This design comes from an exercise in tuning for small area on the open sky130 flow, not from production work.
Where RTL was checked, it was by simulation tests only, not by an equivalence proof against the original.
The series may have gaps, and a smaller design here may also do less where the tests do not look.
Function not checked in run 5: the RTL went through the layout flow alone.
The clock port is modelled as an ideal driver; clocking choices that lean on that would not hold on a real chip.

### Critical path on the layout, run 1

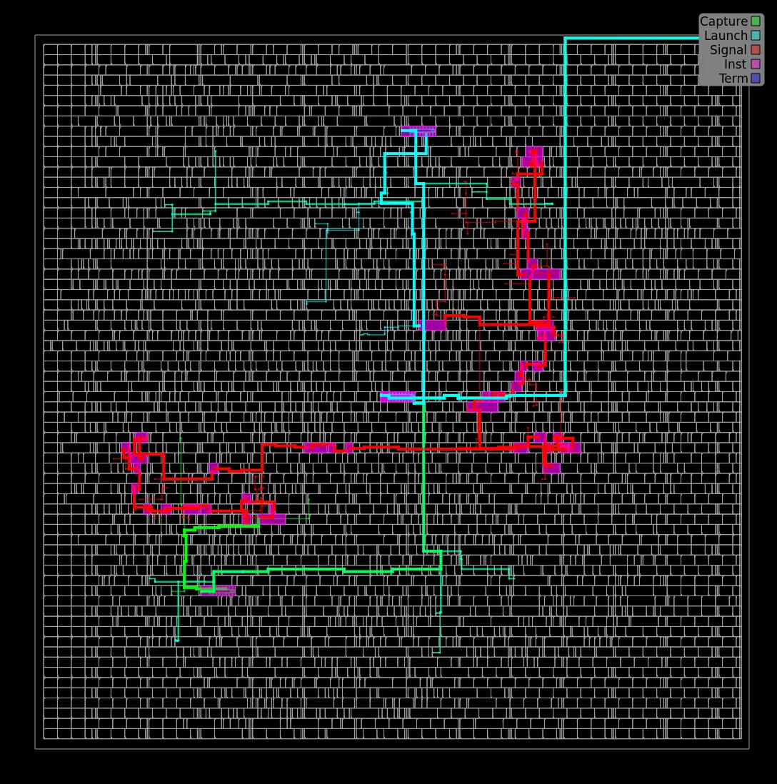
### Clock routing, run 1

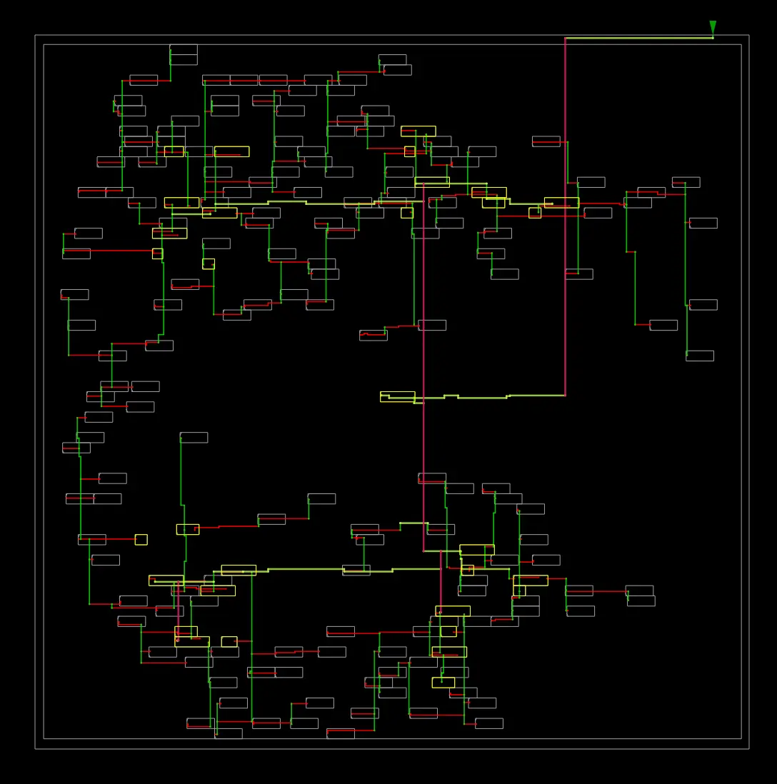
### Gate-type map, run 1

Bar = 50 um.
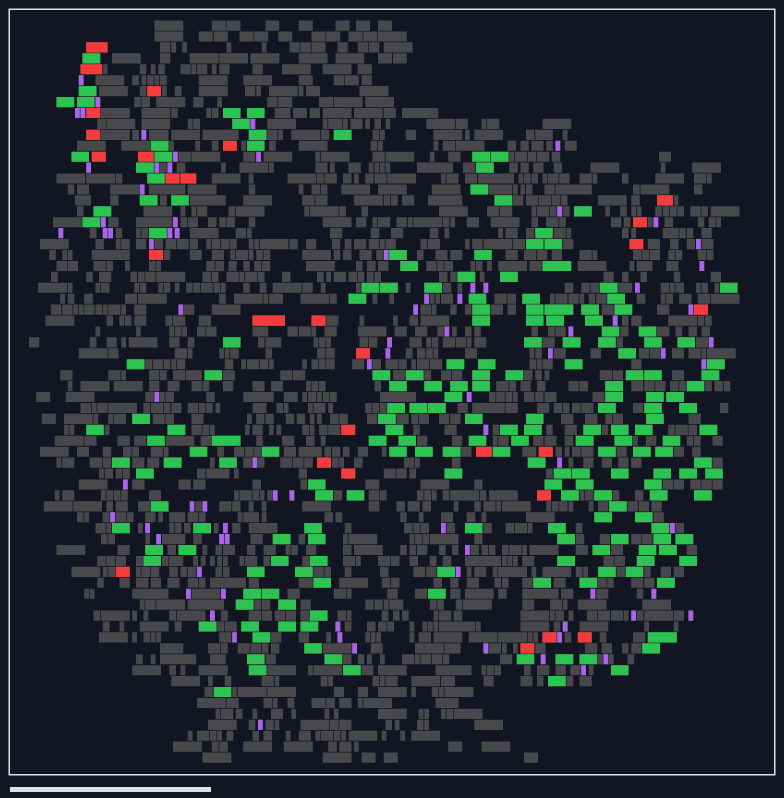
==> design/flow/design.v <==
module binary_to_segment(
	input[2:0] player_score, 
	input[2:0] cpu_score, 
	input clk, 
	input rst, 
	output reg [6:0] seven_output, 
	output reg [3:0] AN
	);	
reg[6:0] seven_1;
wire[6:0] seven_2 = 7'b1111110;  
wire[6:0] seven_3 = 7'b1111110;
reg[6:0] seven_4;  
reg[10:0] clk_count;  
reg[1:0] LED_route;
wire count_max = &clk_count;
always @ (posedge clk) begin
	if(rst) begin
		AN = 4'b1111;
		seven_output = 7'b1111110;
		clk_count <= 0;
		LED_route <= 0;
		seven_1 = 7'b1111110;
		seven_4 = 7'b1111110;
	end
	else if(count_max) begin
		clk_count <= 0;
		case(cpu_score)	
			0: seven_1 = 7'b0000001;
			1: seven_1 = 7'b1001111;
			2: seven_1 = 7'b0010010;
			3: seven_1 = 7'b0000110;
			4: seven_1 = 7'b1001100;
			5: seven_1 = 7'b0100100;
			6: seven_1 = 7'b0100000;
			7: seven_1 = 7'b0001111;
			8: seven_1 = 7'b0000000;
			9: seven_1 = 7'b0001100;
			default: seven_1 = 7'b1111110; 
		endcase
		case(player_score)	
			0: seven_4 = 7'b0000001;
			1: seven_4 = 7'b1001111;
			2: seven_4 = 7'b0010010;
			3: seven_4 = 7'b0000110;
			4: seven_4 = 7'b1001100;
			5: seven_4 = 7'b0100100;
			6: seven_4 = 7'b0100000;
			7: seven_4 = 7'b0001111;
			8: seven_4 = 7'b0000000;
			9: seven_4 = 7'b0001100;
			default: seven_4 = 7'b1111110; 
		endcase
		case(LED_route)
			2'b00:begin AN = 4'b1110; seven_output = seven_1; end
			2'b01:begin AN = 4'b1101; seven_output = seven_2; end
			2'b10:begin AN = 4'b1011; seven_output = seven_3; end
			2'b11:begin AN = 4'b0111; seven_output = seven_4; end
			default: AN = 4'b1111;
		endcase
		LED_route <= LED_route + 2'b01;
	end
	else clk_count <= clk_count + 1'b1;
end
endmodule	
`timescale 1ns / 1ps
module vga_controller_640_60 (rst,pixel_clk,HS,VS,hcounter,vcounter,blank);
	input rst, pixel_clk;	 
	output reg HS, VS, blank;	 
	output reg [10:0] hcounter, vcounter;	 
	parameter HMAX = 800; 	 
	parameter VMAX = 525; 	 
	parameter HLINES = 640;	 
	parameter HFP = 648; 	 
	parameter HSP = 744; 	 
	parameter VLINES = 480;	 
	parameter VFP = 482; 	 
	parameter VSP = 484; 	 
	parameter SPP = 0;		 
	wire video_enable;	 
	always@(posedge pixel_clk)begin
		if(rst == 1) blank <= 0;
		else blank <= ~video_enable; 
	end
	always@(posedge pixel_clk)begin
		if(rst == 1) hcounter <= 0;
		else if (hcounter == HMAX) hcounter <= 0;
		else hcounter <= hcounter + 1'b1;
	end
	always@(posedge pixel_clk)begin
		if(rst == 1) vcounter <=0;
		else if(hcounter == HMAX) begin
			if(vcounter == VMAX) vcounter <= 0;
			else vcounter <= vcounter + 1'b1; 
		end
	end
	always@(posedge pixel_clk)begin
		if(rst == 1) HS <= ~SPP;
		else if(hcounter >= HFP && hcounter < HSP) HS <= SPP;
		else HS <= ~SPP; 
	end
	always@(posedge pixel_clk)begin
		if(rst == 1) VS <= ~SPP;
		else if(vcounter >= VFP && vcounter < VSP) VS <= SPP;
		else VS <= ~SPP; 
	end
	assign video_enable = (hcounter < HLINES && vcounter < VLINES) ? 1'b1 : 1'b0;
endmodule
`timescale 1ns / 1ps
module vga_display(
		input rst,  
		input clk,  
		input up,
		input down,
		input left,
		input right,
		input[2:0] R_control,
		input[2:0] G_control,
		input[1:0] B_control,
		output reg [2:0] R,  
		output reg [2:0] G, 
		output reg [1:0] B,
		output wire [6:0] seven_output,
		output wire [3:0] AN,
		output HS,  
		output VS
		);
	wire [10:0] hcount, vcount;	 
	wire blank;	 
	wire ball;	 
	wire player;  
	wire computer;  
	wire [14:0] addra;
	wire [7:0] douta;
	wire [2:0] R2, G2;
	wire [1:0] B2;
	wire endgame;
	parameter S_IDLE = 0;	 
	parameter S_UP = 1;		 
	parameter S_DOWN = 2;	 
	parameter S_LEFT = 4; 	 
	parameter S_RIGHT = 8;	 
	reg [3:0] state, next_state;
	reg signed [10:0] player_y, computer_y;		 
	reg signed [10:0] ball_x, ball_y, ball_x_speed, ball_y_speed;
	reg [8:0] computer_score, player_score;
	localparam signed [10:0] ball_width = 10;
	localparam signed [10:0] player_width = 20;
	localparam signed [10:0] player_height = 120;
	localparam signed [10:0] computer_width = 20;
	localparam signed [10:0] computer_height = 120;
	localparam signed [10:0] player_speed = 8;
	localparam signed [10:0] computer_speed = 8;
	binary_to_segment b2s(
		.player_score(player_score[2:0]),
		.cpu_score(computer_score[2:0]),
		.clk(clk), 
		.rst(rst),
		.seven_output(seven_output),
		.AN(AN)
		);
	localparam TICK_BITS = 13;
	reg [TICK_BITS-1:0] slow_count;	
	wire slow_tick = &slow_count;
	always @ (posedge clk)begin
		if (rst) slow_count <= 0;
		else slow_count <= slow_count + 1'b1;	
	end	
	reg signed [10:0] py, cy;
	always @ (posedge clk)begin
		if (rst) begin
			state <= S_IDLE;
			next_state <= S_IDLE;
			player_y <= 180;
			computer_y <= 180;
		end
		else if (slow_tick) begin
			py = player_y;
			cy = computer_y;
			state <= next_state;
			case (state)
				S_UP: begin	 
					if (py - player_speed > 0 ) py = py - player_speed;	
				end	
				S_DOWN: begin  
					if (py + player_speed + player_height < 480 ) py = py + player_speed;	
				end
				default: ;
			endcase
			next_state <= {right,left,down,up};
			if(ball_x_speed > 0) begin
				if((ball_y - 60 > cy) && (cy + computer_speed + computer_height) < 480 ) cy = cy + computer_speed;
				else if((ball_y - 60 < cy) && (cy - computer_speed > 0 )) cy = cy - computer_speed;
			end
			else
				if((cy - 60) > 250) cy = cy - computer_speed;
				else if((cy - 60) < 230) cy = cy + computer_speed;
			player_y <= py;
			computer_y <= cy;
		end
	end
	reg signed [10:0] bx, by, bxs, bys;
	reg [8:0] cs, ps;
	always @ (posedge clk) begin		
		if (rst) begin
			ball_x <= 300; 
			ball_y <= 200;
			ball_x_speed <= 10;
			ball_y_speed <= 10;
			computer_score <= 0;
			player_score <= 0;
		end
		else if (slow_tick) begin
			bx = ball_x; by = ball_y; bxs = ball_x_speed; bys = ball_y_speed;
			cs = computer_score; ps = player_score;
			if(by + bys < 20 || by + bys > 460)
			begin
				bys = -1 * bys;
			end
			if(bx + bxs < 20) 
			begin
				bx = 300; 
				by = 200;
				bxs = -1 * bxs;
				cs  = cs + 1;
				if(cs == 8) begin
					cs = 0;
					ps = 0;
				end
			end
			else if(bx + bxs + ball_width > 620)
			begin
				bx = 300; 
				by = 200;
				bxs = -1 * bxs;
				ps = ps + 1;
				if(ps == 8) begin
					cs = 0;
					ps = 0;
				end
			end
			else if(bx + bxs < 60 & bx + bxs > 20 & by + bys < player_y + player_height & by + bys + ball_width > player_y)
			begin
				bxs = -1 * bxs;
			end
			else if(bx + bxs + ball_width > 580 & bx + bxs + ball_width < 600 & by + bys < computer_y + computer_height & by + bys + ball_width > computer_y)
			begin
				bxs = -1 * bxs;
			end
			ball_x <= bx + bxs;
			ball_y <= by + bys;
			ball_x_speed <= bxs;
			ball_y_speed <= bys;
			computer_score <= cs;
			player_score <= ps;
		end
	end
	vga_controller_640_60 vc(
		.rst(rst), 
		.pixel_clk(clk), 
		.HS(HS), 
		.VS(VS), 
		.hcounter(hcount), 
		.vcounter(vcount), 
		.blank(blank));
	assign ball = ~blank & (hcount >= ball_x & hcount <= ball_x + ball_width & vcount >= ball_y & vcount <= ball_y + ball_width);
	assign player = ~blank & (hcount >= 40 & hcount <= player_width + 40 & vcount >= player_y & vcount <= player_y + player_height);
	assign computer = ~blank & (hcount >= 580 & hcount <= 600 & vcount >= computer_y & vcount <= computer_y + computer_height);
	wire border;
	assign border = ~blank & (hcount <= 20 || hcount >= 620 || vcount >= 460 || vcount <= 20);
	assign endgame = (player_score > 5 || computer_score > 5);
	always @ (posedge clk) begin
		if(rst)begin
			R = 0;
			G = 0;
			B = 0;
		end
		else if(endgame)begin
			R = 0;
			G = 0;
			B = 0;
		end
		else if (ball || player || computer || border) begin	 
			R = R_control;
			G = G_control;
			B = B_control;
		end
		else begin	 
			R = 0;
			G = 0;
			B = 0;
		end
	end
endmodule
==> design/flow/run.sh <==
#!/bin/bash
# synth_recipe.tcl (not shown) runs the flow's synth.tcl, then flattens the netlist and writes it again
# the make line also repeats each setting of config.mk as NAME=value (left out here)
make -C /OpenROAD-flow-scripts/flow DESIGN_CONFIG=/design/flow/config.mk WORK_HOME=/design/flow/orfs CLKGATE_MAP_FILE= SYNTH_SCRIPT=/design/flow/synth_recipe.tcl finish
==> design/flow/config.mk <==
export PLATFORM = sky130hd
export DESIGN_NAME = vga_display
export DESIGN_NICKNAME = vga_display
export VERILOG_FILES = /design/flow/design.v
export SDC_FILE = /design/flow/constraint.sdc
export NUM_CORES = 4
export LEC_CHECK = 0
export CAP_MARGIN = 20
export CORE_MARGIN = 2
export CORE_UTILIZATION = 40
export SLEW_MARGIN = 20
==> design/flow/constraint.sdc <==
create_clock -name core_clock -period 40.0 [get_ports {clk}]
set_input_delay 8.0000 -clock core_clock [delete_from_list [all_inputs] [get_ports {clk}]]
set_output_delay 8.0000 -clock core_clock [all_outputs]
set_load 0.01 [all_outputs]
==> summary.txt, run 1 <==
status: no timing/DRC/antenna violations
ys async rst share: 0%
CTS Hold Buffers Added: 0
RSZ-0062 raised after global routing: no
clock sinks: 166
syn avg cell area: 8.12 um2
Vias per Instance: 5.56
Remaining DRCs: 0
dpl hpwl: 27200 um
Reg2Reg Depth: 44
Syn Std Cell Area: 13900 um2
gr ovfl total: 0
number of global-route vias before repair: 11.5k
Crit Path Max Fanout: 14
Die H: 190 um
io pins: 35
post-synthesis sequential area ratio: 24.0%
Routed wire per std cell: 16.6 um
Area after DPL: 14600 um2
biggest area consumer among synthesized cells: dfxtp_1
Yosys reg bits: 166
deepest clock path buffer count: 2
Most used DFF post-synth: dfxtp_1
worst path required time: 40330 ps
Hold Path Stages: 1
Routed Antenna Nets: 0
kind of cell adding the most delay to the critical path: compound AO/OA/AOI/OAI gates
CP startpoint: ball_y[1]$_SDFFE_PP0P_
first-pass GRT wire length: 59300 um
commonest non-fill, non-tap cells in the layout: ha_1, dfxtp_1, nor2_1
Post-CTS Repair Setup Buffers: 0
Initial Utilization: 40.3%
Reg2Reg Launch Point: ball_y[1]$_SDFFE_PP0P_
reg2reg end: ball_x[10]$_SDFFE_PP0P_
Max-slew headroom: 34.1%
Netlist cell types: 89
via count: 12.1k
largest net degree at the start of global routing: 71
Slowest cell on crit path: o41ai_2
1st-iter DRT viols: 736
routed wire length: 36100 um
DP Worst Slack: 29620 ps
layout cells sized above 1: 4.29%
Crit Path Category: flip-flop to flip-flop
root buf cell: clkbuf_16
chip width: 190 um
clock latency on the worst-skew pair: 450 ps
Worst Hold End: slow_count[0]$_SDFF_PP0_
post-synth top area share: 24.0%
Rows: 68
Layout Skew: 14.3 ps
Clock transition at path regs: 80 ps
Placer Congestion: 0.882
CP max stage delay: 660 ps
CP Depth: 44
final instance area: 15200 um2
die area: 36200 um2
synth top area cells: dfxtp_1, ha_1, xnor2_1, nor2_1, xor2_1
Crit path top cell by count: a21oi_1
Max Clk Rate: 0.0954 GHz
Final Hold Viols: 0
Ys Warns: 3
CTS tree: yes
Startpoint Class: flip-flop
post-layout util: 44.2%
Hold Startpoint: slow_count[0]$_SDFF_PP0_
Total GRT Usage: 20.4%
Setup violations, final: 0
antenna diode count: 0
initial antenna violation count: 0
r2r setup slk: 29510 ps
port bufs: 34
Post-layout nets: 1931
WP buf/inv: 0
number of flip-flops in the largest register: 13
Critical Path Sink Type: flip-flop
most frequent cell after synthesis: ha_1
post_cts resized: 0
Reg with most FFs: slow_count
core area: 34400 um2
htree depth: 4
Hold WS: 450 ps
Setup crit end: ball_x[10]$_SDFFE_PP0P_
Area Overhead vs Synth: 9.60%
period utilisation layout: 26.2%
TNS Setup: 0 ps
first-pass iteration count of the detailed router: 5
Cells after Synth: 1708
number of max-cap violations: 0
Hold Path Class: flip-flop to flip-flop
Post-synth top cells: ha_1, dfxtp_1, nor2_1
fin. max-slew vios: 0
Worst Max-Slew Pin Slew: 989 ps
CP arrival: 10810 ps
Post-synth EDFFs: 0
-- 'Critical path on the layout' (at the start) --
fin cells: 2179
Tmin final: 10490 ps
fin worst setup slack: 29510 ps

-- 'Clock routing' (at the start) --
Num CTS Buffers: 17

-- 'Gate-type map' (at the start) --
color	family	cells
purple	inv cells	83
red	mux cells	28
green	fa/ha/maj cells	206
most common cell after layout, fill and taps aside: ha_1
multi-input combinational area share: 65.7%

[run 1: layer usage]
metal | global-route usage, % | vias to the layer above | wire, um
li1 | - | 6137 | -
met2 | 33.7 | 244 | 16700
met4 | 5.69 | 0 | 619
met5 | 0 | - | 0
met3 | 2.97 | 39 | 1400
met1 | 27.5 | 5689 | 17400
[run 1: per-stage QoR]
stage,std cells
5_1_grt,2179
3_3_place_gp,2146
4_1_cts,2178
3_5_place_dp,2146
6_report,2179
2_1_floorplan,1709
[run 1: area by class of cell]
type	instances	area (um2)
fill	3427	19200
multi-input combinational	1399	9980
sequential	166	3320
tap	455	569
clock buffer	18	439
timing repair buffer	44	417
inverter	83	312
clock inverter	14	155
[run 1: kinds of logic after synthesis]
group | count (synthesis) | share of synthesized area, %
mux | 28 | 2.22
compound gates | 395 | 18.6
flops | 166 | 24.0
xor+xnor | 159 | 10.2
simple gates | 609 | 22.1
buf+inv | 144 | 4.11
fa+ha+maj | 206 | 18.8
other cells | 1 | 0.0270
--- run 2 (changed files replaced; the others as in run 1) ---
==> design/flow/design.v <==
module binary_to_segment(
	input [2:0] cpu_score,
	input [2:0] old_player_score,	 
	input [1:0] p,
	input started,
	output [6:0] seven_output,
	output [3:0] AN
	);
	wire [2:0] s = p[0] ? cpu_score : old_player_score;
	reg [6:0] seg;
	always @(*) begin
		case (s)
			3'd0: seg = 7'b0000001;
			3'd1: seg = 7'b1001111;
			3'd2: seg = 7'b0010010;
			3'd3: seg = 7'b0000110;
			3'd4: seg = 7'b1001100;
			3'd5: seg = 7'b0100100;
			3'd6: seg = 7'b0100000;
			default: seg = 7'b0001111;
		endcase
	end
	assign seven_output = (started & ~p[1]) ? seg : 7'b1111110;
	assign AN = ~started ? 4'b1111 :
		p == 2'd1 ? 4'b1110 :
		p == 2'd2 ? 4'b1101 :
		p == 2'd3 ? 4'b1011 : 4'b0111;
endmodule
module vga_controller_640_60 (
	input rst,
	input pixel_clk,
	input started,		 
	output HS,
	output VS,
	output visible,
	output reg [6:0] ht,
	output reg [3:0] ho,
	output reg [9:0] w
	);
	wire ho_max = ho[3] & ho[0];		 
	wire ho_zero = (ho == 4'd0);
	wire h_zero = ho_zero & (ht == 7'd0);
	wire h_end = ho_zero & (ht == 7'd80);	 
	always @(posedge pixel_clk) begin
		if (rst | h_end) begin
			ht <= 0;
			ho <= 0;
		end else if (ho_max) begin
			ho <= 0;
			ht <= ht + 1'b1;
		end else
			ho <= ho + 1'b1;
	end
	always @(posedge pixel_clk) begin
		if (rst) w <= 10'd4;
		else if (h_end) begin
			if (w == 10'd529) w <= 10'd4;
			else w <= w + 1'b1;
		end
	end
	assign HS = ~((ht == 7'd64 & ho_max) | (ht >= 7'd65 & ht <= 7'd73) | (ht == 7'd74 & ho <= 4'd4));
	assign VS = ~(h_zero ? (w == 10'd487 | w == 10'd488) : (w == 10'd486 | w == 10'd487));
	assign visible = h_zero ? (w == 10'd4 & ~started)
		: ((ht < 7'd64 | (ht == 7'd64 & ho_zero)) & w < 10'd484);
endmodule
module vga_display(
		input rst,  
		input clk,  
		input up,
		input down,
		input left,
		input right,
		input[2:0] R_control,
		input[2:0] G_control,
		input[1:0] B_control,
		output reg [2:0] R,
		output reg [2:0] G,
		output reg [1:0] B,
		output wire [6:0] seven_output,
		output wire [3:0] AN,
		output HS,
		output VS
		);
	reg [12:0] sc;
	wire tick = &sc;
	wire seg_step = &sc[10:0];
	reg started;
	always @(posedge clk) begin
		if (rst) begin
			sc <= 0;
			started <= 0;
		end else begin
			sc <= sc + 1'b1;
			if (seg_step) started <= 1'b1;
		end
	end
	reg [2:0] cs, ps, old_ps;
	always @(posedge clk)
		if (sc[12:11] != 2'd0) old_ps <= ps;
	binary_to_segment b2s(
		.cpu_score(cs),
		.old_player_score(old_ps),
		.p(sc[12:11]),
		.started(started),
		.seven_output(seven_output),
		.AN(AN));
	reg [1:0] next_state, state;
	reg [5:0] kp, kc, kx;
	reg [7:0] hy;
	reg xs, ys;
	wire bounce = ys ? (hy > 8'd225) : (hy < 8'd15);
	wire ys1 = ys ^ bounce;
	wire [7:0] hy1 = ys1 ? hy + 8'd5 : hy - 8'd5;
	wire [5:0] kx1 = xs ? kx + 1'b1 : kx - 1'b1;
	wire score_c = kx1 < 6'd2;
	wire score_p = kx1 > 6'd61;
	wire [7:0] hy1p2 = hy1 + 8'd2;
	wire [5:0] dp = hy1p2[7:2] - kp;
	wire [5:0] dc = hy1p2[7:2] - kc;
	wire hit_p = kx1 >= 6'd3 & kx1 <= 6'd5 & hy1p2[7:2] >= kp & dp < 6'd16;
	wire hit_c = kx1 == 6'd58 & hy1p2[7:2] >= kc & dc < 6'd16;
	wire xs1 = xs ^ (score_c | score_p | hit_p | hit_c);
	wire [7:0] cref = {kc, 2'b00} + 8'd32;
	wire c_gt = hy > cref;
	wire c_lt = hy < cref;
	always @(posedge clk) begin
		if (rst) begin
			next_state <= 0;
			state <= 0;
			kp <= 22;
			kc <= 22;
			kx <= 30;
			hy <= 100;
			xs <= 1;
			ys <= 1;
			cs <= 0;
			ps <= 0;
		end else if (tick) begin
			state <= next_state;
			next_state <= {down & ~up & ~left & ~right, up & ~down & ~left & ~right};
			if (state[0] & kp != 0) kp <= kp - 1'b1;
			else if (state[1] & kp < 6'd44) kp <= kp + 1'b1;
			if (xs) begin
				if (c_gt & kc < 6'd44) kc <= kc + 1'b1;
				else if (c_lt & kc != 0) kc <= kc - 1'b1;
			end else begin
				if (kc >= 6'd39) kc <= kc - 1'b1;
				else if (kc <= 6'd35) kc <= kc + 1'b1;
			end
			ys <= ys1;
			xs <= xs1;
			if (score_c | score_p) begin
				kx <= xs ? 6'd29 : 6'd31;
				hy <= ys1 ? 8'd105 : 8'd95;
			end else begin
				kx <= xs1 ? kx + 1'b1 : kx - 1'b1;
				hy <= hy1;
			end
			if (score_c) begin
				if (cs == 3'd7) begin cs <= 0; ps <= 0; end
				else cs <= cs + 1'b1;
			end
			if (score_p) begin
				if (ps == 3'd7) begin cs <= 0; ps <= 0; end
				else ps <= ps + 1'b1;
			end
		end
	end
	wire HS_i, VS_i, visible;
	wire [6:0] ht;
	wire [3:0] ho;
	wire [9:0] w;
	vga_controller_640_60 vc(
		.rst(rst),
		.pixel_clk(clk),
		.started(started),
		.HS(HS_i),
		.VS(VS_i),
		.visible(visible),
		.ht(ht),
		.ho(ho),
		.w(w));
	assign HS = HS_i;
	assign VS = VS_i;
	wire ho_zero = (ho == 4'd0);
	wire [8:0] by_d = w[9:1] - {1'b0, hy};
	wire ball = (ht == {1'b0, kx} | (ht == {1'b0, kx} + 1'b1 & ho_zero))
		& ((by_d >= 9'd2 & by_d <= 9'd6) | (by_d == 9'd7 & ~w[0]));
	wire [6:0] pd = w[9:3] - {1'b0, kp};
	wire [6:0] cd = w[9:3] - {1'b0, kc};
	wire prow = (pd >= 7'd1 & pd <= 7'd15) | (pd == 7'd16 & w[2:0] == 3'd0);
	wire crow = (cd >= 7'd1 & cd <= 7'd15) | (cd == 7'd16 & w[2:0] == 3'd0);
	wire player = prow & (ht == 7'd4 | ht == 7'd5 | (ht == 7'd6 & ho_zero));
	wire computer = crow & (ht == 7'd58 | ht == 7'd59 | (ht == 7'd60 & ho_zero));
	wire border = ht <= 7'd1 | (ht == 7'd2 & ho_zero) | ht >= 7'd62 | w >= 10'd464 | w <= 10'd24;
	wire endgame = (cs[2] & cs[1]) | (ps[2] & ps[1]);
	wire lit = ~rst & visible & ~endgame & (ball | player | computer | border);
	always @(posedge clk) begin
		R <= lit ? R_control : 3'd0;
		G <= lit ? G_control : 3'd0;
		B <= lit ? B_control : 2'd0;
	end
endmodule
==> run 2 against run 1 <==
Against the previous run:
- clock skew down 6.9 ps
- synthesized area down 52%
- wire length down 56%
- highest routed layer unchanged
- first-iteration DRC count down 61%
- flip-flop and latch count down 82
- utilization up 1.2 points
==> summary.txt, run 2 <==
Worst Max-Slew Pin Slew: 979 ps (-9.85 ps)
Post-synth EDFFs: 3 (+3)
Slowest cell on crit path: nor3b_1
CTS tree: yes
multiplexer share of the synthesized area: 3.23% (+1.0 points)
layout cells sized above 1: 4.94% (+0.64 points)
kind of cell adding the most delay to the critical path: simple AND/OR/NAND/NOR gates
status: no timing/DRC/antenna violations
Num CTS Buffers: 9 (-8)
Max Clk Rate: 0.0892 GHz (-6.5%)
Hold Path Class: flip-flop to flip-flop
post-synth top area share: 24.2% (+0.23 points)
TNS Setup: 0 ps (unchanged)
Tmin final: 11210 ps (+724 ps)
final instance area: 7480 um2 (-51%)
Netlist cell types: 75 (-16%)
io pins: 35 (unchanged)
CP max stage delay: 550 ps (-110 ps)
Most used DFF post-synth: dfxtp_1
Remaining DRCs: 0 (unchanged)
htree depth: 3 (-1)
port bufs: 34 (unchanged)
number of max-cap violations: 0 (unchanged)
main combinational cell family by area after synthesis: simple AND/OR/NAND/NOR gates
initial antenna violation count: 0 (unchanged)
worst path required time: 32000 ps (-8330 ps)
Crit Path Category: flip-flop to output port
dpl hpwl: 11400 um (-58%)
Placer Congestion: 0.883 (about the same)
Yosys reg bits: 84 (-49%)
placed insts: 1055 (-51%)
grt peak-use layer: met2
Crit path top cell by count: nand3_1
Hold WS: 445 ps (-5.11 ps)
Ys Warns: 3 (unchanged)
Cells after Synth: 835 (-51%)
Vias per Instance: 5.35 (-3.7%)
number of global-route vias before repair: 5349 (-54%)
Die H: 133 um (-30%)
fin cells: 1071 (-51%)
RSZ-0062 raised after global routing: no
multi-input logic area: 4600 um2 (-54%)
largest net degree at the start of global routing: 45 (-37%)
CP arrival: 3210 ps (-7600 ps)
routed wire length: 15800 um (-56%)
chip width: 133 um (-30%)
gr ovfl total: 0 (unchanged)
fin. max-slew vios: 0 (unchanged)
Post-CTS Repair Setup Buffers: 0 (unchanged)
post-synthesis simple-gate area fraction: 23.4% (+1.3 points)
Post-synth top cells: nor2_1, dfxtp_1, ha_1
Initial Utilization: 40.7% (+0.37 points)
met2 global-route usage: 29.2% (-4.6 points)
via count: 5732 (-53%)
Setup violations, final: 0 (unchanged)
Critical Path Sink Type: output port
Crit Path Max Fanout: 5 (-9)
Reg with most FFs: sc
post_cts resized: 0 (unchanged)
most common cell after layout, fill and taps aside: nor2_1
met1 capacity usage during global routing: 25.5% (-2.0 points)
post-layout util: 45.4% (+1.2 points)
[run 2: cell types whose count changed after synthesis, sizes merged, moves of 20 or more]
cell,delta
a21o,-50
a21oi,-62
clkbuf,-23
dfxtp,-85
ha,-131
nand2,-77
nand3,-31
nor2,-73
nor2b,-20
nor3,-21
o21ai,-43
xnor2,-45
xor2,-39
[run 2: final timing paths]
check        cells after the start  slack, ps           startpoint            endpoint
max                             10      28790  vc.ho[0]$_SDFF_PP0_                  VS
min                              1        450     sc[0]$_SDFF_PP0_    sc[0]$_SDFF_PP0_
max reg2reg                     20      34610   hy[7]$_SDFFE_PP0P_  kx[2]$_SDFFE_PP1P_
min reg2reg                      1        450     sc[0]$_SDFF_PP0_    sc[0]$_SDFF_PP0_
[run 2: area by class of cell]
type,count,area share (%)
multi-input combinational,649,61.5
clock inverter,5,0.820
tap,220,3.68
inverter,65,3.26
clock buffer,11,3.11
timing repair buffer,37,4.78
sequential,84,22.9
[run 2: cell families after synthesis]
family          after synthesis
compound gates              180
flops                        84
simple gates                302
buf+inv                     102
xor+xnor                     73
mux                          18
fa+ha+maj                    76
### Register map, names as in the netlist, run 2

Bar = 50 um. Other sequential cells in the stronger gray, the rest of the logic in the fainter gray.
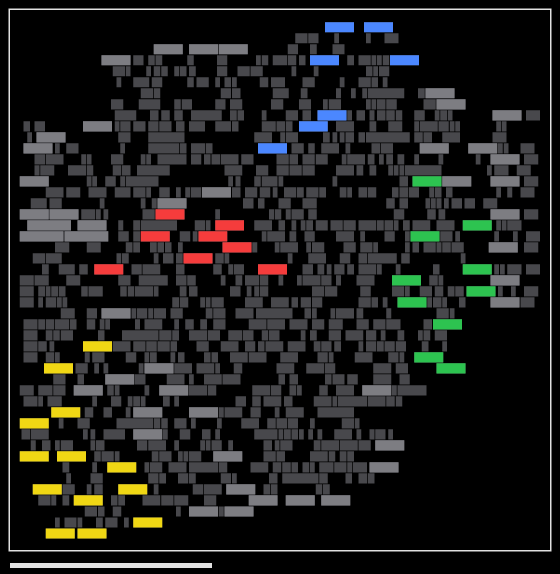
color	signal	placed flops
blue	`vc.ht`	7
green	`vc.w`	10
red	`hy`	8
yellow	`sc`	13
register area: 1710 um2

### Clock network drawn from the DEF, run 2

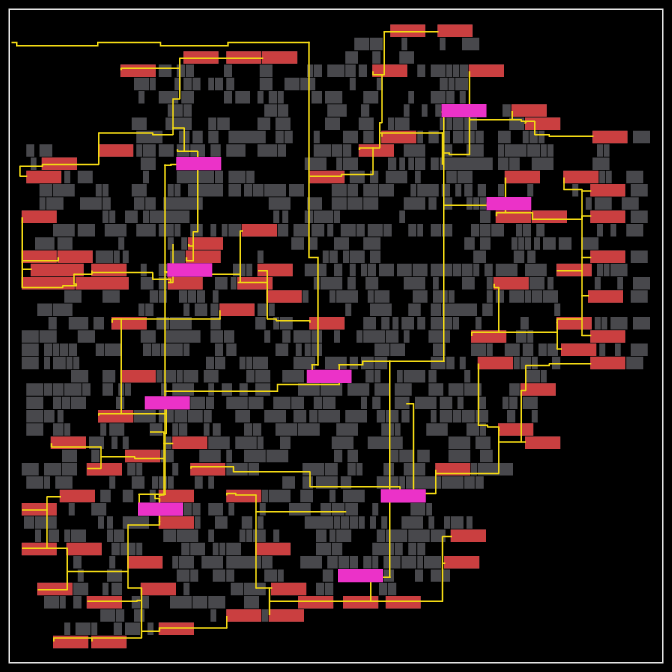
[yellow] clock wires | length: 1430 um
[magenta] clock-net drivers | count: 9
[red] flip-flops | count: 84
routed clock nets	10
flops lie	widely spread

### Clock routing, run 2

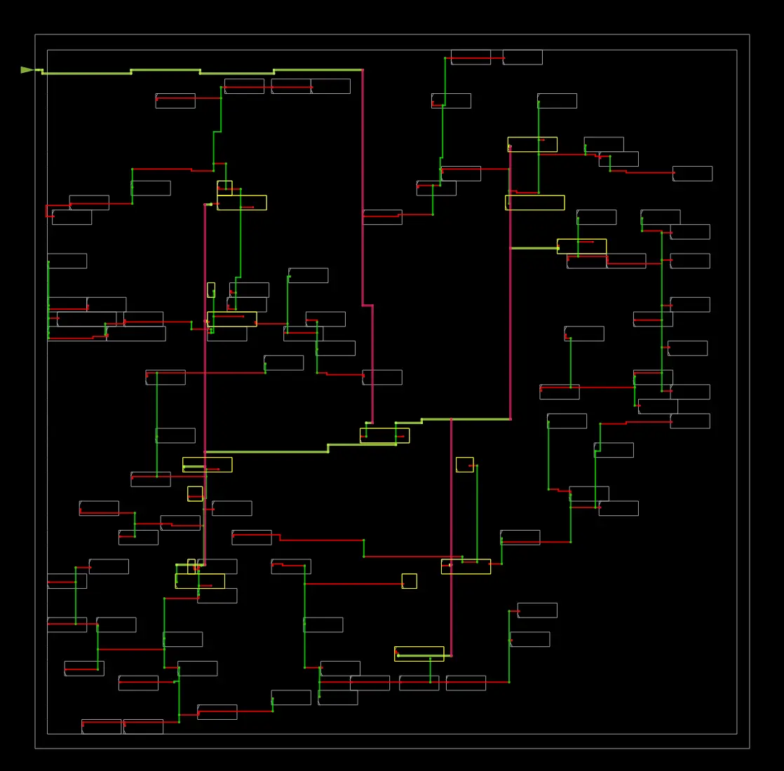
clock sinks: 84
clock buffers: 11
clock latency on the worst-skew pair: 360 ps
Layout Skew: 7.43 ps

## Run 3: files that changed since run 2, shown whole
removed: design/flow/run.sh
==> design/flow/design.v <==
module binary_to_segment(
	input [2:0] cpu_score,
	input [2:0] old_player_score,	 
	input [1:0] p,
	input started,
	output [6:0] seven_output,
	output [3:0] AN
	);
	wire [2:0] s = p[0] ? cpu_score : old_player_score;
	reg [6:0] seg;
	always @(*) begin
		case (s)
			3'd0: seg = 7'b0000001;
			3'd1: seg = 7'b1001111;
			3'd2: seg = 7'b0010010;
			3'd3: seg = 7'b0000110;
			3'd4: seg = 7'b1001100;
			3'd5: seg = 7'b0100100;
			3'd6: seg = 7'b0100000;
			default: seg = 7'b0001111;
		endcase
	end
	assign seven_output = (started & ~p[1]) ? seg : 7'b1111110;
	assign AN = {~started | p != 2'd0, ~started | p != 2'd3, ~started | p != 2'd2, ~started | p != 2'd1};
endmodule
module vga_controller_640_60 (
	input rst,
	input pixel_clk,
	input started,		 
	output HS,
	output VS,
	output visible,
	output ho_zero,
	output reg [6:0] ht,
	output reg [9:0] w
	);
	reg [4:0] ho;
	wire ho_max = ho[4] & ~ho[3];			 
	assign ho_zero = ~ho[4] & ~ho[0];
	wire ht_zero = ~|ht;
	wire h_end = ho_zero & ht[6] & ht[4];		 
	wire w_end = w[9] & w[4] & w[0];		 
	always @(posedge pixel_clk) begin
		if (rst | h_end) begin
			ht <= 0;
			ho <= 0;
		end else begin
			ho <= {ho[3:0], ~ho[4]};
			if (ho_max) ht <= ht + 1'b1;
		end
	end
	always @(posedge pixel_clk) begin
		if (rst | (h_end & w_end)) w <= 10'd4;
		else if (h_end) w <= w + 1'b1;
	end
	assign HS = ~((ht == 7'd64 & ho_max) | (ht >= 7'd65 & ht <= 7'd73) | (ht == 7'd74 & ~ho[4]));
	assign VS = ~((ho_zero & ht_zero) ? (w == 10'd487 | w == 10'd488) : (w == 10'd486 | w == 10'd487));
	assign visible = (ho_zero & ht_zero) ? (w == 10'd4 & ~started)
		: (~ht[6] | (ht[5:0] == 6'd0 & ho_zero)) & w < 10'd484;
endmodule
module vga_display(
		input rst,  
		input clk,  
		input up,
		input down,
		input left,
		input right,
		input[2:0] R_control,
		input[2:0] G_control,
		input[1:0] B_control,
		output reg [2:0] R,
		output reg [2:0] G,
		output reg [1:0] B,
		output wire [6:0] seven_output,
		output wire [3:0] AN,
		output HS,
		output VS
		);
	reg [10:0] lf;
	reg [1:0] p;
	wire lz = ~|lf[9:0];
	wire seg_step = lz & ~lf[10];
	wire tick = seg_step & p[1] & p[0];
	reg started;
	always @(posedge clk) begin
		if (rst) begin
			lf <= 11'd1;
			p <= 0;
			started <= 0;
		end else begin
			lf <= {lf[9:0], lf[10] ^ lf[8] ^ lz};
			p <= p + seg_step;
			if (seg_step) started <= 1'b1;
		end
	end
	reg [2:0] cs, ps, old_ps;
	always @(posedge clk)
		if (p != 2'd0) old_ps <= ps;
	binary_to_segment b2s(
		.cpu_score(cs),
		.old_player_score(old_ps),
		.p(p),
		.started(started),
		.seven_output(seven_output),
		.AN(AN));
	reg [1:0] next_state, state;
	reg [5:0] KP, KC, kx;
	reg [7:0] Y;
	reg xs, ys;
	wire bounce = ys ? (Y[7] & Y[6] & Y[5] & Y[3]) : ~|Y[7:4];	 
	wire ys1 = ys ^ bounce;
	wire [7:0] Y1 = Y + {{5{~ys1}}, ys1, ~ys1, 1'b1};		 
	wire score_c = ~xs & (kx == 6'd2);
	wire score_p = xs & (kx == 6'd61);
	wire px = xs ? (kx >= 6'd2 & kx <= 6'd4) : (kx >= 6'd4 & kx <= 6'd6);
	wire cx = xs ? (kx == 6'd57) : (kx == 6'd59);
	wire [5:0] dcol = Y1[7:2] - (kx[5] ? KC : KP);
	wire hit = (px | cx) & (dcol[5:3] == 3'b000 | dcol[5:3] == 3'b111);
	wire score = score_c | score_p;
	wire xs1 = xs ^ (score | hit);
	wire [7:0] cref = {KC, 2'b10};
	wire c_gt = Y > cref;
	wire c_lt = Y < cref;
	wire p_up = state[0] & (KP != 6'd8);
	wire p_dn = state[1] & (KP != 6'd52);
	wire c_up = xs ? (c_lt & ~(c_gt & KC != 6'd52) & KC != 6'd8) : (KC >= 6'd47);
	wire c_dn = xs ? (c_gt & KC != 6'd52) : (KC <= 6'd43);
	always @(posedge clk) begin
		if (rst) begin
			next_state <= 0;
			state <= 0;
			KP <= 30;
			KC <= 30;
			kx <= 30;
			Y <= 102;
			xs <= 1;
			ys <= 1;
			cs <= 0;
			ps <= 0;
		end else if (tick) begin
			state <= next_state;
			next_state <= {down & ~up & ~left & ~right, up & ~down & ~left & ~right};
			KP <= KP + {{5{p_up}}, p_up | p_dn};
			KC <= KC + {{5{c_up}}, c_up | c_dn};
			ys <= ys1;
			xs <= xs1;
			if (score) begin
				kx <= xs ? 6'd29 : 6'd31;
				Y <= ys1 ? 8'd107 : 8'd97;
			end else begin
				kx <= kx + {{5{~xs1}}, 1'b1};
				Y <= Y1;
			end
			if (score_c) begin
				if (cs == 3'd7) begin cs <= 0; ps <= 0; end
				else cs <= cs + 1'b1;
			end
			if (score_p) begin
				if (ps == 3'd7) begin cs <= 0; ps <= 0; end
				else ps <= ps + 1'b1;
			end
		end
	end
	wire visible, ho_zero;
	wire [6:0] ht;
	wire [9:0] w;
	vga_controller_640_60 vc(
		.rst(rst),
		.pixel_clk(clk),
		.started(started),
		.HS(HS),
		.VS(VS),
		.visible(visible),
		.ho_zero(ho_zero),
		.ht(ht),
		.w(w));
	wire [5:0] kx_inc = kx + 1'b1;
	wire [7:0] by_d = w[8:1] - Y;
	wire ball = (ht[5:0] == kx | (ht[5:0] == kx_inc & ho_zero))
		& by_d[7:3] == 5'd0 & (~by_d[2] | by_d[1:0] == 2'd0 | (by_d[1:0] == 2'd1 & ~w[0]));
	wire [5:0] pd = w[8:3] - (ht[5] ? KC : KP);
	wire prow = pd[5:3] == 3'b000 | (pd[5:3] == 3'b111 & pd[2:0] != 3'd0) | (pd == 6'd8 & w[2:0] == 3'd0);
	wire pcol = ht[5] ? (ht == 7'd58 | ht == 7'd59 | (ht == 7'd60 & ho_zero))
		: (ht == 7'd4 | ht == 7'd5 | (ht == 7'd6 & ho_zero));
	wire border = ht <= 7'd1 | (ht == 7'd2 & ho_zero) | ht >= 7'd62 | w >= 10'd464 | w <= 10'd24;
	wire endgame = (cs[2] & cs[1]) | (ps[2] & ps[1]);
	wire lit = ~rst & visible & ~endgame & (ball | (prow & pcol) | border);
	always @(posedge clk) begin
		R <= lit ? R_control : 3'd0;
		G <= lit ? G_control : 3'd0;
		B <= lit ? B_control : 2'd0;
	end
endmodule
==> design/flow/flow/run.sh <==
#!/bin/bash
# Layout flow: the standard synthesis, then the combinational cells re-mapped
# for area by ABC (every flip-flop instance kept as synthesis made it), then the
# standard ORFS steps from floorplan to finish, with small port buffers and a
# small clock tree.
set -euo pipefail
W=$(pwd)
R=$W/orfs/results/$FLOW_PLATFORM/vga_display/base
LIB=$FLOW_HOME/platforms/$FLOW_PLATFORM/lib/sky130_fd_sc_hd__tt_025C_1v80.lib
YOSYS=$(command -v yosys || echo "$FLOW_HOME/../tools/install/yosys/bin/yosys")

bash standard.sh synth > "$W/log_1_synth.txt" 2>&1
cp "$R/1_2_yosys.v" "$W/std_1_2_yosys.v"

RS_LIB="$LIB" RS_IN="$W/std_1_2_yosys.v" RS_OUT="$W/resynth.v" \
RS_SCRIPT="$W/flow/resynth.abc" RS_DONT_USE="*probe* *lpflow*" \
	"$YOSYS" -c "$W/flow/resynth.tcl" > "$W/log_2_resynth.txt" 2>&1

cp "$W/resynth.v" "$R/1_2_yosys.v"
rm -f "$R/1_synth.odb" "$R/1_synth.sdc"

export BUFFER_PORTS_ARGS="-buffer_cell sky130_fd_sc_hd__buf_1"
export CTS_ARGS="${FLOW_CTS_ARGS:--sink_clustering_enable -repair_clock_nets -buf_list sky130_fd_sc_hd__clkbuf_8 -dont_use_dummy_load}"
bash standard.sh finish > "$W/log_3_layout.txt" 2>&1
==> design/flow/flow/resynth.abc <==
strash
&get -n
&st
&deepsyn -T 30
&put
strash
&get -n
&dch -f
&nf -a
&put
==> design/flow/flow/resynth.tcl <==
# Re-map the combinational logic of the standard synthesis netlist for area.
# The flip-flop instances (names, cell types, connections) are kept as they are.
yosys -import
set lib $::env(RS_LIB)
set in $::env(RS_IN)
set out $::env(RS_OUT)
set script $::env(RS_SCRIPT)
set fh [open $in r]
set text [read $fh]
close $fh
set flops [lsort -unique [regexp -all -inline {sky130_fd_sc_hd__(?:e?df|sdf|dl)[a-z0-9_]*} $text]]
read_liberty -ignore_miss_func $lib
read_verilog $in
hierarchy -top vga_display
setattr -mod -set keep_hierarchy 1 {*}$flops
flatten
opt_clean -purge
set dont {}
foreach c [split $::env(RS_DONT_USE)] { if {$c ne ""} { lappend dont -dont_use $c } }
abc -liberty $lib {*}$dont -script $script
opt_clean -purge
setundef -zero
hilomap -singleton -hicell sky130_fd_sc_hd__conb_1 HI -locell sky130_fd_sc_hd__conb_1 LO
insbuf -buf sky130_fd_sc_hd__buf_4 A X
splitnets
opt_clean -purge
hierarchy -top vga_display
blackbox {*}$flops
tee -o $out.stat stat -liberty $lib
write_verilog -noattr -noexpr -nohex -nodec $out
==> design/flow/standard.sh <==
#!/bin/bash
# synth_recipe.tcl (not shown) runs the flow's synth.tcl, then flattens the netlist and writes it again
# the make line also repeats each setting of config.mk as NAME=value (left out here)
make -C /OpenROAD-flow-scripts/flow DESIGN_CONFIG=/design/flow/config.mk WORK_HOME=/design/flow/orfs CLKGATE_MAP_FILE= SYNTH_SCRIPT=/design/flow/synth_recipe.tcl "${@:-finish}"
==> design/flow/config.mk <==
export PLATFORM = sky130hd
export DESIGN_NAME = vga_display
export DESIGN_NICKNAME = vga_display
export VERILOG_FILES = /design/flow/design.v
export SDC_FILE = /design/flow/constraint.sdc
export NUM_CORES = 4
export LEC_CHECK = 0
export CAP_MARGIN = 20
export CORE_MARGIN = 2
export CORE_UTILIZATION = 50
export SLEW_MARGIN = 20
==> run 3 against run 2 <==
Against the previous run:
- fmax up 4.9%
- critical path type unchanged
- highest routed layer unchanged
- still clean on timing, DRC and antenna
- synthesized cell count down 34%
- worst setup slack better by 520 ps
==> summary.txt, run 3 <==
status: no timing/DRC/antenna violations
Clock transition at path regs: 80 ps
Num CTS Buffers: 9 (unchanged)
Initial Utilization: 51.5% (+11 points)
Remaining DRCs: 0 (unchanged)
Slowest cell on crit path: dfxtp_1
TNS Setup: 0 ps (unchanged)
first-pass iteration count of the detailed router: 5
initial antenna violation count: 0 (unchanged)
CTS Hold Buffers Added: 0
period utilisation layout: 26.7%
most common cell after layout, fill and taps aside: dfxtp_1
layout cells sized above 1: 2.00% (-2.9 points)
Largest regs: lf (11), vc.w (10), Y (8)
number of global-route vias before repair: 3801 (-29%)
die area: 9760 um2
placed insts: 698 (-34%)
Hold Path Class: flip-flop to flip-flop
worst path required time: 32000 ps (about the same)
fin. max-slew vios: 0 (unchanged)
Setup violations, final: 0 (unchanged)
via count: 4220 (-26%)
register area: 1730 um2 (+1.2%)
Ys Warns: 3 (unchanged)
Total GRT Usage: 22.9%
Critical Path Sink Type: output port
Final Hold Viols: 0
Reg with most FFs: lf
chip width: 98.8 um (-26%)
Layout Skew: 25.3 ps (+17.9 ps)
io pins: 35 (unchanged)
gr ovfl total: 0 (unchanged)
number of flip-flops in the largest register: 11
post-layout util: 56.1% (+11 points)
Crit Path Max Fanout: 11 (+6)
Placer Congestion: 0.953 (+7.9%)
Cells after Synth: 554 (-34%)
antenna diode count: 0
DP Worst Slack: 29680 ps
WP buf/inv: 1
deepest clock path buffer count: 2
Routed Antenna Nets: 0
Max Clk Rate: 0.0935 GHz (+4.9%)
1st-iter DRT viols: 225
CP arrival: 2690 ps (-520 ps)
dpl hpwl: 8060 um (-29%)
CP max stage delay: 640 ps (+90 ps)
Post-layout nets: 615
Area Overhead vs Synth: 8.97%
Worst Max-Slew Pin Slew: 1140 ps (+157 ps)
fin worst setup slack: 29310 ps
Routed wire per std cell: 15.4 um
RSZ-0062 raised after global routing: no
Post-CTS Repair Setup Buffers: 0 (unchanged)
Tmin final: 10690 ps (-519 ps)
largest net degree at the start of global routing: 45 (unchanged)
multi-input logic area: 2680 um2 (-42%)
post_cts resized: 0 (unchanged)
htree depth: 3 (unchanged)
kind of cell adding the most delay to the critical path: simple AND/OR/NAND/NOR gates
Max-slew headroom: 23.6%
first-pass GRT wire length: 18400 um
port bufs: 34 (unchanged)
commonest non-fill, non-tap cells in the layout: dfxtp_1, nor2_1, a21oi_1
syn avg cell area: 8.11 um2
CP cell instances: and2_0 > nand3_1 > a2111oi_0 > nand2_1 > or2_0 > o21ai_0 > o21ai_0 > nand3_1 > buf_1
fin cells: 707 (-34%)
fill count: 832
Crit Path Category: flip-flop to output port
Vias per Instance: 5.97 (+12%)
number of max-cap violations: 0 (unchanged)
clock latency on the worst-skew pair: 360 ps (about the same)
Startpoint Class: flip-flop
Syn Std Cell Area: 4490 um2
Die H: 98.8 um (-26%)
CTS tree: yes
core area: 8720 um2
clock sinks: 85 (+1.2%)
root buf cell: clkbuf_8
Rows: 34
[run 3: path summary, 6_finish.rpt]
check	startpoint	to	slack (ps)	cells past startpoint
hold / removal	vc.ho[1]$_SDFF_PP0_	vc.ho[2]$_SDFF_PP0_	420	1
setup / recovery	vc.ht[5]$_SDFFE_PP0P_	VS	29310	9
setup reg to reg	Y[7]$_SDFFE_PP0P_	kx[2]$_SDFFE_PP1P_	36560	12
hold reg to reg	vc.ho[1]$_SDFF_PP0_	vc.ho[2]$_SDFF_PP0_	420	1
[run 3: metrics by stage]
step           instance area, um2  hold WS, ps
2_1_floorplan                4490          407
4_1_cts                      4890          421
5_1_grt                      4890          427
3_5_place_dp                 4770          421
6_report                     4890          416
3_3_place_gp                 4770          408
[run 3: per-layer routing]
layer / vias to the layer above / track usage [%] / part of all wire, %
met2: 113 / 38.1 / 47
li1: 2129 / - / -
met4: 0 / 6.85 / 1.4
met5: - / 0 / 0
met1: 1964 / 31.0 / 47
met3: 14 / 3.40 / 4.5
[run 3: cell type report]
type	count	area share, %
Clock buffer	9	2.53
Sequential cell	85	35.4
Multi-Input combinational cell	448	54.8
Tap cell	108	2.76
Inverter	21	1.61
Timing Repair Buffer	36	2.94
### Register map, names as in the netlist, run 3

Bar = 20 um. Other sequential cells in the stronger gray, the rest of the logic in the fainter gray.
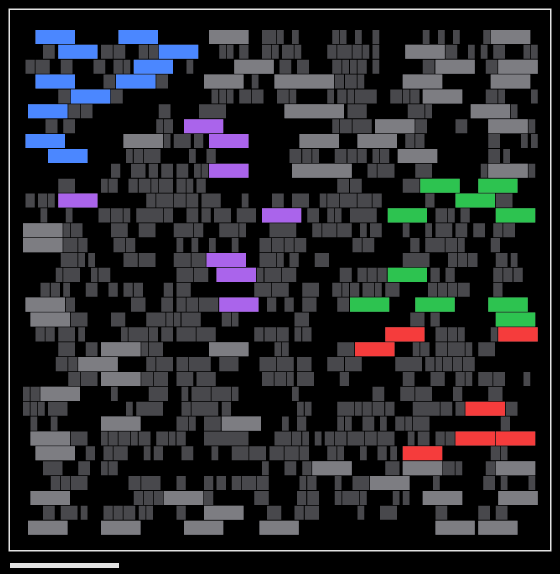
Seq area share: 35.4%

### Layout detail, run 3

Bar = 10 um. Window x 34 to 64, y 15 to 45 um. Cells in gray, sequential cells in the stronger gray; small squares are vias.
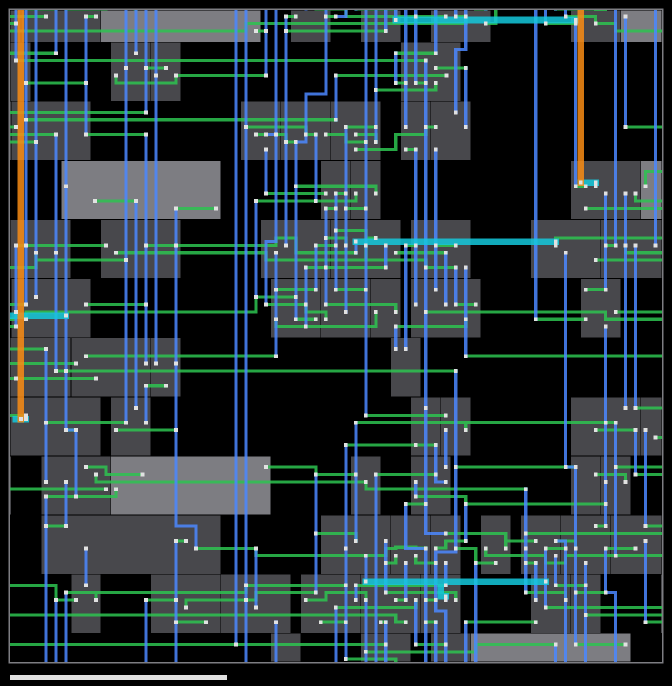
color	layer
green	M1
orange	M4
blue	M2
cyan	M3
netlist names of flops here include	`kx` (2), `Y` (1)
most frequent	nor2_1 (8), mux2i_1 (6)
cells with their middle in the window	64
sequential cells in the window	3

### The metal 1 layer, run 3

Supply wires on this layer in gray.
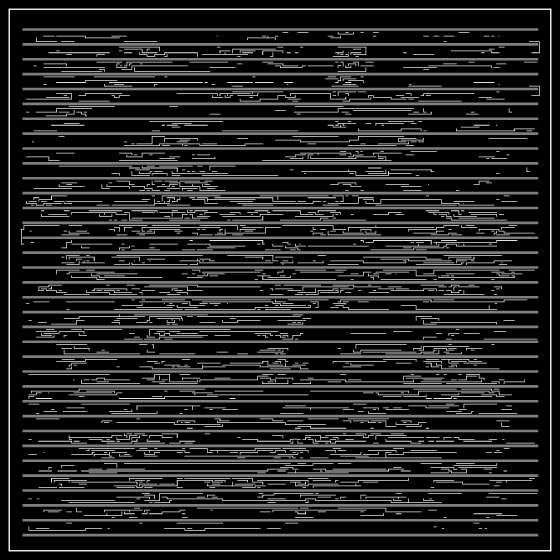
wire length on this layer	5160 um
nets with wire on the layer	572
share of all routed wire	47%
main direction	horizontal
longest straight run	34.0 um
routed wire length: 10900 um
met1 capacity usage during global routing: 31.0%

==> inputs of run 4 (changes only) <==
==> design/flow/flow/resynth.abc (replaced) <==
strash
&get -n
&st
&deepsyn -T 30
&put
strash
&get -n
&dch -f
&nf -p -R 1000 -F 8
&put
==> run 4 against run 3 <==
Against the previous run:
- still clean on timing, DRC and antenna
- utilization decreased by 0.23 points
- via count decreased by 2.9%
- flip-flop and latch count unchanged
- non-clock buffer count decreased by 1
- fmax increased by 2.7%
- wire length decreased by 1.9%
- register-to-register slack got worse by 1100 ps
- die area decreased by 1.3%
- critical path depth decreased by 1
- first-iteration DRC count decreased by 29%
- critical path type unchanged
- largest cell class unchanged
==> summary.txt, run 4 <==
CTS tree: yes
TNS Setup: 0 ps (unchanged)
grt peak-use layer: met2
gr ovfl total: 0 (unchanged)
buffering overhead: 2.83% (-0.11 points)
Vias per Instance: 5.88 (-1.5%)
Reg with most FFs: lf
Worst Hold End: vc.ho[4]$_SDFF_PP0_
Routed wire per std cell: 15.3 um (-0.45%)
Clock transition at path regs: 100 ps (+20 ps)
placed insts: 688 (-1.4%)
worst path required time: 32000 ps (about the same)
commonest non-fill, non-tap cells in the layout: dfxtp_1, nor2_1, a21oi_1
initial antenna violation count: 0 (unchanged)
Rows: 34 (unchanged)
Placer Congestion: 0.901 (-5.5%)
clock sinks: 85 (unchanged)
clock buffers: 9 (unchanged)
first-pass GRT wire length: 18300 um (-0.30%)
syn avg cell area: 8.13 um2 (+0.29%)
Largest regs: lf (11), vc.w (10), Y (8)
layout cells sized above 1: 1.87% (-0.14 points)
Area Overhead vs Synth: 8.92% (about the same)
multi-input logic area: 2670 um2 (-0.56%)
core area: 8640 um2 (-0.98%)
Routed Antenna Nets: 0 (unchanged)
Area-dominant class: multi-input combinational cells
DP Worst Slack: 29970 ps (+291 ps)
deepest clock path buffer count: 2 (unchanged)
Remaining DRCs: 0 (unchanged)
met1 capacity usage during global routing: 31.1% (+0.16 points)
htree depth: 3 (unchanged)
Post-layout nets: 605 (-1.6%)
Reg2Reg Depth: 19 (+7)
antenna diode count: 0 (unchanged)
Hold Path Stages: 2 (+1)
wire length on met3: 459 um (-7.1%)
Initial Utilization: 51.3% (-0.19 points)
Area after DPL: 4700 um2 (-1.4%)
#MultiIn Comb: 451 (+0.67%)
CP cell instances: nand4_1 > o31ai_1 > nand2_1 > or4_1 > nor2_1 > nor3b_1 > o21ai_0 > buf_1
1st-iter DRT viols: 159 (-29%)
kind of cell adding the most delay to the critical path: simple AND/OR/NAND/NOR gates
number of max-cap violations: 0 (unchanged)
Cells after Synth: 545 (-1.6%)
period utilisation layout: 26.0% (-0.70 points)
Seq Cell Count: 85 (unchanged)
chip width: 98.1 um (-0.65%)
Final Hold Viols: 0 (unchanged)
clock latency on the worst-skew pair: 360 ps (about the same)
met2 global-route usage: 38.3% (+0.21 points)
Slowest cell on crit path: dfxtp_1
register area: 1730 um2 (unchanged)
port bufs: 34 (unchanged)
CTS Hold Buffers Added: 0 (unchanged)
reg2reg end: kx[1]$_SDFFE_PP1P_
Max Clk Rate: 0.0960 GHz (+2.7%)
r2r setup slk: 35480 ps (-1080 ps)
largest net degree at the start of global routing: 47 (+4.4%)
first-pass iteration count of the detailed router: 4 (-1)
Num CTS Buffers: 9 (unchanged)
Die H: 98.1 um (-0.65%)
Ys Warns: 3 (unchanged)
final instance area: 4830 um2 (-1.4%)
root buf cell: clkbuf_8
status: no timing/DRC/antenna violations
inverters: 9 (-57%)
non-clock buffer total of the final layout: 35 (-2.8%)
M3 GR Usage: 3.08% (-0.33 points)
CP arrival: 2410 ps (-280 ps)
uppermost routed layer: met4
Post-CTS Repair Setup Buffers: 0 (unchanged)
met2 wire len: 4920 um (-2.7%)
Clock-cell share: 2.57% (+0.035 points)
Setup violations, final: 0 (unchanged)
RSZ-0062 raised after global routing: no
Crit Path Max Fanout: 13 (+2)
Max-slew headroom: 50.2% (+27 points)
io pins: 35 (unchanged)
met1 wire length: 5040 um (-2.3%)
dpl hpwl: 7660 um (-5.0%)
TAP cells: 108 (unchanged)
Critical Path Sink Type: output port
WP buf/inv: 1 (unchanged)
fin. max-slew vios: 0 (unchanged)
multi-input combinational area share: 55.2% (+0.46 points)
fill count: 867 (+4.2%)
number of global-route vias before repair: 3785 (-0.42%)
CP max stage delay: 690 ps (+50 ps)
Startpoint Class: flip-flop
Hold Path Class: flip-flop to flip-flop
Total GRT Usage: 23.2% (+0.25 points)
Worst Max-Slew Pin Slew: 740 ps (-397 ps)
post_cts resized: 0 (unchanged)
most common cell after layout, fill and taps aside: dfxtp_1
Crit Path Category: flip-flop to output port
Hold Startpoint: vc.ho[3]$_SDFF_PP0_
Reg2Reg Launch Point: Y[4]$_SDFFE_PP0P_
## run 4: how the worst max path moves through the flow
| stage | to | slack, ps | cells past startpoint | startpoint |
|---|---|---|---|---|
| 6_report | VS | 29590 | 8 | vc.ht[5]$_SDFFE_PP0P_ |
| 5_1_grt | VS | 29300 | 8 | vc.ht[5]$_SDFFE_PP0P_ |
| 4_1_cts | VS | 29570 | 8 | vc.ht[5]$_SDFFE_PP0P_ |
| 3_5_place_dp | VS | 29970 | 8 | vc.ht[5]$_SDFFE_PP0P_ |
| 3_3_place_gp | VS | 30030 | 8 | vc.ht[5]$_SDFFE_PP0P_ |
| 2_1_floorplan | seven_output[6] | 30190 | 5 | p[0]$_SDFF_PP0_ |
## run 4: worst register-to-register path: stages (launching register included)
cell	delay [ps]
dfxtp_1	440
clkinv_1	250
a31oi_1	250
o21a_1	260
a21oi_1	100
o21ai_0	280
and3_1	230
nand2_1	90
a21oi_1	290
a21oi_1	160
nor3_1	140
o21ai_0	140
xnor2_1	290
xor2_1	220
a21oi_1	60
o32ai_1	430
a21oi_1	200
xnor2_1	280
xor2_1	180
a21oi_1	80
### Critical path on the layout, run 4

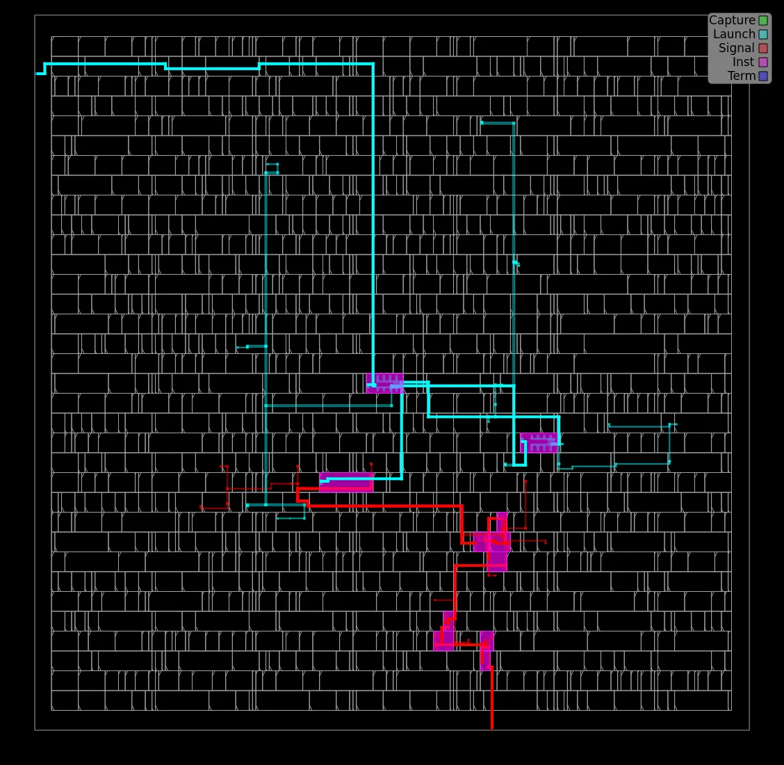
post-layout util: 55.9%
fin worst setup slack: 29590 ps
fin cells: 697
Tmin final: 10410 ps

### The metal 1 layer, run 4

Supply wires on this layer in gray.
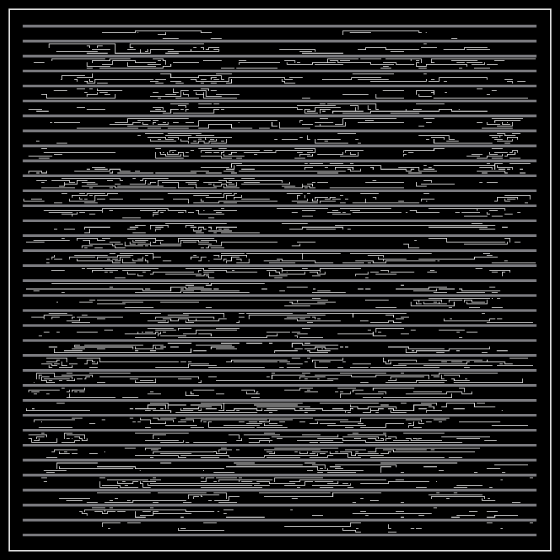
share of all routed wire	47%
wire length on this layer	5040 um
main direction	horizontal
routed wire length: 10700 um
via count: 4097

### Clock routing, run 4

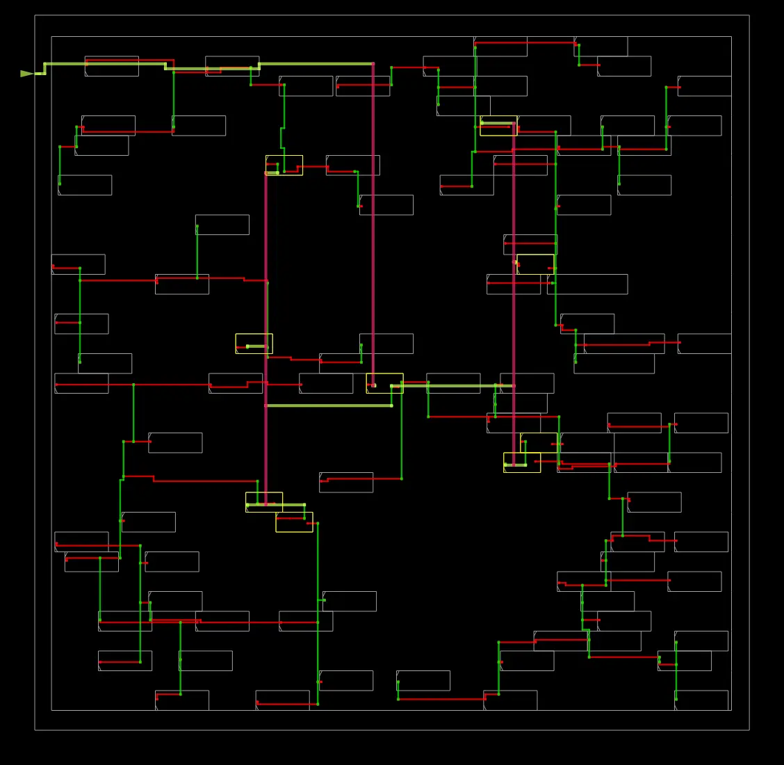
Layout Skew: 29.5 ps

==> inputs of run 5 (changes only) <==
--- a/design/flow/design.v
+++ b/design/flow/design.v
@@ -115,6 +115,6 @@
 	wire px = xs ? (kx >= 6'd2 & kx <= 6'd4) : (kx >= 6'd4 & kx <= 6'd6);
 	wire cx = xs ? (kx == 6'd57) : (kx == 6'd59);
-	wire [5:0] dcol = Y1[7:2] - (kx[5] ? KC : KP);
-	wire hit = (px | cx) & (dcol[5:3] == 3'b000 | dcol[5:3] == 3'b111);
+	reg hit_y;
+	wire hit = (px | cx) & hit_y;
 	wire score = score_c | score_p;
 	wire xs1 = xs ^ (score | hit);
@@ -179,5 +179,8 @@
 	wire ball = (ht[5:0] == kx | (ht[5:0] == kx_inc & ho_zero))
 		& by_d[7:3] == 5'd0 & (~by_d[2] | by_d[1:0] == 2'd0 | (by_d[1:0] == 2'd1 & ~w[0]));
-	wire [5:0] pd = w[8:3] - (ht[5] ? KC : KP);
+	wire blank_h = ht[6];
+	wire [5:0] pd = (blank_h ? Y1[7:2] : w[8:3]) - ((blank_h ? kx[5] : ht[5]) ? KC : KP);
+	always @(posedge clk)
+		if (blank_h) hit_y <= pd[5:3] == 3'b000 | pd[5:3] == 3'b111;
 	wire prow = pd[5:3] == 3'b000 | (pd[5:3] == 3'b111 & pd[2:0] != 3'd0) | (pd == 6'd8 & w[2:0] == 3'd0);
 	wire pcol = ht[5] ? (ht == 7'd58 | ht == 7'd59 | (ht == 7'd60 & ho_zero))
--- a/design/flow/flow/run.sh
+++ b/design/flow/flow/run.sh
@@ -3,5 +3,5 @@
 # for area by ABC (every flip-flop instance kept as synthesis made it), then the
 # standard ORFS steps from floorplan to finish, with small port buffers and a
-# small clock tree.
+# clock tree of small buffers, the leaves sized up only where needed.
 set -euo pipefail
 W=$(pwd)
@@ -21,4 +21,6 @@
 
 export BUFFER_PORTS_ARGS="-buffer_cell sky130_fd_sc_hd__buf_1"
-export CTS_ARGS="${FLOW_CTS_ARGS:--sink_clustering_enable -repair_clock_nets -buf_list sky130_fd_sc_hd__clkbuf_8 -dont_use_dummy_load}"
+export CTS_ARGS="${FLOW_CTS_ARGS:--sink_clustering_enable -repair_clock_nets -buf_list sky130_fd_sc_hd__clkbuf_4 -dont_use_dummy_load}"
+# leaf clock buffers driving slow clock edges are sized up after CTS
+export POST_CTS_TCL="$W/flow/cts_post.tcl"
 bash standard.sh finish > "$W/log_3_layout.txt" 2>&1
==> design/flow/flow/cts_post.tcl (new file) <==
# After CTS: give each leaf clock buffer whose flip-flops see a slow clock
# edge the next larger size, then legalize again.
proc clk_slew_worst {} {
  set worst 0
  foreach pin [get_pins -hierarchical */CLK] { set s [get_property $pin slew_max]; if {$s > $worst} {set worst $s} }
  return $worst
}
set limit [expr {[info exists ::env(CLK_SLEW_TARGET)] ? $::env(CLK_SLEW_TARGET) : 0.11}]
for {set round 0} {$round < 3} {incr round} {
  estimate_parasitics -placement
  set up {}
  foreach pin [get_pins -hierarchical */CLK] {
    if {[get_property $pin slew_max] > $limit} {
      set net [get_nets -of_objects $pin]
      foreach d [get_pins -of_objects $net -filter "direction == output"] {
        set inst [get_cells -of_objects $d]
        set ref [get_property $inst ref_name]
        if {$ref eq "sky130_fd_sc_hd__clkbuf_4"} { dict set up [get_full_name $inst] sky130_fd_sc_hd__clkbuf_8 }
        if {$ref eq "sky130_fd_sc_hd__clkbuf_8"} { dict set up [get_full_name $inst] sky130_fd_sc_hd__clkbuf_16 }
      }
    }
  }
  if {[dict size $up] == 0} break
  dict for {i c} $up { puts "clock buffer $i -> $c"; replace_cell [get_cells $i] $c }
  detailed_placement
}
estimate_parasitics -placement
puts "worst flip-flop clock slew after sizing: [clk_slew_worst]"
==> run 5 against run 4 <==
Against the previous run:
- final area shrank 1.2%
- critical path depth shrank 2
- fmax is 0.12% lower
- flip-flop and latch count increased by 1
- worst hold slack improved by 14 ps
- critical path type unchanged
- die area fell by 0.72%
- via count up 0.15%
==> summary.txt, run 5 <==
CP startpoint: p[0]$_SDFF_PP0_
final instance area: 4770 um2 (-1.2%)
kind of cell adding the most delay to the critical path: flip-flops
Routed Antenna Nets: 0 (unchanged)
Clock transition at path regs: 100 ps (about the same)
Setup violations, final: 0 (unchanged)
Worst Hold End: vc.ho[2]$_SDFF_PP0_
routed wire length: 10500 um (-1.3%)
CP arrival: 2420 ps (about the same)
Hold Startpoint: vc.ho[1]$_SDFF_PP0_
largest net degree at the start of global routing: 43 (-8.5%)
fill count: 838 (-3.3%)
Routed wire per std cell: 14.9 um (-2.7%)
CP Depth: 6 (-2)
Critical Path Sink Type: output port
r2r setup slk: 35460 ps (-20 ps)
layout cells sized above 1: 1.84% (-0.031 points)
initial antenna violation count: 0 (unchanged)
Hold Path Stages: 1 (-1)
number of global-route vias before repair: 3774 (-0.29%)
Rows: 34 (unchanged)
number of flip-flops in the largest register: 11
Ys Warns: 3 (unchanged)
1st-iter DRT viols: 196 (+23%)
Final Hold Viols: 0 (unchanged)
core area: 8640 um2 (unchanged)
CP cell instances: mux2i_1 > nor2_1 > or3_1 > a31oi_1 > o31ai_1 > buf_1
Post-layout nets: 615 (+1.7%)
M3 GR Usage: 5.30% (+2.2 points)
Area Overhead vs Synth: 8.42%
Cells after Synth: 555 (+1.8%)
Vias per Instance: 5.80 (-1.3%)
worst path required time: 32000 ps (about the same)
period utilisation layout: 26.1% (+0.030 points)
CP max stage delay: 540 ps (-150 ps)
fin worst setup slack: 29580 ps (-12.2 ps)
die area: 9560 um2
Slowest cell on crit path: dfxtp_1
clock sinks: 86 (+1.2%)
chip width: 97.8 um (-0.36%)
Worst Max-Slew Pin Slew: 909 ps (+169 ps)
grt peak-use layer: met2
Total GRT Usage: 22.4% (-0.77 points)
RSZ-0062 raised after global routing: no
Hold Path Class: flip-flop to flip-flop
most common cell after layout, fill and taps aside: dfxtp_1
Crit Path Category: flip-flop to output port
Reg2Reg Depth: 18 (-1)
first-pass GRT wire length: 17700 um (-3.4%)
io pins: 35 (unchanged)
status: no timing/DRC/antenna violations
DP Worst Slack: 30050 ps (+82.3 ps)
fin. max-slew vios: 0 (unchanged)
Initial Utilization: 50.9% (-0.39 points)
Die H: 97.8 um (-0.36%)
Reg2Reg Launch Point: Y[4]$_SDFFE_PP0P_
gr ovfl total: 0 (unchanged)
commonest non-fill, non-tap cells in the layout: dfxtp_1, nor2_1, a21oi_1
Largest regs: lf (11), vc.w (10), Y (8)
Reg with most FFs: lf
Remaining DRCs: 0 (unchanged)
Setup crit end: seven_output[3]
Placer Congestion: 0.929 (+3.2%)
Startpoint Class: flip-flop
WP buf/inv: 1 (unchanged)
met2 global-route usage: 35.9% (-2.4 points)
syn avg cell area: 7.92 um2 (-2.6%)
dpl hpwl: 7710 um (+0.64%)
number of max-cap violations: 0 (unchanged)
Max-slew headroom: 37.6% (-13 points)
via count: 4103 (+0.15%)
Syn Std Cell Area: 4400 um2
first-pass iteration count of the detailed router: 5 (+1)
port bufs: 34 (unchanged)
antenna diode count: 0 (unchanged)
Max Clk Rate: 0.0959 GHz (-0.12%)
reg2reg end: R[1]$_SDFF_PN0_
CTS tree: yes
Area after DPL: 4670 um2 (-0.72%)
met1 capacity usage during global routing: 29.9% (-1.2 points)
Crit Path Max Fanout: 11 (-2)
[run 5: layout make-up]
class                   instances  area [um2]  area share, %
multi-input cells             441        2530           53.1
repair buffers                 35         136           2.86
well taps                     108         135           2.83
flip-flops and latches         86        1760           37.0
clock buffers                   9        98.8           2.07
inverters                      28         105           2.20
[run 5: per-layer routing]
metal,vias up,part of all wire (%)
met5,-,0
met4,0,2.2
met3,18,4.6
met2,103,45
met1,1852,48
li1,2130,-
[run 5: per-stage QoR]
| step | hold WS [ps] | cells | util, % |
|---|---|---|---|
| 2_1_floorplan | 413 | 555 | - |
| 3_3_place_gp | 426 | 698 | 54.1 |
| 3_5_place_dp | 433 | 698 | 54.1 |
| 5_1_grt | 450 | 707 | 55.2 |
| 6_report | 440 | 707 | 55.2 |
### Critical path on the layout, run 5

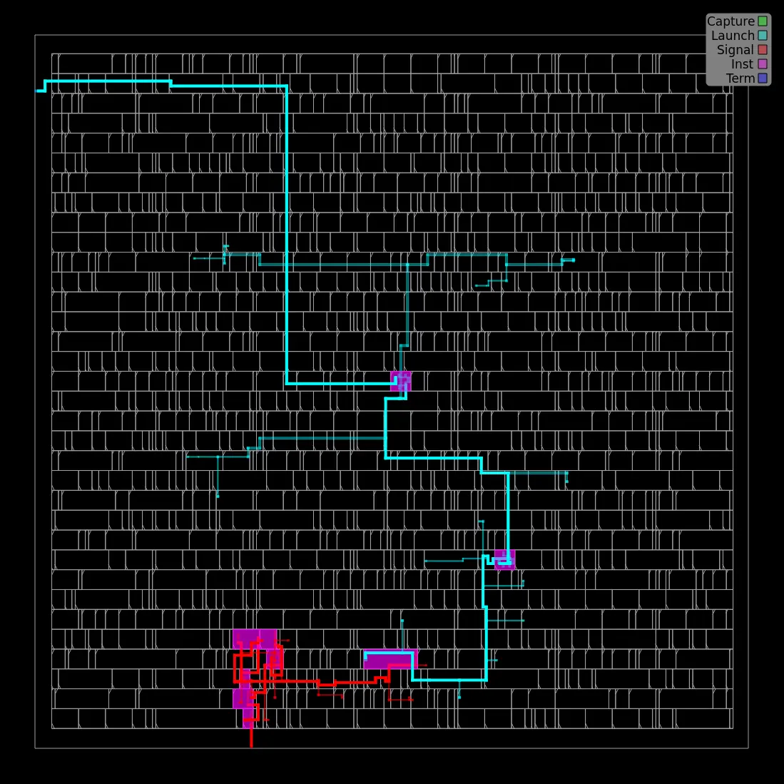
Tmin final: 10420 ps
TNS Setup: 0 ps

### Clock routing, run 5

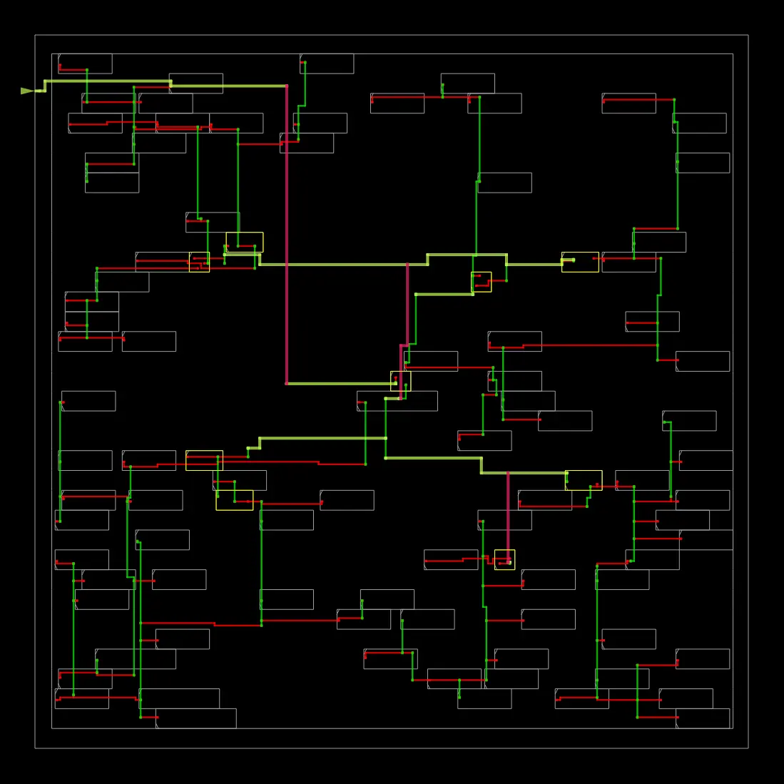
clock latency on the worst-skew pair: 440 ps
Layout Skew: 30.5 ps

### Register map, names as in the netlist, run 5

Bar = 20 um. Other sequential cells in the stronger gray, the rest of the logic in the fainter gray.
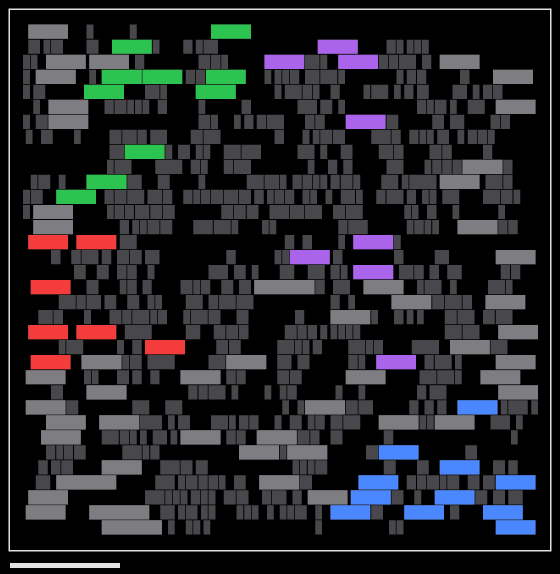
color	signal	placed flops
red	`vc.ht`	7
purple	`Y`	8
green	`vc.w`	10
blue	`lf`	11
post-layout util: 55.2%
Seq area share: 37.0%
register area: 1760 um2

==> inputs of run 6 (changes only) <==
--- a/design/flow/design.v
+++ b/design/flow/design.v
@@ -124,5 +124,5 @@
 	wire p_up = state[0] & (KP != 6'd8);
 	wire p_dn = state[1] & (KP != 6'd52);
-	wire c_up = xs ? (c_lt & ~(c_gt & KC != 6'd52) & KC != 6'd8) : (KC >= 6'd47);
+	wire c_up = xs ? (c_lt & KC != 6'd8) : (KC >= 6'd47);
 	wire c_dn = xs ? (c_gt & KC != 6'd52) : (KC <= 6'd43);
 	always @(posedge clk) begin
==> run 6 against run 5 <==
Against the previous run:
- sequential share of layout area is 0.55 points higher
- utilization up 1.4 points
- wire length shrank 0.94%
- final cell count shrank 3.3%
- count of clock-buffer cells in the layout unchanged
- worst setup slack worse by 54 ps
- highest routed layer unchanged
- critical endpoint unchanged
- synthesized area decreased by 1.5%
- synthesized cell count fell by 3.6%
- global-route usage shrank 0.27 points
- non-clock buffer count stayed put
- largest cell class unchanged
==> summary.txt, run 6 <==
worst path required time: 32000 ps (about the same)
fin cells: 684 (-3.3%)
Clock-cell share: 2.10% (+0.031 points)
r2r setup slk: 35350 ps (-110 ps)
dpl hpwl: 7530 um (-2.3%)
multi-input logic area: 2480 um2 (-2.0%)
Routed wire per std cell: 15.2 um (+2.4%)
via count: 4025 (-1.9%)
Hold Path Class: flip-flop to flip-flop
antenna diode count: 0 (unchanged)
routed wire length: 10400 um (-0.94%)
Setup violations, final: 0 (unchanged)
Cells after Synth: 535 (-3.6%)
Syn Std Cell Area: 4330 um2 (-1.5%)
final instance area: 4700 um2 (-1.5%)
CP arrival: 2480 ps (+60 ps)
initial antenna violation count: 0 (unchanged)
Ys Warns: 3 (unchanged)
buffering overhead: 2.88% (+0.016 points)
gr ovfl total: 0 (unchanged)
Slowest cell on crit path: dfxtp_1
grt peak-use layer: met2
first-pass iteration count of the detailed router: 5 (unchanged)
Tmin final: 10480 ps (+53.8 ps)
Crit Path Category: flip-flop to output port
fill count: 782 (-6.7%)
Initial Utilization: 52.2% (+1.3 points)
die area: 9420 um2 (-1.4%)
clock latency on the worst-skew pair: 440 ps (about the same)
Area-dominant class: multi-input combinational cells
WP buf/inv: 1 (unchanged)
TNS Setup: 0 ps (unchanged)
status: no timing/DRC/antenna violations
met1 wire length: 5150 um (+2.1%)
wire length on met3: 496 um (+3.1%)
number of flip-flops in the largest register: 11 (unchanged)
io pins: 35 (unchanged)
uppermost routed layer: met4
Post-layout nets: 595 (-3.3%)
M3 GR Usage: 4.17% (-1.1 points)
Startpoint Class: flip-flop
Worst Max-Slew Pin Slew: 930 ps (+20.4 ps)
first-pass GRT wire length: 17200 um (-2.6%)
Crit Path Max Fanout: 11 (unchanged)
core area: 8300 um2 (-3.9%)
Routed Antenna Nets: 0 (unchanged)
number of global-route vias before repair: 3526 (-6.6%)
met2 global-route usage: 34.2% (-1.7 points)
CTS tree: yes
inverters: 24 (-14%)
RSZ-0062 raised after global routing: no
non-clock buffer total of the final layout: 35 (unchanged)
chip width: 97.1 um (-0.72%)
CP max stage delay: 540 ps (about the same)
number of max-cap violations: 0 (unchanged)
1st-iter DRT viols: 261 (+33%)
Largest regs: lf (11), vc.w (10), Y (8)
Vias per Instance: 5.88 (+1.4%)
Clock transition at path regs: 90 ps (about the same)
commonest non-fill, non-tap cells in the layout: dfxtp_1, nor2_1, a21oi_1
fin. max-slew vios: 0 (unchanged)
kind of cell adding the most delay to the critical path: flip-flops
CP cell instances: mux2i_1 > nor2_1 > or3_1 > a31oi_1 > o31ai_1 > buf_1
Rows: 33 (-2.9%)
layout cells sized above 1: 1.73% (-0.11 points)
port bufs: 34 (unchanged)
Critical Path Sink Type: output port
syn avg cell area: 8.10 um2 (+2.2%)
TAP cells: 105 (-2.8%)
run 6: cell count changes in the layout (fill, tap and decap cells not counted), sizes merged, moves of 5 or more:
cell and change:
a21oi -5, o21ai +5, nor2 -20, o211ai +5, xnor2 -5
run 6: final timing paths:
| kind | endpoint | from | cells past startpoint |
|---|---|---|---|
| worst max-delay path | seven_output[3] | p[0]$_SDFF_PP0_ | 6 |
| worst max register to register | R[1]$_SDFF_PN0_ | Y[4]$_SDFFE_PP0P_ | 16 |
| worst min register to register | vc.ho[3]$_SDFF_PP0_ | vc.ho[2]$_SDFF_PP0_ | 1 |
| worst min-delay path | vc.ho[3]$_SDFF_PP0_ | vc.ho[2]$_SDFF_PP0_ | 1 |
run 6: per-stage QoR:
step                      utilization (%)  setup WS, ps  hold slack (ps)
after detailed placement             55.4         30020              441
after global routing                 56.6         29270              468
after global placement               55.4         30090              419
after floorplan                         -         30280              413
final                                56.6         29520              451
### Layout detail, run 6

Bar = 10 um. Window x 34 to 64, y 14 to 44 um. Cells in gray, sequential cells in the stronger gray; small squares are vias.
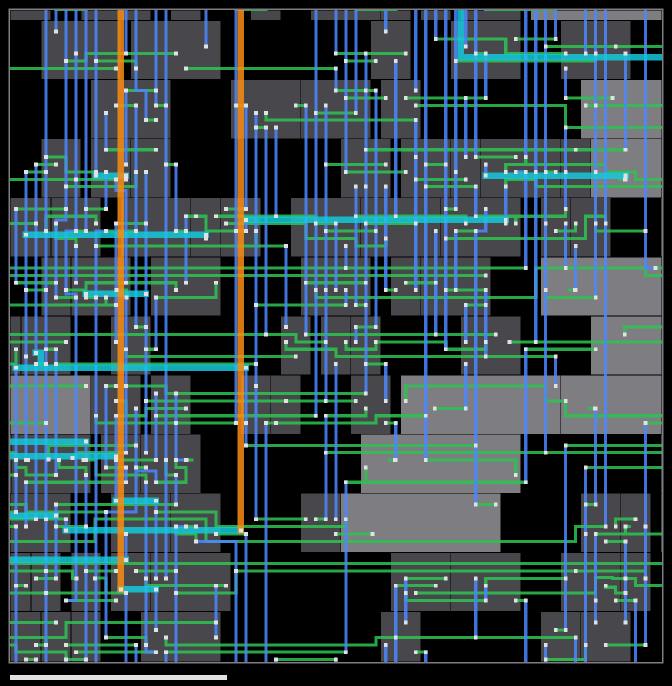
color	layer
orange	M4
green	M1
cyan	M3
blue	M2
most frequent	clkinv_1 (8), dfxtp_1 (7)
netlist names of flops here include	`Y` (4), `KP` (2)
sequential cells in the window	7
cells with their middle in the window	76

### Register map, names as in the netlist, run 6

Bar = 20 um. Other sequential cells in the stronger gray, the rest of the logic in the fainter gray.
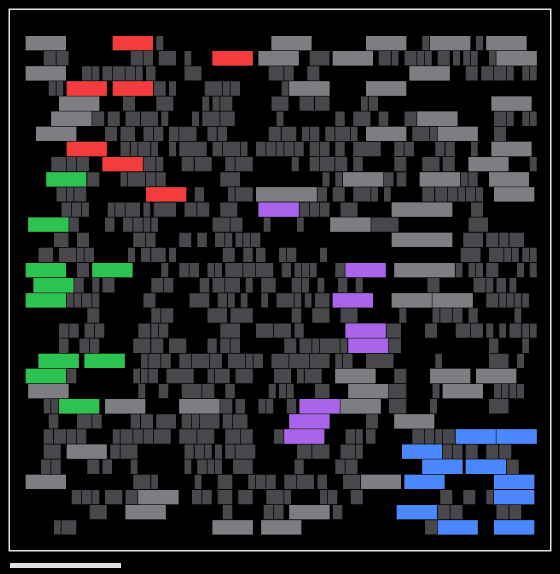
color	signal	placed flops
purple	`Y`	8
red	`vc.ht`	7
green	`vc.w`	10
blue	`lf`	11

### Clock routing, run 6

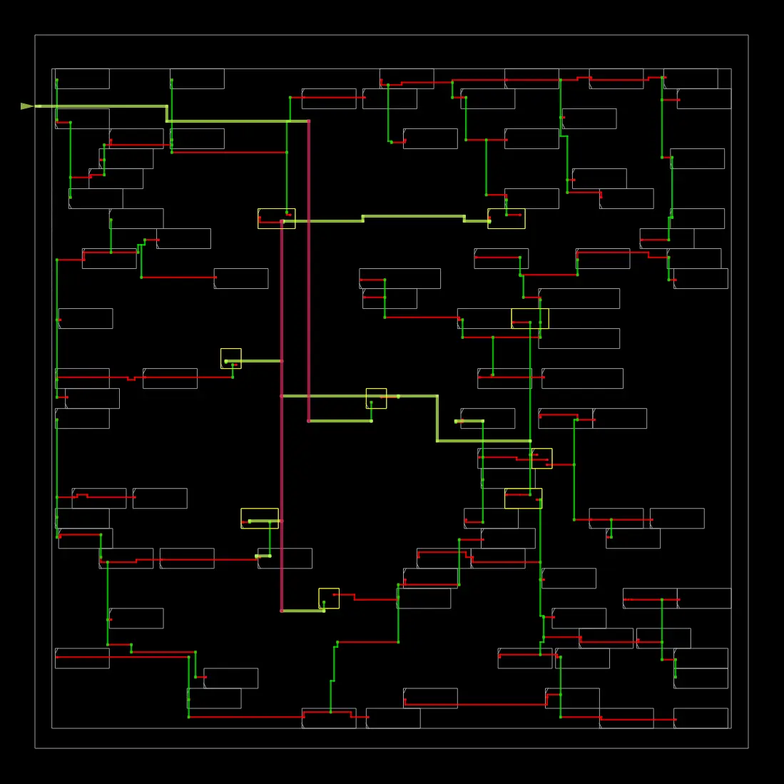
Seq Cell Count: 86
clock buffers: 9
Layout Skew: 27.7 ps

==> inputs of run 7 (changes only) <==
--- a/design/flow/config.mk
+++ b/design/flow/config.mk
@@ -8,4 +8,5 @@
 export CAP_MARGIN = 20
 export CORE_MARGIN = 2
-export CORE_UTILIZATION = 50
+export CORE_UTILIZATION = 65
+export PLACE_DENSITY = 0.9
 export SLEW_MARGIN = 20
==> run 7 against run 6 <==
Against the previous run:
- worst hold slack lost 13 ps
- fmax grew 0.15%
- first-iteration DRC count grew 41%
- synthesized cell count is the same
- highest routed layer unchanged
- critical endpoint unchanged
==> summary.txt, run 7 <==
status: no timing/DRC/antenna violations
Rows: 29 (-12%)
uppermost routed layer: met4
initial antenna violation count: 0 (unchanged)
reg2reg end: R[1]$_SDFF_PN0_
period utilisation layout: 26.2%
Crit Path Category: flip-flop to output port
Slowest cell on crit path: dfxtp_1
Initial Utilization: 67.8% (+16 points)
Ys Warns: 3 (unchanged)
chip width: 85.6 um (-12%)
Worst Hold End: vc.ho[4]$_SDFF_PP0_
met1 wire length: 4450 um (-14%)
CP startpoint: p[0]$_SDFF_PP0_
first-pass iteration count of the detailed router: 5 (unchanged)
Total GRT Usage: 28.9%
fin. max-slew vios: 0 (unchanged)
Final Hold Viols: 0
CP cell instances: mux2i_1 > nor2_1 > or3_1 > a31oi_1 > o31ai_1 > buf_1
TNS Setup: 0 ps (unchanged)
multi-input logic area: 2480 um2 (unchanged)
Vias per Instance: 6.27 (+6.5%)
Reg2Reg Depth: 16 (unchanged)
worst path required time: 32000 ps (about the same)
Max Clk Rate: 0.0956 GHz
largest net degree at the start of global routing: 41
clock latency on the worst-skew pair: 440 ps (about the same)
clock sinks: 86
register area: 1760 um2
kind of cell adding the most delay to the critical path: flip-flops
Crit Path Max Fanout: 11 (unchanged)
number of max-cap violations: 0 (unchanged)
Reg2Reg Launch Point: Y[6]$_SDFFE_PP1P_
Placer Congestion: 1.01
Startpoint Class: flip-flop
Hold Path Stages: 2 (+1)
io pins: 35 (unchanged)
r2r setup slk: 35310 ps (-40 ps)
Tmin final: 10460 ps (-15.7 ps)
CP arrival: 2460 ps (-20 ps)
CP max stage delay: 560 ps (+20 ps)
most common cell after layout, fill and taps aside: dfxtp_1
RSZ-0062 raised after global routing: no
Largest regs: lf (11), vc.w (10), Y (8)
Routed Antenna Nets: 0 (unchanged)
M3 GR Usage: 7.89% (+3.7 points)
antenna diode count: 0 (unchanged)
Syn Std Cell Area: 4330 um2 (unchanged)
Hold Startpoint: vc.ho[3]$_SDFF_PP0_
Layout Skew: 28.5 ps (+0.799 ps)
layout cells sized above 1: 1.73% (unchanged)
met2 global-route usage: 46.1% (+12 points)
port bufs: 34 (unchanged)
Max-slew headroom: 38.9%
first-pass GRT wire length: 17100 um (-0.88%)
Hold WS: 439 ps (-12.6 ps)
met2 wire len: 4800 um
number of flip-flops in the largest register: 11 (unchanged)
CTS tree: yes
Cells after Synth: 535 (unchanged)
commonest non-fill, non-tap cells in the layout: dfxtp_1, nor2_1, a21oi_1
wire length on met3: 683 um (+38%)
Reg with most FFs: lf
die area: 7330 um2 (-22%)
Area Overhead vs Synth: 7.48%
1st-iter DRT viols: 367 (+41%)
Critical Path Sink Type: output port
grt peak-use layer: met2
Routed wire per std cell: 15.5 um (+1.9%)
Die H: 85.6 um
core area: 6390 um2 (-23%)
Remaining DRCs: 0
WP buf/inv: 1 (unchanged)
syn avg cell area: 8.10 um2 (unchanged)
Setup violations, final: 0 (unchanged)
Clock transition at path regs: 100 ps (about the same)
Hold Path Class: flip-flop to flip-flop
number of global-route vias before repair: 3776 (+7.1%)
gr ovfl total: 0 (unchanged)
Post-layout nets: 595 (unchanged)
dpl hpwl: 7320 um (-2.8%)
Worst Max-Slew Pin Slew: 891 ps (-38.8 ps)
fill count: 497 (-36%)
## run 7: metrics by stage
step / instances / setup slack, ps / utilization [%] / instance area, um2
after floorplan: 535 / 30280 / - / 4330
after global placement: 647 / 30110 / 71.5 / 4560
after detailed placement: 647 / 29980 / 71.5 / 4560
after global routing: 656 / 29290 / 72.9 / 4660
final: 656 / 29540 / 72.9 / 4660
## run 7: how the worst max path moves through the flow
| stage | endpoint | depth (start not counted) |
|---|---|---|
| after floorplan | seven_output[3] | 5 |
| after detailed placement | seven_output[3] | 6 |
| after global routing | VS | 8 |
| after global placement | VS | 8 |
| final | seven_output[3] | 6 |
## run 7: final cells by class
class	count	share of cell area [%]
multi-input combinational	425	53.3
sequential	86	37.8
timing repair buffer	35	2.90
tap	77	2.07
clock buffer	9	1.99
inverter	24	1.93
### Register map, names as in the netlist, run 7

Bar = 20 um. Other sequential cells in the stronger gray, the rest of the logic in the fainter gray.
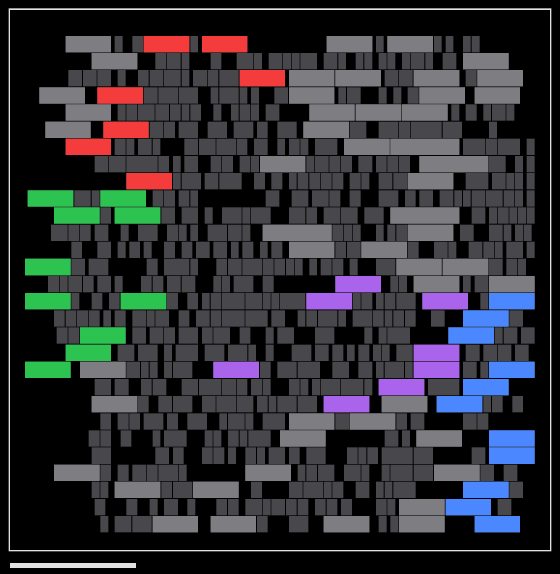
color	signal	placed flops
blue	`lf`	11
red	`vc.ht`	7
purple	`Y`	8
green	`vc.w`	10
not colored	50
Seq area share: 37.8%
post-layout util: 72.9%

### The metal 1 layer, run 7

Supply wires on this layer in gray.
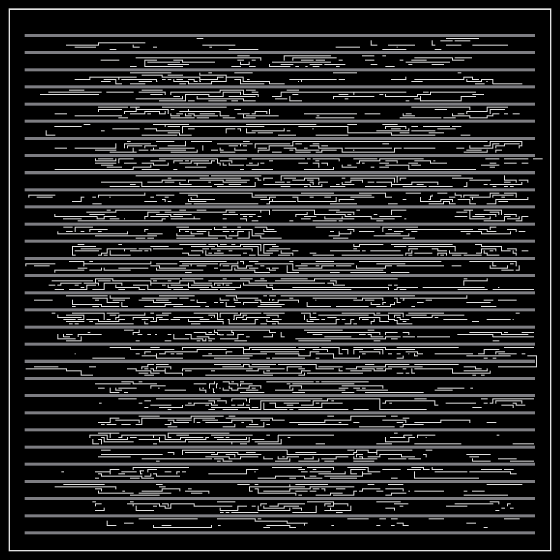
met1 capacity usage during global routing: 37.1%
routed wire length: 10200 um
via count: 4111

### Layout detail, run 7

Bar = 10 um. Window x 28 to 58, y 11 to 41 um. Cells in gray, sequential cells in the stronger gray; small squares are vias.
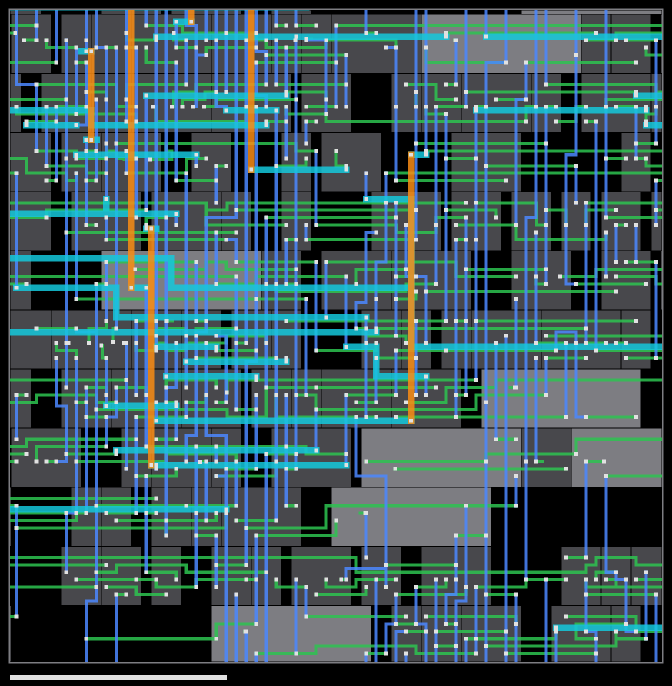
color	layer
orange	M4
cyan	M3
green	M1
blue	M2
sequential cells in the window	7
netlist names of flops here include	`KP` (4), `Y` (3)
most frequent	clkinv_1 (10), nand2_1 (10), o21ai_0 (9)
cells with their middle in the window	96

==> re-timing with driven ports <==
In the flow no input, the clock included, has a driving cell. The finished layouts below were timed again as built, in two steps.
Step 1 (the two cells are an assumption about what drives the block):
set clk [get_ports {clk}]
set_driving_cell -lib_cell sky130_fd_sc_hd__clkbuf_16 $clk
set_driving_cell -lib_cell sky130_fd_sc_hd__buf_2 [delete_from_list [all_inputs] $clk]
Step 2, shift: input delay + t, output delay - t, t = (earliest + latest rising clock arrival at the registers) / 2. This alone moves slack from input paths to output paths.
Three values: ideal ports, drivers, drivers and shift; two values: the first two.
| run | t, ns | setup slack, ns | clock arrival spread, ns |
|---|---|---|---|
| run 1 | 0.496 | 29.513 / 29.513 / 29.513 | 0.015 / 0.014 |
| run 2 | 0.399 | 28.789 / 28.746 / 29.144 | 0.007 / 0.007 |
| run 3 | 0.380 | 29.308 / 29.276 / 29.656 | 0.026 / 0.026 |
| run 4 | 0.379 | 29.588 / 29.555 / 29.933 | 0.030 / 0.029 |
| run 5 | 0.454 | 29.576 / 29.543 / 29.997 | 0.031 / 0.030 |
| run 6 | 0.456 | 29.522 / 29.489 / 29.945 | 0.028 / 0.028 |
| run 7 | 0.453 | 29.538 / 29.506 / 29.959 | 0.029 / 0.029 |
After both steps setup and hold are still met in every run listed.
